From an optimization exercise on the open Yosys and OpenROAD flow, aimed at small area, a short achievable clock period and few clock cycles per item; shortcuts taken in it are not production practice.
Where RTL was checked, it was by simulation tests only, not by an equivalence proof against the original.
Some runs may be left out. An edit can pass the tests and still lose a function that they never use.
No functional check of the RTL was part of runs 1 and 2.
Power and IR drop assume default switching activity.

--- flow/design.v: outline only ---
// module fmul: 9403 lines
// module fa3: 4 lines
// module ha2: 4 lines
module fmul #(
    parameter pDATA_WIDTH = 64
) (
    input  [(pDATA_WIDTH-1):0]  in_A,
    input  [(pDATA_WIDTH-1):0]  in_B,
    input                       clk,
    input                       rst_n,
    input                       in_valid,
    output [(pDATA_WIDTH-1):0]  result,
    output                      out_valid
);
  // ...
==> flow/run.sh <==
#!/bin/bash
# synth_recipe.tcl (not shown) runs the flow's synth.tcl, then flattens the netlist and writes it again
# the make line also repeats each setting of config.mk as NAME=value (left out here)
make -C /OpenROAD-flow-scripts/flow DESIGN_CONFIG=/design/flow/config.mk WORK_HOME=/design/flow/orfs CLKGATE_MAP_FILE= SYNTH_SCRIPT=/design/flow/synth_recipe.tcl finish
==> flow/config.mk <==
export PLATFORM = sky130hd
export DESIGN_NAME = fmul
export DESIGN_NICKNAME = fmul
export VERILOG_FILES = /design/flow/design.v
export SDC_FILE = /design/flow/constraint.sdc
export NUM_CORES = 8
export LEC_CHECK = 0
export CAP_MARGIN = 20
export CORE_MARGIN = 2
export CORE_UTILIZATION = 50
export SLEW_MARGIN = 20
export SYNTH_HIERARCHICAL = 1
==> flow/constraint.sdc <==
create_clock -name core_clock -period 10.0 [get_ports {clk}]
set_input_delay 2.0000 -clock core_clock [delete_from_list [all_inputs] [get_ports {clk}]]
set_output_delay 2.0000 -clock core_clock [all_outputs]
set_load 0.01 [all_outputs]
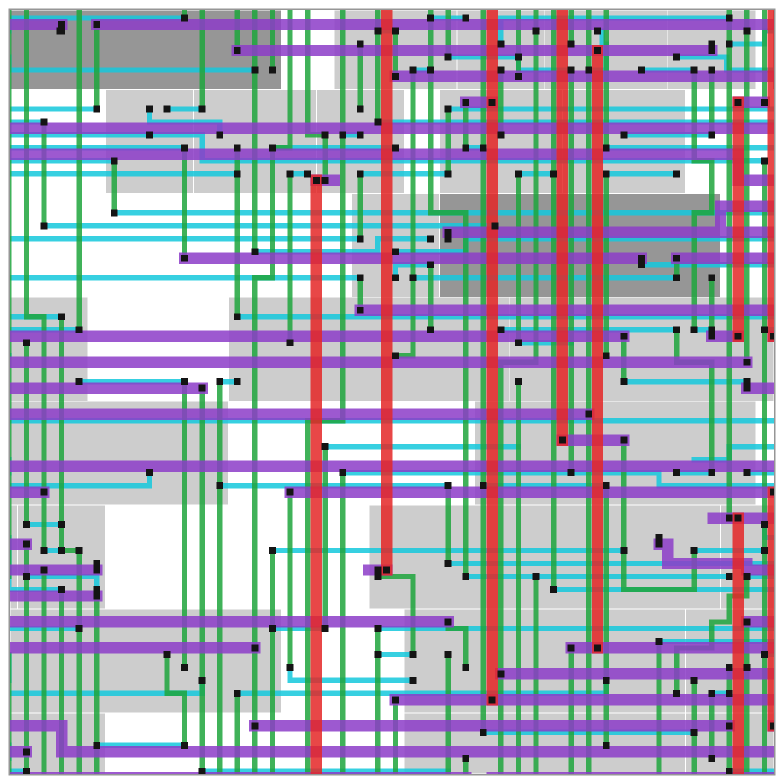
Run 1: layout detail
Window x 216 to 236, y 216 to 236 um. Cells in gray, sequential cells in the stronger gray; small squares are vias.
Key: red = M4; purple = M3; cyan = M1; green = M2
Most frequent: o22ai_1 (8), xnor2_1 (8), fa_1 (7). 26 logic cells have their middle in the window. Sequential cells in the window: 2.

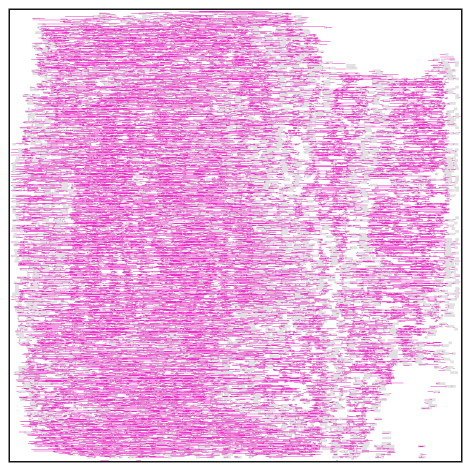
Run 1: the metal 1 layer
Drawn at 1 px/um. Cells faint in the background.
The layer holds 37% of the routed length. The wires run mostly horizontal.

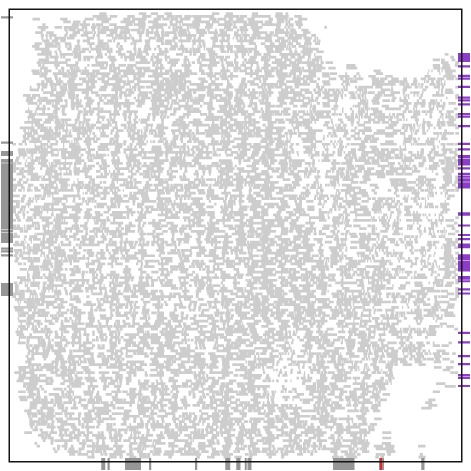
Run 1: ports around the boundary
Drawn at 1 px/um. Pins as bars across the die edge, other pins in gray.
Key: purple = result [pins 64, direction output, edge east]; red = rst_n [pins 1, direction input, edge south]
port bufs: 195
die height: 451 um
Die Wd: 451 um

==> results.sh, run 1 <==
export IMPL_status="complete, no violations"
export IMPL_max_slew_margin=0.168
export IMPL_use_met1=0.457
export IMPL_drt_total_wl_um=380000
export IMPL_syn_area_sq_um=100000
export IMPL_clockBufferCount=218
export IMPL_whs_path_depth=0
export IMPL_hold_violations=0
export IMPL_inverters=357
export IMPL_p_leak_nw=40.5
export IMPL_dieArea_sq_um=204000
export IMPL_clock_area_frac=0.0536
export IMPL_clockRootBuffer="clkbuf_16"
export IMPL_maxCapViolCount=0
export IMPL_ff_latch_area_sq_um=28900
export IMPL_p_switching_mw=20.7
export IMPL_pwr_share_seq=0.246
export IMPL_hold_class="reg2reg"
export IMPL_ctsHoldBuffers=0
export IMPL_post_cts_resized=0
export IMPL_finalCriticalPeriod_ps=5360
export IMPL_internal_power_mw=24.3
export IMPL_n_tap_cell=2656
export IMPL_yosysSeqAreaShare=0.287
export IMPL_multi_input_area_sq_um=66500
export IMPL_clockBufferDepth=3
export IMPL_grt_max_degree=84
export IMPL_dominant_cells="multi-input gates"
export IMPL_htreeDepth=4
export IMPL_gp_congestion=0.987
export IMPL_end_kind="flop"
export IMPL_grt_pass1_vias=80032
export IMPL_grt_first_pass_wirelength_um=547000
export IMPL_rsz0062_at_grt="false"
export IMPL_pwr_share_clk=0.143
export IMPL_synth_cell_type_count=95
export IMPL_buffers=350
export IMPL_syn_instance_count=9505
export IMPL_holdWs_ps=293
export IMPL_setup_violations_final=0
export IMPL_tns_ps=0
export IMPL_grt_use_total=0.365
export IMPL_core_area_sq_um=199000
export IMPL_remaining_drc_errors=0
export IMPL_synth_seq_cells=1431
export IMPL_critPathLaunchType="flop"
export IMPL_final_common_cell="xnor2_1"
export IMPL_p_comb_frac=0.611
export IMPL_largest_reg_flops=531
export IMPL_async_reset_ff_frac=0.00489
export IMPL_row_count=164
export IMPL_netlist_area_leader_share=0.285
export IMPL_synth_edf_count=0
export IMPL_dr_pass1_iters=8
export IMPL_seq_share=0.265
export IMPL_start_util=0.502
export IMPL_layout_area_overhead_vs_synth_pct=9.07
export IMPL_cts_setup_buffers=0
export IMPL_wl_per_cell_um=31.9
export IMPL_cp_max_fo=83
export IMPL_synth_nets=11189
export IMPL_grtUsageMet3=0.180
export IMPL_antenna_found_initial=20
export IMPL_via_per_inst=6.59
export IMPL_report_final_slew_viol_count=0
export IMPL_crit_type="reg2reg"
export IMPL_power_density_nw_per_um2=413
export IMPL_drtAntennaViolNets=0
export IMPL_dp_hpwl_um=255000
export IMPL_diodes=27
export IMPL_rrSetupSlack_ps=4640
export IMPL_reg2reg_depth=16
export IMPL_layout_nonclk_buf_frac=0.0288
export IMPL_fin_skew_ps=51.4
export IMPL_fmax_mhz=186
export IMPL_drt_iter0_markers=10242
export IMPL_multi_input_area_share=0.609
export IMPL_busiest_layer="met2"
export IMPL_cts_buffers=163
export IMPL_tightest_slew_ps=1250
export IMPL_clock_sinks=1431
export IMPL_grt_overflow=0
export IMPL_worst_ep_required_time_ps=10700
export IMPL_synth_area_leader_cell="dfxtp_1"
export IMPL_routed_via_count=78429
export IMPL_num_multi_input_gates=6789
export IMPL_peakVddDrop_v=0.000410
export IMPL_arrival_ps=6060
export IMPL_pin_count=196
## run 1: per-stage QoR
step | util | power [mW] | cells | area, sq um
floorplan | - | 26.7 | 9505 | 100000
global placement | 0.517 | 36.9 | 11581 | 103000
detailed placement | 0.517 | 37.7 | 11583 | 103000
CTS | 0.547 | 44.3 | 11881 | 109000
global route | 0.547 | 48.4 | 11902 | 109000
finish | 0.547 | 45.0 | 11908 | 109000
## run 1: power by group through the flow
stage	Combinational [mW]	Clock (mW)	Sequential, mW
floorplan	17.0	0	9.77
global placement	25.9	0	11.1
detailed placement	26.5	0	11.1
CTS	26.7	6.52	11.0
global route	30.3	6.76	11.3
finish	27.5	6.43	11.1
## run 1: logic make-up (layout without fill, tap and decap cells)
kind of cell / count (synthesis) / after routing / synth area share
compound gates: 2153 / 2153 / 0.139
xor+xnor: 1623 / 1623 / 0.142
fa+ha+maj: 1553 / 1553 / 0.292
buf+inv: 1285 / 1005 / 0.0486
flops: 1431 / 1431 / 0.287
mux: 275 / 275 / 0.0362
other cells: 0 / 27 / 0
simple gates: 1185 / 1185 / 0.0546
## run 1: worst max-delay path, cell delays in order (launching register included)
cell and delay, ps:
dfxtp_4 690, buf_4 770, o31a_1 300, o22ai_4 110, or4_4 570, nor3_4 440
nor3b_4 320, buf_4 350, o21ai_2 160, a211oi_2 340, nand2_1 100, xnor2_1 190
ha_1 250, nor2_1 50, o32ai_1 230, a32oi_1 100, xnor2_1 160
## run 1: routing by layer
metal | vias up | share of wire
li1 | 31695 | -
met1 | 38653 | 0.37
met2 | 6484 | 0.41
met3 | 1567 | 0.16
met4 | 30 | 0.059
met5 | - | 0.00083
## run 1: cell usage after synthesis, types with 15 or more instances
cell      count
mux2i_1     176
or3_1        16
nand4_1      47
xnor2_1    1499
nand3_1      96
a31oi_1      18
a211oi_1     29
nor3_1       38
a22oi_1     402
and2_1       22
mux4_2       66
o21a_1       42
nand2b_1     40
ha_1        249
a21o_1       29
inv_2        42
nor4_1       50
clkinv_1     27
dfxtp_1    1424
nand2_1     452
o211ai_1     15
inv_1       288
buf_2        15
buf_1       239
o22ai_1    1086
o21ai_0     169
fa_1       1304
xor2_1      124
nor2b_1      41
mux2_2       31
clkbuf_1    672
nor2_1      310
and3_1       23
a21oi_1     245
--- run 2 (diff from run 1) ---
--- a/flow/design.v
+++ b/flow/design.v
@@ -4902,6 +4902,7 @@
 wire inc_a1_47;
 wire inc_a1_49;
 wire inc_a1_51;
+wire inc_a1_53;
 wire inc_a2_2;
 wire inc_a2_3;
 wire inc_a2_6;
@@ -4953,6 +4954,7 @@
 wire inc_a3_46;
 wire inc_a3_47;
 wire inc_a3_52;
+wire inc_a3_53;
 wire inc_a4_8;
 wire inc_a4_9;
 wire inc_a4_10;
@@ -4998,6 +5000,7 @@
 wire inc_a5_50;
 wire inc_a5_51;
 wire inc_a5_52;
+wire inc_a5_53;
 wire inc_a6_32;
 wire inc_a6_33;
 wire inc_a6_34;
@@ -5019,6 +5022,7 @@
 wire inc_a6_50;
 wire inc_a6_51;
 wire inc_a6_52;
+wire inc_a6_53;
 wire lzz1_0, lzv1_0;
 wire lzz1_2, lzv1_2;
 wire lzz1_4, lzv1_4;
@@ -8922,8 +8926,8 @@
 wire [12:0] kk2 = 13'd62 - e3;
 wire [12:0] kk3 = 13'd61 - e3;
 wire [6:0]  dk0 = (kk0[12] | (kk0[11:0] < 12'd10)) ? 7'd10 : ((|kk0[11:7]) ? 7'd127 : kk0[6:0]);
-wire [6:0]  dk1 = (kk1[12] | (kk1[11:0] < 12'd10)) ? 7'd10 : ((|kk1[11:7]) ? 7'd127 : kk1[6:0]);
-wire [6:0]  dk2 = (kk2[12] | (kk2[11:0] < 12'd10)) ? 7'd10 : ((|kk2[11:7]) ? 7'd127 : kk2[6:0]);
+wire [6:0]  dk1 = (kk1[12] | (kk1[11:0] < 12'd10)) ? 7'd11 : ((kk1[11:0] > 12'd126) ? 7'd127 : kk1[6:0] + 7'd1);
+wire [6:0]  dk2 = (kk2[12] | (kk2[11:0] < 12'd10)) ? 7'd12 : ((kk2[11:0] > 12'd125) ? 7'd127 : kk2[6:0] + 7'd2);
 wire        bk0 = ~kk0[12] & (kk0[11:0] > 12'd115);
 wire        bk1 = ~kk1[12] & (kk1[11:0] > 12'd115);
 wire        bk2 = ~kk2[12] & (kk2[11:0] > 12'd115);
@@ -8957,90 +8961,92 @@
     sgn4  <= sgn3;
 end
 wire        h     = p4[55];                        
-wire [52:0] frac  = h ? p4[55:3] : p4[54:2];
+wire [53:0] qm    = {p4[55:3], p4[2] | h};
 wire        lsb   = h ? p4[3] : p4[2];
 wire        guard = h ? p4[2] : p4[1];
 wire        stk   = h ? (p4[1] | p4[0] | nz4) : (p4[0] | nz4);
 wire        rnd   = guard & (lsb | stk);
-wire [53:0] cy;                                     
-assign inc_a1_1 = frac[1] & frac[0];
-assign inc_a1_3 = frac[3] & frac[2];
-assign inc_a1_5 = frac[5] & frac[4];
-assign inc_a1_7 = frac[7] & frac[6];
-assign inc_a1_9 = frac[9] & frac[8];
-assign inc_a1_11 = frac[11] & frac[10];
-assign inc_a1_13 = frac[13] & frac[12];
-assign inc_a1_15 = frac[15] & frac[14];
-assign inc_a1_17 = frac[17] & frac[16];
-assign inc_a1_19 = frac[19] & frac[18];
-assign inc_a1_21 = frac[21] & frac[20];
-assign inc_a1_23 = frac[23] & frac[22];
-assign inc_a1_25 = frac[25] & frac[24];
-assign inc_a1_27 = frac[27] & frac[26];
-assign inc_a1_29 = frac[29] & frac[28];
-assign inc_a1_31 = frac[31] & frac[30];
-assign inc_a1_33 = frac[33] & frac[32];
-assign inc_a1_35 = frac[35] & frac[34];
-assign inc_a1_37 = frac[37] & frac[36];
-assign inc_a1_39 = frac[39] & frac[38];
-assign inc_a1_41 = frac[41] & frac[40];
-assign inc_a1_43 = frac[43] & frac[42];
-assign inc_a1_45 = frac[45] & frac[44];
-assign inc_a1_47 = frac[47] & frac[46];
-assign inc_a1_49 = frac[49] & frac[48];
-assign inc_a1_51 = frac[51] & frac[50];
-assign inc_a2_2 = frac[2] & inc_a1_1;
+wire [54:0] cy;                                     
+assign inc_a1_1 = qm[1] & qm[0];
+assign inc_a1_3 = qm[3] & qm[2];
+assign inc_a1_5 = qm[5] & qm[4];
+assign inc_a1_7 = qm[7] & qm[6];
+assign inc_a1_9 = qm[9] & qm[8];
+assign inc_a1_11 = qm[11] & qm[10];
+assign inc_a1_13 = qm[13] & qm[12];
+assign inc_a1_15 = qm[15] & qm[14];
+assign inc_a1_17 = qm[17] & qm[16];
+assign inc_a1_19 = qm[19] & qm[18];
+assign inc_a1_21 = qm[21] & qm[20];
+assign inc_a1_23 = qm[23] & qm[22];
+assign inc_a1_25 = qm[25] & qm[24];
+assign inc_a1_27 = qm[27] & qm[26];
+assign inc_a1_29 = qm[29] & qm[28];
+assign inc_a1_31 = qm[31] & qm[30];
+assign inc_a1_33 = qm[33] & qm[32];
+assign inc_a1_35 = qm[35] & qm[34];
+assign inc_a1_37 = qm[37] & qm[36];
+assign inc_a1_39 = qm[39] & qm[38];
+assign inc_a1_41 = qm[41] & qm[40];
+assign inc_a1_43 = qm[43] & qm[42];
+assign inc_a1_45 = qm[45] & qm[44];
+assign inc_a1_47 = qm[47] & qm[46];
+assign inc_a1_49 = qm[49] & qm[48];
+assign inc_a1_51 = qm[51] & qm[50];
+assign inc_a1_53 = qm[53] & qm[52];
+assign inc_a2_2 = qm[2] & inc_a1_1;
 assign inc_a2_3 = inc_a1_3 & inc_a1_1;
-assign inc_a2_6 = frac[6] & inc_a1_5;
+assign inc_a2_6 = qm[6] & inc_a1_5;
 assign inc_a2_7 = inc_a1_7 & inc_a1_5;
-assign inc_a2_10 = frac[10] & inc_a1_9;
+assign inc_a2_10 = qm[10] & inc_a1_9;
 assign inc_a2_11 = inc_a1_11 & inc_a1_9;
-assign inc_a2_14 = frac[14] & inc_a1_13;
+assign inc_a2_14 = qm[14] & inc_a1_13;
 assign inc_a2_15 = inc_a1_15 & inc_a1_13;
-assign inc_a2_18 = frac[18] & inc_a1_17;
+assign inc_a2_18 = qm[18] & inc_a1_17;
 assign inc_a2_19 = inc_a1_19 & inc_a1_17;
-assign inc_a2_22 = frac[22] & inc_a1_21;
+assign inc_a2_22 = qm[22] & inc_a1_21;
 assign inc_a2_23 = inc_a1_23 & inc_a1_21;
-assign inc_a2_26 = frac[26] & inc_a1_25;
+assign inc_a2_26 = qm[26] & inc_a1_25;
 assign inc_a2_27 = inc_a1_27 & inc_a1_25;
-assign inc_a2_30 = frac[30] & inc_a1_29;
+assign inc_a2_30 = qm[30] & inc_a1_29;
 assign inc_a2_31 = inc_a1_31 & inc_a1_29;
-assign inc_a2_34 = frac[34] & inc_a1_33;
+assign inc_a2_34 = qm[34] & inc_a1_33;
 assign inc_a2_35 = inc_a1_35 & inc_a1_33;
-assign inc_a2_38 = frac[38] & inc_a1_37;
+assign inc_a2_38 = qm[38] & inc_a1_37;
 assign inc_a2_39 = inc_a1_39 & inc_a1_37;
-assign inc_a2_42 = frac[42] & inc_a1_41;
+assign inc_a2_42 = qm[42] & inc_a1_41;
 assign inc_a2_43 = inc_a1_43 & inc_a1_41;
-assign inc_a2_46 = frac[46] & inc_a1_45;
+assign inc_a2_46 = qm[46] & inc_a1_45;
 assign inc_a2_47 = inc_a1_47 & inc_a1_45;
-assign inc_a2_50 = frac[50] & inc_a1_49;
+assign inc_a2_50 = qm[50] & inc_a1_49;
 assign inc_a2_51 = inc_a1_51 & inc_a1_49;
-assign inc_a3_4 = frac[4] & inc_a2_3;
+assign inc_a3_4 = qm[4] & inc_a2_3;
 assign inc_a3_5 = inc_a1_5 & inc_a2_3;
 assign inc_a3_6 = inc_a2_6 & inc_a2_3;
 assign inc_a3_7 = inc_a2_7 & inc_a2_3;
-assign inc_a3_12 = frac[12] & inc_a2_11;
+assign inc_a3_12 = qm[12] & inc_a2_11;
 assign inc_a3_13 = inc_a1_13 & inc_a2_11;
 assign inc_a3_14 = inc_a2_14 & inc_a2_11;
 assign inc_a3_15 = inc_a2_15 & inc_a2_11;
-assign inc_a3_20 = frac[20] & inc_a2_19;
+assign inc_a3_20 = qm[20] & inc_a2_19;
 assign inc_a3_21 = inc_a1_21 & inc_a2_19;
 assign inc_a3_22 = inc_a2_22 & inc_a2_19;
 assign inc_a3_23 = inc_a2_23 & inc_a2_19;
-assign inc_a3_28 = frac[28] & inc_a2_27;
+assign inc_a3_28 = qm[28] & inc_a2_27;
 assign inc_a3_29 = inc_a1_29 & inc_a2_27;
 assign inc_a3_30 = inc_a2_30 & inc_a2_27;
 assign inc_a3_31 = inc_a2_31 & inc_a2_27;
-assign inc_a3_36 = frac[36] & inc_a2_35;
+assign inc_a3_36 = qm[36] & inc_a2_35;
 assign inc_a3_37 = inc_a1_37 & inc_a2_35;
 assign inc_a3_38 = inc_a2_38 & inc_a2_35;
 assign inc_a3_39 = inc_a2_39 & inc_a2_35;
-assign inc_a3_44 = frac[44] & inc_a2_43;
+assign inc_a3_44 = qm[44] & inc_a2_43;
 assign inc_a3_45 = inc_a1_45 & inc_a2_43;
 assign inc_a3_46 = inc_a2_46 & inc_a2_43;
 assign inc_a3_47 = inc_a2_47 & inc_a2_43;
-assign inc_a3_52 = frac[52] & inc_a2_51;
-assign inc_a4_8 = frac[8] & inc_a3_7;
+assign inc_a3_52 = qm[52] & inc_a2_51;
+assign inc_a3_53 = inc_a1_53 & inc_a2_51;
+assign inc_a4_8 = qm[8] & inc_a3_7;
 assign inc_a4_9 = inc_a1_9 & inc_a3_7;
 assign inc_a4_10 = inc_a2_10 & inc_a3_7;
 assign inc_a4_11 = inc_a2_11 & inc_a3_7;
@@ -9048,7 +9054,7 @@
 assign inc_a4_13 = inc_a3_13 & inc_a3_7;
 assign inc_a4_14 = inc_a3_14 & inc_a3_7;
 assign inc_a4_15 = inc_a3_15 & inc_a3_7;
-assign inc_a4_24 = frac[24] & inc_a3_23;
+assign inc_a4_24 = qm[24] & inc_a3_23;
 assign inc_a4_25 = inc_a1_25 & inc_a3_23;
 assign inc_a4_26 = inc_a2_26 & inc_a3_23;
 assign inc_a4_27 = inc_a2_27 & inc_a3_23;
@@ -9056,7 +9062,7 @@
 assign inc_a4_29 = inc_a3_29 & inc_a3_23;
 assign inc_a4_30 = inc_a3_30 & inc_a3_23;
 assign inc_a4_31 = inc_a3_31 & inc_a3_23;
-assign inc_a4_40 = frac[40] & inc_a3_39;
+assign inc_a4_40 = qm[40] & inc_a3_39;
 assign inc_a4_41 = inc_a1_41 & inc_a3_39;
 assign inc_a4_42 = inc_a2_42 & inc_a3_39;
 assign inc_a4_43 = inc_a2_43 & inc_a3_39;
@@ -9064,7 +9070,7 @@
 assign inc_a4_45 = inc_a3_45 & inc_a3_39;
 assign inc_a4_46 = inc_a3_46 & inc_a3_39;
 assign inc_a4_47 = inc_a3_47 & inc_a3_39;
-assign inc_a5_16 = frac[16] & inc_a4_15;
+assign inc_a5_16 = qm[16] & inc_a4_15;
 assign inc_a5_17 = inc_a1_17 & inc_a4_15;
 assign inc_a5_18 = inc_a2_18 & inc_a4_15;
 assign inc_a5_19 = inc_a2_19 & inc_a4_15;
@@ -9080,12 +9086,13 @@
 assign inc_a5_29 = inc_a4_29 & inc_a4_15;
 assign inc_a5_30 = inc_a4_30 & inc_a4_15;
 assign inc_a5_31 = inc_a4_31 & inc_a4_15;
-assign inc_a5_48 = frac[48] & inc_a4_47;
+assign inc_a5_48 = qm[48] & inc_a4_47;
 assign inc_a5_49 = inc_a1_49 & inc_a4_47;
 assign inc_a5_50 = inc_a2_50 & inc_a4_47;
 assign inc_a5_51 = inc_a2_51 & inc_a4_47;
 assign inc_a5_52 = inc_a3_52 & inc_a4_47;
-assign inc_a6_32 = frac[32] & inc_a5_31;
+assign inc_a5_53 = inc_a3_53 & inc_a4_47;
+assign inc_a6_32 = qm[32] & inc_a5_31;
 assign inc_a6_33 = inc_a1_33 & inc_a5_31;
 assign inc_a6_34 = inc_a2_34 & inc_a5_31;
 assign inc_a6_35 = inc_a2_35 & inc_a5_31;
@@ -9106,8 +9113,9 @@
 assign inc_a6_50 = inc_a5_50 & inc_a5_31;
 assign inc_a6_51 = inc_a5_51 & inc_a5_31;
 assign inc_a6_52 = inc_a5_52 & inc_a5_31;
+assign inc_a6_53 = inc_a5_53 & inc_a5_31;
 assign cy[0] = rnd;
-assign cy[1] = rnd & frac[0];
+assign cy[1] = rnd & qm[0];
 assign cy[2] = rnd & inc_a1_1;
 assign cy[3] = rnd & inc_a2_2;
 assign cy[4] = rnd & inc_a2_3;
@@ -9160,6 +9168,7 @@
 assign cy[51] = rnd & inc_a6_50;
 assign cy[52] = rnd & inc_a6_51;
 assign cy[53] = rnd & inc_a6_52;
+assign cy[54] = rnd & inc_a6_53;
 assign lzz1_0 = ~(p4[54] | p4[53]);
 assign lzv1_0 = ~p4[54];
 assign lzz1_2 = ~(p4[52] | p4[51]);
@@ -9313,9 +9322,9 @@
 assign lzv6_0_3 = lzz5_0 ? lzv5_2_3 : lzv5_0_3;
 assign lzv6_0_4 = lzz5_0 ? lzz4_4 : lzz4_0;
 assign lzl = {lzz5_0, lzv6_0_4, lzv6_0_3, lzv6_0_2, lzv6_0_1, lzv6_0_0};
-wire [53:0] f54   = {cy[53], frac ^ cy[52:0]};
-wire        ovf1  = f54[53];
-wire [52:0] f1_s4 = ovf1 ? f54[53:1] : f54[52:0];
+wire [54:0] r55   = {cy[54], qm ^ cy[53:0]};
+wire        ovf1  = rnd & (h ? (&p4[54:3]) : (&p4[54:2]));
+wire [54:0] f1_s4 = {r55[54:1], r55[0] & ~h};
 wire [5:0]  lzl;
 wire        mono  = ~|(p4[54:3] & ~p4[53:2]);
 wire        lzdec = ~h & rnd & mono & ~p4[54];
@@ -9336,9 +9345,9 @@
 wire [6:0]  oc1   = ot1[12] ? 7'd0 : ((|ot1[11:6]) ? 7'd64 : {1'b0, ot1[5:0]});
 wire [6:0]  oc2   = ot2[12] ? 7'd0 : ((|ot2[11:6]) ? 7'd64 : {1'b0, ot2[5:0]});
 wire [6:0]  oc_s4 = j2 ? oc2 : (j1 ? oc1 : oc0);
-reg [52:0] f5;
+reg [54:0] f5;
 reg [5:0]  lz5;
-reg        dec5;
+reg        dec5, k1_5, k2_5;
 reg [6:0]  dk5, kc5;
 reg        big5;
 reg [11:0] exs5;
@@ -9349,6 +9358,8 @@
     f5    <= f1_s4;
     lz5   <= lz0;
     dec5  <= lzdec;
+    k1_5  <= h | ovf1;                    
+    k2_5  <= h & ovf1;                    
     dk5   <= dk_s4;
     kc5   <= kc_s4;
     big5  <= bk_s4;
@@ -9368,14 +9379,15 @@
 assign n1[4] = nz5[4] ^ (dec5 & nz5[0] & nz5[1] & nz5[2] & nz5[3]);
 assign n1[5] = nz5[5] ^ (dec5 & nz5[0] & nz5[1] & nz5[2] & nz5[3] & nz5[4]);
 wire        nrm   = ({1'b0, nz5} >= kc5);
-wire [6:0]  ush_s5 = nrm ? {1'b0, n1} : dk5;
+wire [6:0]  nk    = k1_5 ? {6'b100000, k2_5} : {1'b0, n1};
+wire [6:0]  ush_s5 = nrm ? nk : dk5;
 wire [6:0]  xlo   = {1'b0, exs5[5:0]} + {1'b0, nz5};
 wire [11:0] x5    = nrm ? {(xlo[6] ? exh5 : exs5[11:6]), xlo[5:0]} : 12'd0;
 wire        ovfx  = nrm & ({1'b0, nz5} >= oc5);
 wire        spec  = inf5 | ovfx;                     
 wire [10:0] xf_s5 = (nan5 | spec) ? 11'h7FF : x5[10:0];
 wire        mz_s5 = nan5 | spec | (big5 & ~nrm);    
-reg [52:0] f6;
+reg [54:0] f6;
 reg [6:0] u6_0, u6_1;
 always @(posedge clk) begin
     u6_0 <= ush_s5;
@@ -9390,11 +9402,11 @@
     sgn6 <= sgn5 & ~nan5;
     xf6  <= xf_s5;
 end
-wire [115:0] y = {f6, 63'd0};
+wire [117:0] y = {f6, 63'd0};
 wire [51:0] mant;
-wire [115:0] ysh0 = y >> u6_0;
+wire [117:0] ysh0 = y >> u6_0;
 assign mant[25:0] = ysh0[25:0];
-wire [115:0] ysh1 = y >> ~u6_1;
+wire [117:0] ysh1 = y >> ~u6_1;
 assign mant[51:26] = ysh1[51:26];
 wire [63:0]  res_s6 = {sgn6, xf6, mant[51:1] & {51{~mz6}}, (mant[0] & ~mz6) | nan6};
 reg [63:0] res7;
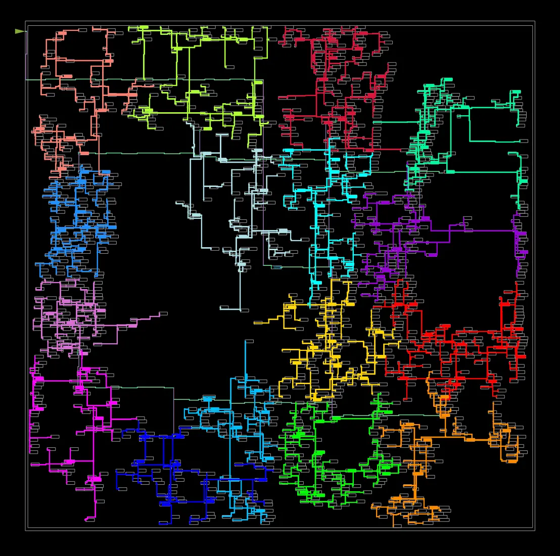
Run 2: the clock tree on the layout
Max H-tree Level: 4
CTS sink cnt: 1437
root cell of the clock tree: clkbuf_16
FFs & Latches: 1437

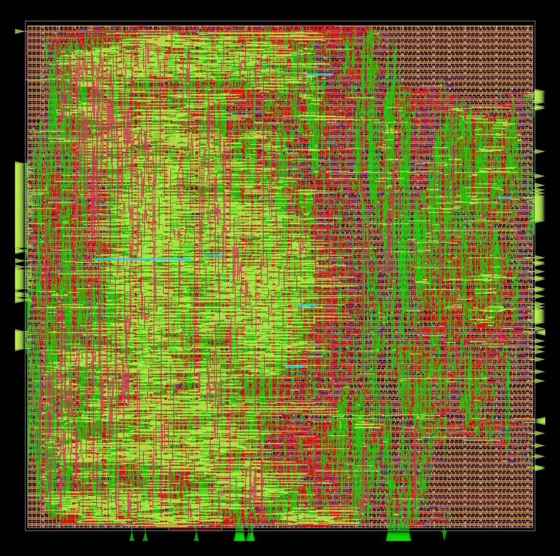
Run 2: the routed nets
WL final: 380000 um
DR vias: 78205
routed wl met2: 158000 um
routed length per instance: 32.2 um
All-Layer GR Usage: 0.367

==> run 2 against run 1 <==
  * Power up 0.24%
  * Count of clock-buffer cells in the layout fell by 1
  * Cell count fell by 0.86%
  * Die area down 0.45%
==> results.sh, run 2 <==
export IMPL_status="complete, no violations"
export IMPL_tightest_slew_ps=1210
export IMPL_p_switching_mw=20.8
export IMPL_max_slew_margin=0.196
export IMPL_grt_max_degree=75
export IMPL_maxCapViolCount=0
export IMPL_grt_first_pass_wirelength_um=548000
export IMPL_path_cells="clkdlybuf4s50_1 -> nor2_1 -> nand4_1 -> or4_1 -> nor4_4 -> o22ai_1"
export IMPL_final_common_cell="xnor2_1"
export IMPL_final_area_sq_um=108000
export IMPL_yosysSeqAreaShare=0.289
export IMPL_peakVddDrop_v=0.000340
export IMPL_pin_count=196
export IMPL_synth_cell_type_count=94
export IMPL_largest_reg_flops=531
export IMPL_antenna_found_initial=11
export IMPL_p_leak_nw=40.3
export IMPL_fin_skew_ps=45.0
export IMPL_cts_buffers=159
export IMPL_core_area_sq_um=198000
export IMPL_arrival_ps=4890
export IMPL_synth_common_cells="xnor2_1 (1475), dfxtp_1 (1430), fa_1 (1304)"
export IMPL_reg2reg_depth=11
export IMPL_p_comb_frac=0.617
export IMPL_row_count=163
export IMPL_cp_num_buf_inv=1
export IMPL_pwr_share_clk=0.138
export IMPL_utilization=0.549
export IMPL_synth_area_leader_cell="dfxtp_1"
export IMPL_finalCriticalPeriod_ps=4230
export IMPL_grt_pass1_vias=80473
export IMPL_grt_overflow=0
export IMPL_layout_area_overhead_vs_synth_pct=9.03
export IMPL_drt_iter0_markers=10839
export IMPL_dr_pass1_iters=10
export IMPL_port_buffers=195
export IMPL_remaining_drc_errors=0
export IMPL_whs_path_depth=0
export IMPL_dieArea_sq_um=203000
export IMPL_worst_ep_required_time_ps=10660
export IMPL_pwr_share_seq=0.245
[run 2: cell count changes in the layout (fill, tap and decap cells not counted), moves of 11 or more]
cell,change
a21oi_1,-27
dfxtp_1,+19
dfxtp_2,-14
diode_2,-18
mux2i_1,-61
mux4_2,+14
nand3_1,-26
nor2_1,+43
nor3_1,+11
o21ai_0,-15
or2_2,+12
or3_1,-12
xnor2_1,-24
[run 2: per-layer routing]
layer,vias up,GRT usage,wire [um]
li1,31461,-,-
met1,38626,0.466,141000
met2,6552,0.530,158000
met3,1554,0.176,60800
met4,12,0.158,19600
met5,-,0.00355,155
[run 2: final cells by class]
class	count	share of cell area
multi-input cells	6720	0.609
flip-flops and latches	1437	0.267
clock buffers	217	0.0415
well taps	2640	0.0304
repair buffers	355	0.0297
inverters	356	0.0123
clock inverters	72	0.0102
diodes	9	0.000208
[run 2: stage by stage]
stage               total power, mW  std cells
floorplan                      27.1       9400
global placement               37.2      11504
detailed placement             37.9      11506
CTS                            44.3      11795
global route                   48.6      11798
finish                         45.1      11806
[run 2: cell families (layout without fill, tap and decap cells)]
group,Yosys count,in the layout,share of synthesized area
other cells,0,9,0
flops,1437,1437,0.289
mux,230,230,0.0336
xor+xnor,1606,1606,0.141
simple gates,1211,1211,0.0558
buf+inv,1243,1000,0.0472
fa+ha+maj,1556,1556,0.294
compound gates,2117,2117,0.138
[run 2: power by group through the flow]
stage | clock (mW) | combinational (mW) | sequential, mW
after detailed placement | 0 | 26.8 | 11.1
after floorplan | 0 | 17.2 | 9.85
after global routing | 6.56 | 30.8 | 11.3
after global placement | 0 | 26.1 | 11.1
after CTS | 6.32 | 27.0 | 11.0
final | 6.23 | 27.8 | 11.0
==> run 3: too many edits to list; what changed since run 2 <==
flow/design.v: 9423 -> 8929 lines; modules unchanged: 2
  fmul: edited, 9415 -> 8921 lines
==> flow/flow/run.sh (new file) <==
#!/bin/bash
set -euo pipefail
export SETUP_SLACK_MARGIN=6.8
export BUFFER_PORTS_ARGS="-buffer_cell sky130_fd_sc_hd__buf_4"
bash standard.sh > standard.log 2>&1
==> flow/standard.sh (new file) <==
#!/bin/bash
# synth_recipe.tcl (not shown) runs the flow's synth.tcl, then flattens the netlist and writes it again
# the make line also repeats each setting of config.mk as NAME=value (left out here)
make -C /OpenROAD-flow-scripts/flow DESIGN_CONFIG=/design/flow/config.mk WORK_HOME=/design/flow/orfs CLKGATE_MAP_FILE= SYNTH_SCRIPT=/design/flow/synth_recipe.tcl "${@:-finish}"
--- a/flow/config.mk
+++ b/flow/config.mk
@@ -9,4 +9,6 @@
 export CORE_MARGIN = 2
 export CORE_UTILIZATION = 50
+export CTS_CLUSTER_DIAMETER = 100
+export CTS_CLUSTER_SIZE = 24
 export SLEW_MARGIN = 20
 export SYNTH_HIERARCHICAL = 1
removed: flow/run.sh
==> run 3 against run 2 <==
  * Global-route usage rose by 0.64 points
  * Sequential share of layout area rose by 1.0 points
  * Area after synthesis fell by 0.58%
  * Die area fell by 0.57%
  * Final area fell by 2.7%
  * Worst setup slack improved by 920 ps
  * Via count fell by 0.97%
  * Critical path depth fell by 1
  * Sequential power barely moved
  * Hold slack got worse by 7.2 ps
  * Critical path type is now reg2reg
  * Largest power group unchanged
  * Highest routed layer unchanged
==> results.sh, run 3 <==
export IMPL_status="complete, no violations"
export IMPL_port_buffers=195
export IMPL_p_total_mw=42.9
export IMPL_synth_compound_area_frac=0.137
export IMPL_cts_buffers=79
export IMPL_drt_iter0_markers=10752
export IMPL_pwr_share_clk=0.089
export IMPL_layout_area_overhead_vs_synth_pct=6.70
export IMPL_syn_instance_count=9344
export IMPL_whs_path_depth=0
export IMPL_end_kind="flop"
export IMPL_power_density_nw_per_um2=407
export IMPL_via_per_inst=6.68
export IMPL_largest_reg_flops=531
export IMPL_grt_use_total=0.373
export IMPL_async_reset_ff_frac=0.00488
export IMPL_utilization=0.536
export IMPL_grt_max_degree=77
export IMPL_arrival_ps=3960
export IMPL_critPathLaunchType="flop"
export IMPL_grt_first_pass_wirelength_um=552000
export IMPL_finalCriticalPeriod_ps=3320
export IMPL_synth_xor_area_share=0.143
export IMPL_rsz0062_at_grt="true"
export IMPL_synth_edf_count=0
export IMPL_htreeDepth=3
export IMPL_hold_violations=0
export IMPL_gp_congestion=0.992
export IMPL_clockRootBuffer="clkbuf_16"
export IMPL_max_slew_margin=0.192
export IMPL_internal_power_mw=22.2
export IMPL_die_h_um=449
export IMPL_peakVddDrop_v=0.000397
export IMPL_synth_area_leader_cell="dfxtp_1"
export IMPL_fmax_mhz=302
export IMPL_fin_skew_ps=55.1
export IMPL_antenna_found_initial=11
export IMPL_grt_overflow=0
export IMPL_dr_pass1_iters=12
export IMPL_pwr_share_seq=0.260
export IMPL_report_final_slew_viol_count=0
export IMPL_grt_pass1_vias=78712
export IMPL_final_common_cell="xnor2_1"
export IMPL_yosysSeqAreaShare=0.291
export IMPL_rrSetupSlack_ps=6680
export IMPL_netlist_area_leader_share=0.289
export IMPL_dp_hpwl_um=259000
export IMPL_p_switching_mw=20.7
export IMPL_start_util=0.502
export IMPL_synth_fa_ha_area_frac=0.296
export IMPL_ctsHoldBuffers=0
export IMPL_reg2reg_depth=5
export IMPL_clockBufferDepth=3
export IMPL_worst_ep_required_time_ps=10640
export IMPL_drt_total_wl_um=387000
export IMPL_holdWs_ps=311
export IMPL_p_comb_frac=0.651
export IMPL_synth_common_cells="xnor2_1 (1486), dfxtp_1 (1428), fa_1 (1304)"
export IMPL_remaining_drc_errors=0
export IMPL_syn_area_sq_um=98900
export IMPL_crit_type="reg2reg"
export IMPL_ff_latch_area_sq_um=29300
export IMPL_synth_nets=11032
export IMPL_maxCapViolCount=0
export IMPL_clock_sinks=1435
Testbench counts for the RTL of run 3, summed over its fixed seeds: cycles 36,042, items 36,000.
[run 3: critical path, stage by stage (launching register included)]
cell and delay [ps]:
dfxtp_2 1040, a22oi_1 200, xnor2_1 270, fa_1 490, fa_1 710, fa_1 450
[run 3: kinds of logic (layout without fill, tap and decap cells)]
kind of cell    Yosys count  in the layout
compound gates         2114           2114
xor+xnor               1608           1608
fa+ha+maj              1558           1558
flops                  1435           1435
buf+inv                1244            853
simple gates           1169           1169
mux                     216            216
other cells               0              8
[run 3: area by class of cell]
class                   count  share of cell area
flip-flops and latches   1435               0.277
inverters                 359              0.0137
diodes                      8            0.000190
multi-input cells        6665               0.624
well taps                2640              0.0313
repair buffers            371              0.0295
clock buffers              89              0.0196
clock inverters            34             0.00482
[run 3: metal layers]
| layer | up-vias | part of all wire | wire, um | GRT usage |
|---|---|---|---|---|
| met2 | 6516 | 0.41 | 160000 | 0.537 |
| met1 | 38391 | 0.37 | 142000 | 0.472 |
| met3 | 1502 | 0.16 | 61500 | 0.175 |
| met5 | - | 0.0011 | 440 | 0.0133 |
| li1 | 31024 | - | - | - |
| met4 | 14 | 0.060 | 23300 | 0.176 |
[run 3: repair_timing]
| item | CTS | global route |
|---|---|---|
| endpoints found under the setup margin | 339 | 235 |
| pin swaps | 7 | 8 |
| resized for setup | 185 | 190 |
| buffers inserted | 15 | 11 |
[run 3: through the flow]
step / area (sq um) / setup WS [ps]
global placement: 102000 / 5830
CTS: 105000 / 6670
global route: 106000 / 6650
detailed placement: 102000 / 5880
floorplan: 98900 / 6970
finish: 106000 / 6680
[run 3: power groups by stage]
stage / Sequential [mW] / Combinational [mW] / Clock [mW]
after floorplan: 9.81 / 17.0 / 0
after global placement: 11.2 / 26.1 / 0
after detailed placement: 11.2 / 26.7 / 0
after CTS: 11.1 / 27.0 / 3.87
after global routing: 11.3 / 30.6 / 4.07
final: 11.2 / 28.0 / 3.80
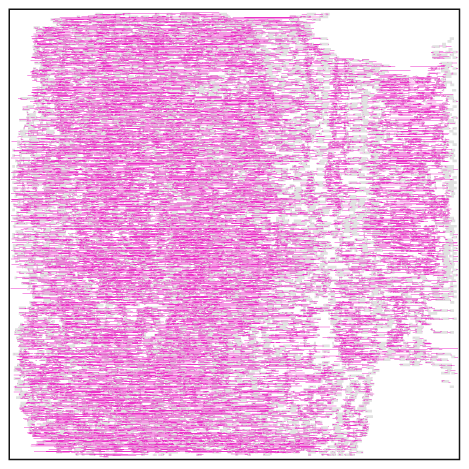
Run 3: the metal 1 layer
Drawn at 1 px/um. Cells faint in the background.
The layer carries 142 mm of wire. The layer holds 37% of the routed length.

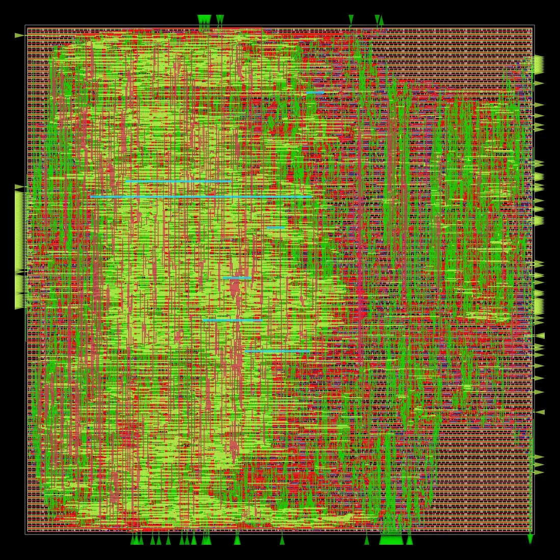
Run 3: the routed nets
DR vias: 77447
WL met1: 142000 um

## Run 4: large edit since run 3, in outline
flow/design.v: 8929 -> 9014 lines; modules unchanged: 2
  fmul: edited, 8921 -> 9006 lines
--- a/flow/config.mk
+++ b/flow/config.mk
@@ -8,5 +8,5 @@
 export CAP_MARGIN = 20
 export CORE_MARGIN = 2
-export CORE_UTILIZATION = 50
+export CORE_UTILIZATION = 55
 export CTS_CLUSTER_DIAMETER = 100
 export CTS_CLUSTER_SIZE = 24
==> run 4 against run 3 <==
  * Utilization is 5.3 points higher
  * Via count is 5.9% lower
  * Clock power is 11% lower
  * Die area is 13% lower
  * Largest cell class unchanged
  * Sequential share of layout area is 0.57 points lower
  * Non-clock buffer count is 16 higher
  * Register-to-register slack worse by 110 ps
  * Critical endpoint is now p4[29]
  * Routed wire length is 8.3% lower
  * Global-route usage is 2.8 points higher
  * Combinational power is 5% lower
  * Hold slack better by 6.6 ps
  * Worst setup slack worse by 110 ps
==> results.sh, run 4 <==
export IMPL_arrival_ps=4110
export IMPL_report_final_slew_viol_count=0
export IMPL_cts_buffers=72
export IMPL_clock_sinks=1345
export IMPL_hold_violations=0
export IMPL_end_kind="flop"
export IMPL_worst_ep_required_time_ps=10690
export IMPL_via_per_inst=6.75
export IMPL_gp_congestion=0.977
export IMPL_status="complete, no violations"
export IMPL_drtAntennaViolNets=0
export IMPL_dp_hpwl_um=242000
export IMPL_place_inst=10665
export IMPL_synth_area_leader_cell="dfxtp_1"
export IMPL_p_total_mw=40.2
export IMPL_grt_max_degree=71
export IMPL_die_h_um=419
export IMPL_clockBufferDepth=3
export IMPL_syn_instance_count=8854
export IMPL_netlist_area_leader_share=0.283
export IMPL_setup_violations_final=0
export IMPL_cp_max_fo=3
export IMPL_dr_pass1_iters=7
export IMPL_grt_pass1_vias=74707
export IMPL_utilization=0.588
export IMPL_holdWs_ps=318
export IMPL_finalCriticalPeriod_ps=3420
export IMPL_maxCapViolCount=0
export IMPL_hold_class="reg2reg"
export IMPL_dieArea_sq_um=176000
export IMPL_peakVddDrop_v=0.000333
export IMPL_power_density_nw_per_um2=399
export IMPL_fmax_mhz=292
export IMPL_max_slew_margin=0.240
export IMPL_synth_edf_count=0
export IMPL_crit_type="reg2reg"
export IMPL_p_leak_nw=37.3
export IMPL_synth_seq_cells=1345
export IMPL_syn_area_sq_um=94700
export IMPL_synth_cell_type_count=81
export IMPL_synth_most_common_cell="xnor2_1"
export IMPL_largest_reg_flops=531
export IMPL_htreeDepth=3
export IMPL_reg2reg_depth=16
export IMPL_port_buffers=195
export IMPL_tns_ps=0
export IMPL_grt_use_total=0.401
export IMPL_layout_area_overhead_vs_synth_pct=6.46
export IMPL_critPathLaunchType="flop"
export IMPL_remaining_drc_errors=0
export IMPL_whs_path_depth=0
Testbench counts for the RTL of run 4, summed over its fixed seeds: cycles 36,042, items 36,000.
## run 4: logic make-up after synthesis
logic type / Yosys count / share of synthesized area
multiplexers: 151 / 0.0217
buffers and inverters: 1248 / 0.0497
XOR/XNOR: 1622 / 0.150
AND/OR/NAND/NOR: 945 / 0.0472
AO/OA/AOI/OAI: 1969 / 0.135
adder cells (fa/ha/maj): 1574 / 0.312
flip-flops: 1345 / 0.285
## run 4: final cells by class
type | count | area (sq um)
fillers | 14491 | 70500
multi-input cells | 6262 | 63500
flip-flops and latches | 1345 | 27400
repair buffers | 387 | 3250
well taps | 2310 | 2890
clock buffers | 82 | 1930
inverters | 390 | 1560
clock inverters | 20 | 279
diodes | 11 | 27.5
## run 4: power by group
group / switching [mW] / internal [mW] / leakage (nW)
clock network: 1.91 / 1.47 / 1.07
registers: 1.89 / 8.18 / 11.4
logic: 15.0 / 11.8 / 24.8
## run 4: repair_timing
action	CTS	global route
hold buffers	0	0
pin swaps	28	25
cloned	1	0
buffers inserted	17	11
endpoints found under the setup margin	263	274
gates resized for setup	187	192
hold endpoints to repair	0	0
## run 4: worst max-delay path, stage by stage (launching register included)
cell       delay (ps)
dfxtp_4           450
ha_4              150
o211ai_1          130
a211oi_2          280
o41ai_2           120
a2111oi_2         320
buf_4             250
o2111ai_4         240
buf_6             220
buf_6             110
a21oi_4           130
a21boi_2           90
o21bai_2          190
a21oi_2           100
o211a_1           260
o21bai_2          120
xor2_1            150
## run 4: metal layers
layer,track usage,up-vias,routed length [um]
met4,0.217,20,23300
met2,0.583,5896,149000
met3,0.145,1541,48400
met5,0.00306,-,153
li1,-,29261,-
met1,0.520,36193,134000
## run 4: metrics by stage
stage / instance area [sq um] / worst slack (ps)
global route: 101000 / 6450
floorplan: 94700 / 6970
global placement: 97200 / 6030
finish: 101000 / 6580
CTS: 100000 / 6540
detailed placement: 97200 / 6010
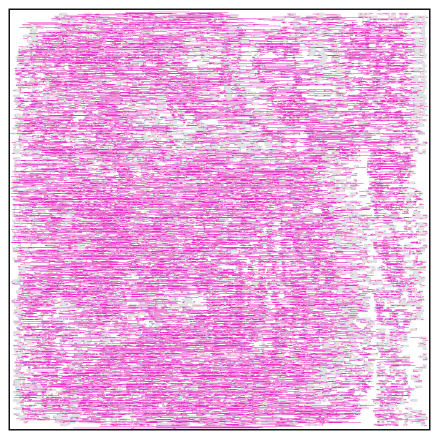
Run 4: the metal 1 layer
Drawn at 1 px/um. Cells faint in the background.
The layer holds 38% of the routed length. The wires run mostly horizontal. The longest straight run is 185 um.
DR vias: 72911
grt met1 use: 0.520
WL final: 355000 um

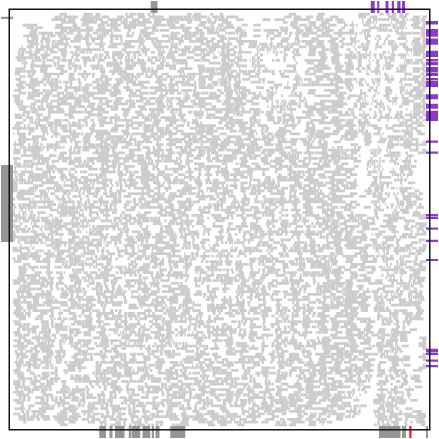
Run 4: ports around the boundary
Drawn at 1 px/um. Pins as bars across the die edge, other pins in gray.
Key: purple = result [pins 64, direction output, edge 53 east, 11 north]; red = rst_n [pins 1, direction input, edge south]
All pins by edge: 71 south, 57 west, 53 east, 15 north.

Run 4, wire density map:
Drawn at 1 px/um. 21 x 21 tiles, from dark blue (low) to red (high), scaled to the fullest tile. Values are wire area over tile area, all layers added.
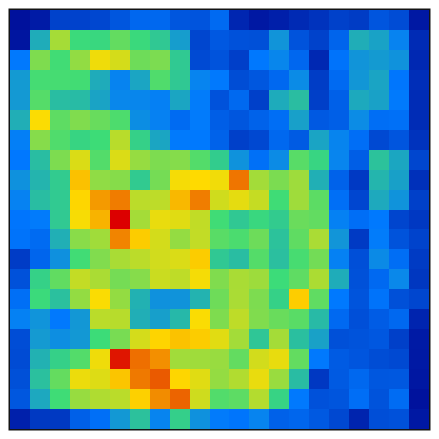

--- run 5 (diff from run 4) ---
--- a/flow/design.v
+++ b/flow/design.v
@@ -4375,6 +4375,7 @@
 wire lw_p4_2;
 wire lw_g5_0;
 wire lo_g1_0;
+wire lo_p1_0;
 wire lo_g1_2;
 wire lo_p1_2;
 wire lo_g1_4;
@@ -4398,6 +4399,7 @@
 wire lo_g1_22;
 wire lo_p1_22;
 wire lo_g2_0;
+wire lo_p2_0;
 wire lo_g2_2;
 wire lo_p2_2;
 wire lo_g2_4;
@@ -4409,14 +4411,16 @@
 wire lo_g2_10;
 wire lo_p2_10;
 wire lo_g3_0;
+wire lo_p3_0;
 wire lo_g3_2;
 wire lo_p3_2;
 wire lo_g3_4;
 wire lo_p3_4;
 wire lo_g4_0;
-wire lo_g4_2;
-wire lo_p4_2;
+wire lo_p4_0;
 wire lo_g5_0;
+wire lo_p5_0;
+wire cin50;
 wire cph_g1_1, cph_p1_1;
 wire cph_g1_3, cph_p1_3;
 wire cph_g1_5, cph_p1_5;
@@ -8062,30 +8066,32 @@
     sgn3 <= sgn2;
 end
 wire [105:0] prod;
-assign lo_g1_0 = gg3[26] | (pp3[26] & cl3);
-assign lo_g1_2 = gg3[28] | (pp3[28] & gg3[27]);
-assign lo_p1_2 = pp3[28] & pp3[27];
-assign lo_g1_4 = gg3[30] | (pp3[30] & gg3[29]);
-assign lo_p1_4 = pp3[30] & pp3[29];
-assign lo_g1_6 = gg3[32] | (pp3[32] & gg3[31]);
-assign lo_p1_6 = pp3[32] & pp3[31];
-assign lo_g1_8 = gg3[34] | (pp3[34] & gg3[33]);
-assign lo_p1_8 = pp3[34] & pp3[33];
-assign lo_g1_10 = gg3[36] | (pp3[36] & gg3[35]);
-assign lo_p1_10 = pp3[36] & pp3[35];
-assign lo_g1_12 = gg3[38] | (pp3[38] & gg3[37]);
-assign lo_p1_12 = pp3[38] & pp3[37];
-assign lo_g1_14 = gg3[40] | (pp3[40] & gg3[39]);
-assign lo_p1_14 = pp3[40] & pp3[39];
-assign lo_g1_16 = gg3[42] | (pp3[42] & gg3[41]);
-assign lo_p1_16 = pp3[42] & pp3[41];
-assign lo_g1_18 = gg3[44] | (pp3[44] & gg3[43]);
-assign lo_p1_18 = pp3[44] & pp3[43];
-assign lo_g1_20 = gg3[46] | (pp3[46] & gg3[45]);
-assign lo_p1_20 = pp3[46] & pp3[45];
-assign lo_g1_22 = gg3[48] | (pp3[48] & gg3[47]);
-assign lo_p1_22 = pp3[48] & pp3[47];
+assign lo_g1_0 = gg3[27] | (pp3[27] & gg3[26]);
+assign lo_p1_0 = pp3[27] & pp3[26];
+assign lo_g1_2 = gg3[29] | (pp3[29] & gg3[28]);
+assign lo_p1_2 = pp3[29] & pp3[28];
+assign lo_g1_4 = gg3[31] | (pp3[31] & gg3[30]);
+assign lo_p1_4 = pp3[31] & pp3[30];
+assign lo_g1_6 = gg3[33] | (pp3[33] & gg3[32]);
+assign lo_p1_6 = pp3[33] & pp3[32];
+assign lo_g1_8 = gg3[35] | (pp3[35] & gg3[34]);
+assign lo_p1_8 = pp3[35] & pp3[34];
+assign lo_g1_10 = gg3[37] | (pp3[37] & gg3[36]);
+assign lo_p1_10 = pp3[37] & pp3[36];
+assign lo_g1_12 = gg3[39] | (pp3[39] & gg3[38]);
+assign lo_p1_12 = pp3[39] & pp3[38];
+assign lo_g1_14 = gg3[41] | (pp3[41] & gg3[40]);
+assign lo_p1_14 = pp3[41] & pp3[40];
+assign lo_g1_16 = gg3[43] | (pp3[43] & gg3[42]);
+assign lo_p1_16 = pp3[43] & pp3[42];
+assign lo_g1_18 = gg3[45] | (pp3[45] & gg3[44]);
+assign lo_p1_18 = pp3[45] & pp3[44];
+assign lo_g1_20 = gg3[47] | (pp3[47] & gg3[46]);
+assign lo_p1_20 = pp3[47] & pp3[46];
+assign lo_g1_22 = gg3[49] | (pp3[49] & gg3[48]);
+assign lo_p1_22 = pp3[49] & pp3[48];
 assign lo_g2_0 = lo_g1_2 | (lo_p1_2 & lo_g1_0);
+assign lo_p2_0 = lo_p1_2 & lo_p1_0;
 assign lo_g2_2 = lo_g1_6 | (lo_p1_6 & lo_g1_4);
 assign lo_p2_2 = lo_p1_6 & lo_p1_4;
 assign lo_g2_4 = lo_g1_10 | (lo_p1_10 & lo_g1_8);
@@ -8097,14 +8103,16 @@
 assign lo_g2_10 = lo_g1_22 | (lo_p1_22 & lo_g1_20);
 assign lo_p2_10 = lo_p1_22 & lo_p1_20;
 assign lo_g3_0 = lo_g2_2 | (lo_p2_2 & lo_g2_0);
+assign lo_p3_0 = lo_p2_2 & lo_p2_0;
 assign lo_g3_2 = lo_g2_6 | (lo_p2_6 & lo_g2_4);
 assign lo_p3_2 = lo_p2_6 & lo_p2_4;
 assign lo_g3_4 = lo_g2_10 | (lo_p2_10 & lo_g2_8);
 assign lo_p3_4 = lo_p2_10 & lo_p2_8;
 assign lo_g4_0 = lo_g3_2 | (lo_p3_2 & lo_g3_0);
-assign lo_g4_2 = gg3[49] | (pp3[49] & lo_g3_4);
-assign lo_p4_2 = pp3[49] & lo_p3_4;
-assign lo_g5_0 = lo_g4_2 | (lo_p4_2 & lo_g4_0);
+assign lo_p4_0 = lo_p3_2 & lo_p3_0;
+assign lo_g5_0 = lo_g3_4 | (lo_p3_4 & lo_g4_0);
+assign lo_p5_0 = lo_p3_4 & lo_p4_0;
+assign cin50 = lo_g5_0 | (lo_p5_0 & cl3);
 assign cph_g1_1 = gg3[51] | (pp3[51] & gg3[50]);
 assign cph_p1_1 = pp3[51] & pp3[50];
 assign cph_g1_3 = gg3[53] | (pp3[53] & gg3[52]);
@@ -8417,62 +8425,62 @@
 assign cph_p6_54 = cph_p5_54 & cph_p5_31;
 assign cph_g6_55 = cph_g5_55 | (cph_p5_55 & cph_g5_31);
 assign cph_p6_55 = cph_p5_55 & cph_p5_31;
-assign prod[50] = pp3[50] ^ lo_g5_0;
-assign prod[51] = pp3[51] ^ (gg3[50] | (pp3[50] & lo_g5_0));
-assign prod[52] = pp3[52] ^ (cph_g1_1 | (cph_p1_1 & lo_g5_0));
-assign prod[53] = pp3[53] ^ (cph_g2_2 | (cph_p2_2 & lo_g5_0));
-assign prod[54] = pp3[54] ^ (cph_g2_3 | (cph_p2_3 & lo_g5_0));
-assign prod[55] = pp3[55] ^ (cph_g3_4 | (cph_p3_4 & lo_g5_0));
-assign prod[56] = pp3[56] ^ (cph_g3_5 | (cph_p3_5 & lo_g5_0));
-assign prod[57] = pp3[57] ^ (cph_g3_6 | (cph_p3_6 & lo_g5_0));
-assign prod[58] = pp3[58] ^ (cph_g3_7 | (cph_p3_7 & lo_g5_0));
-assign prod[59] = pp3[59] ^ (cph_g4_8 | (cph_p4_8 & lo_g5_0));
-assign prod[60] = pp3[60] ^ (cph_g4_9 | (cph_p4_9 & lo_g5_0));
-assign prod[61] = pp3[61] ^ (cph_g4_10 | (cph_p4_10 & lo_g5_0));
-assign prod[62] = pp3[62] ^ (cph_g4_11 | (cph_p4_11 & lo_g5_0));
-assign prod[63] = pp3[63] ^ (cph_g4_12 | (cph_p4_12 & lo_g5_0));
-assign prod[64] = pp3[64] ^ (cph_g4_13 | (cph_p4_13 & lo_g5_0));
-assign prod[65] = pp3[65] ^ (cph_g4_14 | (cph_p4_14 & lo_g5_0));
-assign prod[66] = pp3[66] ^ (cph_g4_15 | (cph_p4_15 & lo_g5_0));
-assign prod[67] = pp3[67] ^ (cph_g5_16 | (cph_p5_16 & lo_g5_0));
-assign prod[68] = pp3[68] ^ (cph_g5_17 | (cph_p5_17 & lo_g5_0));
-assign prod[69] = pp3[69] ^ (cph_g5_18 | (cph_p5_18 & lo_g5_0));
-assign prod[70] = pp3[70] ^ (cph_g5_19 | (cph_p5_19 & lo_g5_0));
-assign prod[71] = pp3[71] ^ (cph_g5_20 | (cph_p5_20 & lo_g5_0));
-assign prod[72] = pp3[72] ^ (cph_g5_21 | (cph_p5_21 & lo_g5_0));
-assign prod[73] = pp3[73] ^ (cph_g5_22 | (cph_p5_22 & lo_g5_0));
-assign prod[74] = pp3[74] ^ (cph_g5_23 | (cph_p5_23 & lo_g5_0));
-assign prod[75] = pp3[75] ^ (cph_g5_24 | (cph_p5_24 & lo_g5_0));
-assign prod[76] = pp3[76] ^ (cph_g5_25 | (cph_p5_25 & lo_g5_0));
-assign prod[77] = pp3[77] ^ (cph_g5_26 | (cph_p5_26 & lo_g5_0));
-assign prod[78] = pp3[78] ^ (cph_g5_27 | (cph_p5_27 & lo_g5_0));
-assign prod[79] = pp3[79] ^ (cph_g5_28 | (cph_p5_28 & lo_g5_0));
-assign prod[80] = pp3[80] ^ (cph_g5_29 | (cph_p5_29 & lo_g5_0));
-assign prod[81] = pp3[81] ^ (cph_g5_30 | (cph_p5_30 & lo_g5_0));
-assign prod[82] = pp3[82] ^ (cph_g5_31 | (cph_p5_31 & lo_g5_0));
-assign prod[83] = pp3[83] ^ (cph_g6_32 | (cph_p6_32 & lo_g5_0));
-assign prod[84] = pp3[84] ^ (cph_g6_33 | (cph_p6_33 & lo_g5_0));
-assign prod[85] = pp3[85] ^ (cph_g6_34 | (cph_p6_34 & lo_g5_0));
-assign prod[86] = pp3[86] ^ (cph_g6_35 | (cph_p6_35 & lo_g5_0));
-assign prod[87] = pp3[87] ^ (cph_g6_36 | (cph_p6_36 & lo_g5_0));
-assign prod[88] = pp3[88] ^ (cph_g6_37 | (cph_p6_37 & lo_g5_0));
-assign prod[89] = pp3[89] ^ (cph_g6_38 | (cph_p6_38 & lo_g5_0));
-assign prod[90] = pp3[90] ^ (cph_g6_39 | (cph_p6_39 & lo_g5_0));
-assign prod[91] = pp3[91] ^ (cph_g6_40 | (cph_p6_40 & lo_g5_0));
-assign prod[92] = pp3[92] ^ (cph_g6_41 | (cph_p6_41 & lo_g5_0));
-assign prod[93] = pp3[93] ^ (cph_g6_42 | (cph_p6_42 & lo_g5_0));
-assign prod[94] = pp3[94] ^ (cph_g6_43 | (cph_p6_43 & lo_g5_0));
-assign prod[95] = pp3[95] ^ (cph_g6_44 | (cph_p6_44 & lo_g5_0));
-assign prod[96] = pp3[96] ^ (cph_g6_45 | (cph_p6_45 & lo_g5_0));
-assign prod[97] = pp3[97] ^ (cph_g6_46 | (cph_p6_46 & lo_g5_0));
-assign prod[98] = pp3[98] ^ (cph_g6_47 | (cph_p6_47 & lo_g5_0));
-assign prod[99] = pp3[99] ^ (cph_g6_48 | (cph_p6_48 & lo_g5_0));
-assign prod[100] = pp3[100] ^ (cph_g6_49 | (cph_p6_49 & lo_g5_0));
-assign prod[101] = pp3[101] ^ (cph_g6_50 | (cph_p6_50 & lo_g5_0));
-assign prod[102] = pp3[102] ^ (cph_g6_51 | (cph_p6_51 & lo_g5_0));
-assign prod[103] = pp3[103] ^ (cph_g6_52 | (cph_p6_52 & lo_g5_0));
-assign prod[104] = pp3[104] ^ (cph_g6_53 | (cph_p6_53 & lo_g5_0));
-assign prod[105] = pp3[105] ^ (cph_g6_54 | (cph_p6_54 & lo_g5_0));
+assign prod[50] = pp3[50] ^ cin50;
+assign prod[51] = pp3[51] ^ (gg3[50] | (pp3[50] & cin50));
+assign prod[52] = pp3[52] ^ (cph_g1_1 | (cph_p1_1 & cin50));
+assign prod[53] = pp3[53] ^ (cph_g2_2 | (cph_p2_2 & cin50));
+assign prod[54] = pp3[54] ^ (cph_g2_3 | (cph_p2_3 & cin50));
+assign prod[55] = pp3[55] ^ (cph_g3_4 | (cph_p3_4 & cin50));
+assign prod[56] = pp3[56] ^ (cph_g3_5 | (cph_p3_5 & cin50));
+assign prod[57] = pp3[57] ^ (cph_g3_6 | (cph_p3_6 & cin50));
+assign prod[58] = pp3[58] ^ (cph_g3_7 | (cph_p3_7 & cin50));
+assign prod[59] = pp3[59] ^ (cph_g4_8 | (cph_p4_8 & cin50));
+assign prod[60] = pp3[60] ^ (cph_g4_9 | (cph_p4_9 & cin50));
+assign prod[61] = pp3[61] ^ (cph_g4_10 | (cph_p4_10 & cin50));
+assign prod[62] = pp3[62] ^ (cph_g4_11 | (cph_p4_11 & cin50));
+assign prod[63] = pp3[63] ^ (cph_g4_12 | (cph_p4_12 & cin50));
+assign prod[64] = pp3[64] ^ (cph_g4_13 | (cph_p4_13 & cin50));
+assign prod[65] = pp3[65] ^ (cph_g4_14 | (cph_p4_14 & cin50));
+assign prod[66] = pp3[66] ^ (cph_g4_15 | (cph_p4_15 & cin50));
+assign prod[67] = pp3[67] ^ (cph_g5_16 | (cph_p5_16 & cin50));
+assign prod[68] = pp3[68] ^ (cph_g5_17 | (cph_p5_17 & cin50));
+assign prod[69] = pp3[69] ^ (cph_g5_18 | (cph_p5_18 & cin50));
+assign prod[70] = pp3[70] ^ (cph_g5_19 | (cph_p5_19 & cin50));
+assign prod[71] = pp3[71] ^ (cph_g5_20 | (cph_p5_20 & cin50));
+assign prod[72] = pp3[72] ^ (cph_g5_21 | (cph_p5_21 & cin50));
+assign prod[73] = pp3[73] ^ (cph_g5_22 | (cph_p5_22 & cin50));
+assign prod[74] = pp3[74] ^ (cph_g5_23 | (cph_p5_23 & cin50));
+assign prod[75] = pp3[75] ^ (cph_g5_24 | (cph_p5_24 & cin50));
+assign prod[76] = pp3[76] ^ (cph_g5_25 | (cph_p5_25 & cin50));
+assign prod[77] = pp3[77] ^ (cph_g5_26 | (cph_p5_26 & cin50));
+assign prod[78] = pp3[78] ^ (cph_g5_27 | (cph_p5_27 & cin50));
+assign prod[79] = pp3[79] ^ (cph_g5_28 | (cph_p5_28 & cin50));
+assign prod[80] = pp3[80] ^ (cph_g5_29 | (cph_p5_29 & cin50));
+assign prod[81] = pp3[81] ^ (cph_g5_30 | (cph_p5_30 & cin50));
+assign prod[82] = pp3[82] ^ (cph_g5_31 | (cph_p5_31 & cin50));
+assign prod[83] = pp3[83] ^ (cph_g6_32 | (cph_p6_32 & cin50));
+assign prod[84] = pp3[84] ^ (cph_g6_33 | (cph_p6_33 & cin50));
+assign prod[85] = pp3[85] ^ (cph_g6_34 | (cph_p6_34 & cin50));
+assign prod[86] = pp3[86] ^ (cph_g6_35 | (cph_p6_35 & cin50));
+assign prod[87] = pp3[87] ^ (cph_g6_36 | (cph_p6_36 & cin50));
+assign prod[88] = pp3[88] ^ (cph_g6_37 | (cph_p6_37 & cin50));
+assign prod[89] = pp3[89] ^ (cph_g6_38 | (cph_p6_38 & cin50));
+assign prod[90] = pp3[90] ^ (cph_g6_39 | (cph_p6_39 & cin50));
+assign prod[91] = pp3[91] ^ (cph_g6_40 | (cph_p6_40 & cin50));
+assign prod[92] = pp3[92] ^ (cph_g6_41 | (cph_p6_41 & cin50));
+assign prod[93] = pp3[93] ^ (cph_g6_42 | (cph_p6_42 & cin50));
+assign prod[94] = pp3[94] ^ (cph_g6_43 | (cph_p6_43 & cin50));
+assign prod[95] = pp3[95] ^ (cph_g6_44 | (cph_p6_44 & cin50));
+assign prod[96] = pp3[96] ^ (cph_g6_45 | (cph_p6_45 & cin50));
+assign prod[97] = pp3[97] ^ (cph_g6_46 | (cph_p6_46 & cin50));
+assign prod[98] = pp3[98] ^ (cph_g6_47 | (cph_p6_47 & cin50));
+assign prod[99] = pp3[99] ^ (cph_g6_48 | (cph_p6_48 & cin50));
+assign prod[100] = pp3[100] ^ (cph_g6_49 | (cph_p6_49 & cin50));
+assign prod[101] = pp3[101] ^ (cph_g6_50 | (cph_p6_50 & cin50));
+assign prod[102] = pp3[102] ^ (cph_g6_51 | (cph_p6_51 & cin50));
+assign prod[103] = pp3[103] ^ (cph_g6_52 | (cph_p6_52 & cin50));
+assign prod[104] = pp3[104] ^ (cph_g6_53 | (cph_p6_53 & cin50));
+assign prod[105] = pp3[105] ^ (cph_g6_54 | (cph_p6_54 & cin50));
 assign prod[0] = 1'b0;
 assign prod[1] = 1'b0;
 assign prod[2] = 1'b0;
==> flow/flow/run.sh (replaced) <==
#!/bin/bash
set -euo pipefail
export SETUP_SLACK_MARGIN=7.0
export BUFFER_PORTS_ARGS="-buffer_cell sky130_fd_sc_hd__buf_4"
bash standard.sh > standard.log 2>&1
--- a/flow/config.mk
+++ b/flow/config.mk
@@ -10,5 +10,6 @@
 export CORE_UTILIZATION = 55
 export CTS_CLUSTER_DIAMETER = 100
 export CTS_CLUSTER_SIZE = 24
+export PLACE_DENSITY = 0.7
 export SLEW_MARGIN = 20
 export SYNTH_HIERARCHICAL = 1
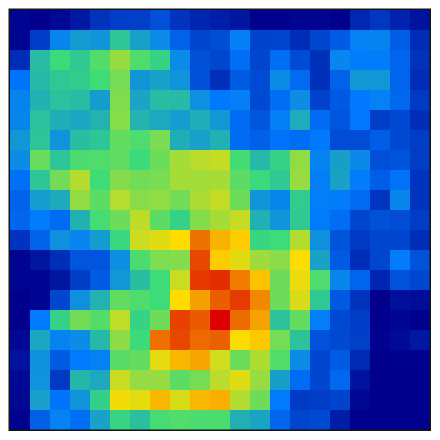
Run 5: wire density map
Drawn at 1 px/um. 21 x 21 tiles, from dark blue (low) to red (high), scaled to the fullest tile. Values are wire area over tile area, all layers added.
30% of the tiles are over half the peak. 8.6% of the tiles are nearly empty. The mean over all tiles is 0.41.

==> run 5 against run 4 <==
  * Still clean on timing, DRC and antenna
  * Worst setup slack improved by 210 ps
  * Critical path depth decreased by 15
  * Fmax increased by 6.7%
  * Routed wire length increased by 3.8%
  * Cell count increased by 0.60%
  * Combinational power increased by 3%
  * Die area increased by 0.27%
  * Final area increased by 1.3%
  * Via count increased by 4.5%
  * Synthesized cell count increased by 0.18%
  * Critical path type is now reg2out
  * Critical endpoint is now out_valid
==> results.sh, run 5 <==
export IMPL_status="complete, no violations"
export IMPL_critical_path_slowest_cell="dfrtp_1"
export IMPL_hold_violations=0
export IMPL_reg2reg_depth=11
export IMPL_tns_ps=0
export IMPL_remaining_drc_errors=0
export IMPL_power_switching_fraction=0.470
export IMPL_grtUsageMet3=0.210
export IMPL_grt_overflow=0
export IMPL_grt_use_total=0.411
export IMPL_synth_edf_count=0
export IMPL_die_h_um=420
export IMPL_htreeDepth=3
export IMPL_preCtsSetupSlack_ps=6050
export IMPL_stdcell_count=10872
export IMPL_syn_instance_count=8870
export IMPL_cpPeakStageDelay_ps=370
export IMPL_multi_input_area_sq_um=64100
export IMPL_clockRootBuffer="clkbuf_16"
export IMPL_p_comb_frac=0.668
export IMPL_report_final_slew_viol_count=0
export IMPL_synth_cell_type_count=85
export IMPL_rsz0062_at_grt="true"
export IMPL_grt_max_degree=71
export IMPL_rrSetupSlack_ps=6810
export IMPL_synth_area_leader_cell="dfxtp_1"
export IMPL_max_slew_margin=0.235
export IMPL_yosysSeqAreaShare=0.284
export IMPL_die_x_um=420
export IMPL_fmax_mhz=312
export IMPL_cpLargestDelayFamily="flip-flops"
export IMPL_maxCapViolCount=0
export IMPL_netlist_area_leader_share=0.282
export IMPL_dieArea_sq_um=176000
export IMPL_ctsHoldBuffers=0
export IMPL_critPathLaunchType="flop"
export IMPL_core_area_sq_um=172000
export IMPL_crit_cells=1
export IMPL_final_common_cell="xnor2_1"
export IMPL_via_per_inst=7.01
export IMPL_dr_pass1_iters=15
export IMPL_p_leak_nw=37.6
Testbench counts for the RTL of run 5, summed over its fixed seeds: cycles 36,042, items 36,000.
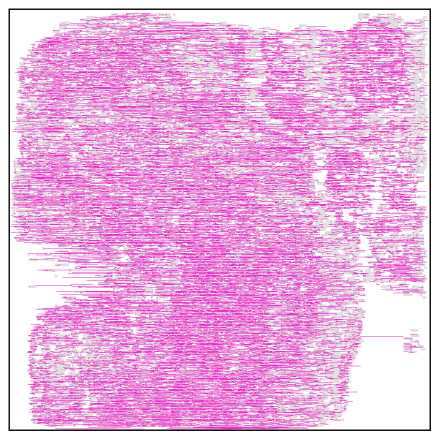
Run 5: the metal 1 layer
Drawn at 1 px/um. Cells faint in the background.
The layer carries 130 mm of wire. The layer holds 35% of the routed length. The longest straight run is 111 um. The wires run mostly horizontal. 9396 nets have wire on it.
WL final: 369000 um
DR vias: 76183
grt met1 use: 0.505

-- run 5: cell families after synthesis --
logic type,after synthesis,synth area share
AO/OA/AOI/OAI,1999,0.137
XOR/XNOR,1624,0.150
adder cells (fa/ha/maj),1573,0.311
buffers and inverters,1230,0.0487
flip-flops,1345,0.284
multiplexers,155,0.0224
AND/OR/NAND/NOR,944,0.0473
-- run 5: cell type report --
class                           count  area share
Multi-Input combinational cell   6295       0.628
Inverter                          371      0.0152
Timing Repair Buffer              416      0.0362
Sequential cell                  1345       0.269
Antenna cell                       28    0.000686
Clock inverter                     23     0.00289
Clock buffer                       84      0.0193
Tap cell                         2310      0.0283
-- run 5: power by group through the flow --
stage	registers [mW]	logic [mW]	clock network, mW
final	10.2	27.5	3.44
after global placement	10.1	24.6	0
after CTS	10.1	26.3	3.48
after detailed placement	10.2	25.6	0
after floorplan	9.18	16.9	0
after global routing	10.4	30.0	3.66
-- run 5: stage by stage --
stage               utilization  power [mW]  instance area (sq um)
floorplan                     -        26.1                  95000
global placement          0.568        34.8                  97500
detailed placement        0.568        35.8                  97500
CTS                       0.589        39.9                 101000
global route              0.595        44.1                 102000
finish                    0.595        41.1                 102000
-- run 5: routing by layer --
metal	wire (um)	vias to the layer above
li1	-	29499
met1	130000	37172
met2	144000	7150
met3	60700	2304
met4	31900	58
met5	2060	-
-- run 5: repair_timing --
action / 4_1_cts / 5_1_grt
pin swaps: 36 / 43
gates resized for setup: 357 / 200
setup endpoints to repair: 545 / 278
setup buffers: 25 / 28
gates cloned: 0 / 0

## Gallery

The routed nets.
picture 1
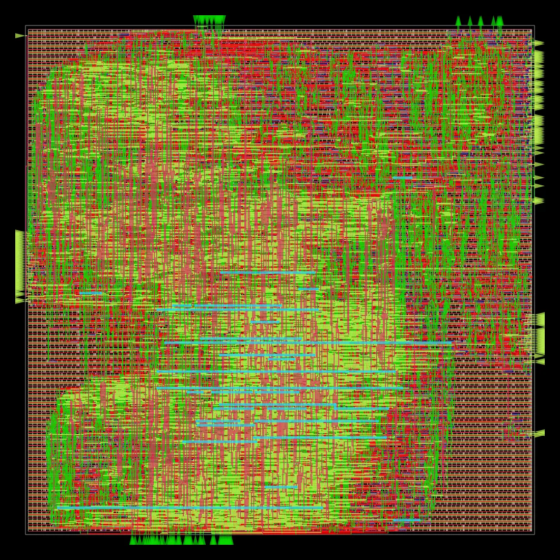
picture 2
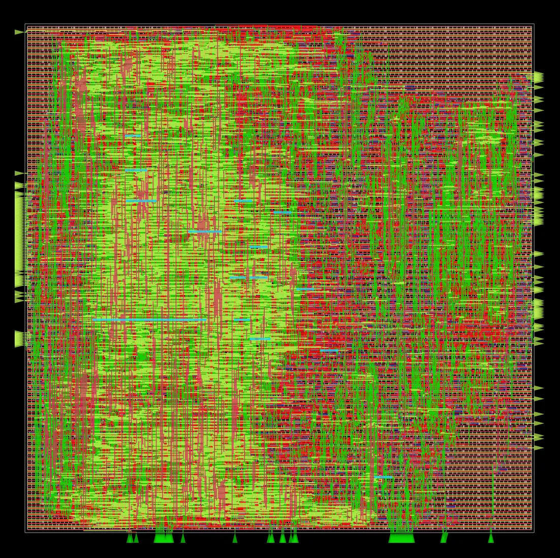
run 5 -> picture 1
run 1 -> picture 2

re-timing with driven ports:
Ports are ideal in the flow. The routed layouts listed here were re-timed in OpenROAD.
Step 1: set_driving_cell puts a clkbuf_16 on clk and a buf_2 on each other input, an assumption about the parent block.
Step 2 adds t to the input delays and takes it off the output delays; t is the mean of the earliest and latest rising clock arrival at the registers after step 1. Input paths then give back, and output paths get back, about the clock's delay inside the block.
a / b / c = ideal / step 1 / step 2; a / b = the first two.
run	shift t [ns]	slack for setup (ns)	worst register clock-pin slew, ns
run 1	0.933	4.635 / 4.635 / 4.507	0.07 / 0.07
run 2	0.919	5.769 / 5.847 / 4.928	0.07 / 0.07
run 3	0.875	6.684 / 6.623 / 6.413	0.11 / 0.11
run 4	0.855	6.576 / 6.576 / 6.576	0.11 / 0.11
run 5	0.841	6.791 / 6.699 / 6.669	0.11 / 0.11
After both steps setup and hold are still met in every run listed. The setup slack of run 2, which loses most, moves by +0.078 ns with the drivers and by -0.841 ns with both steps.
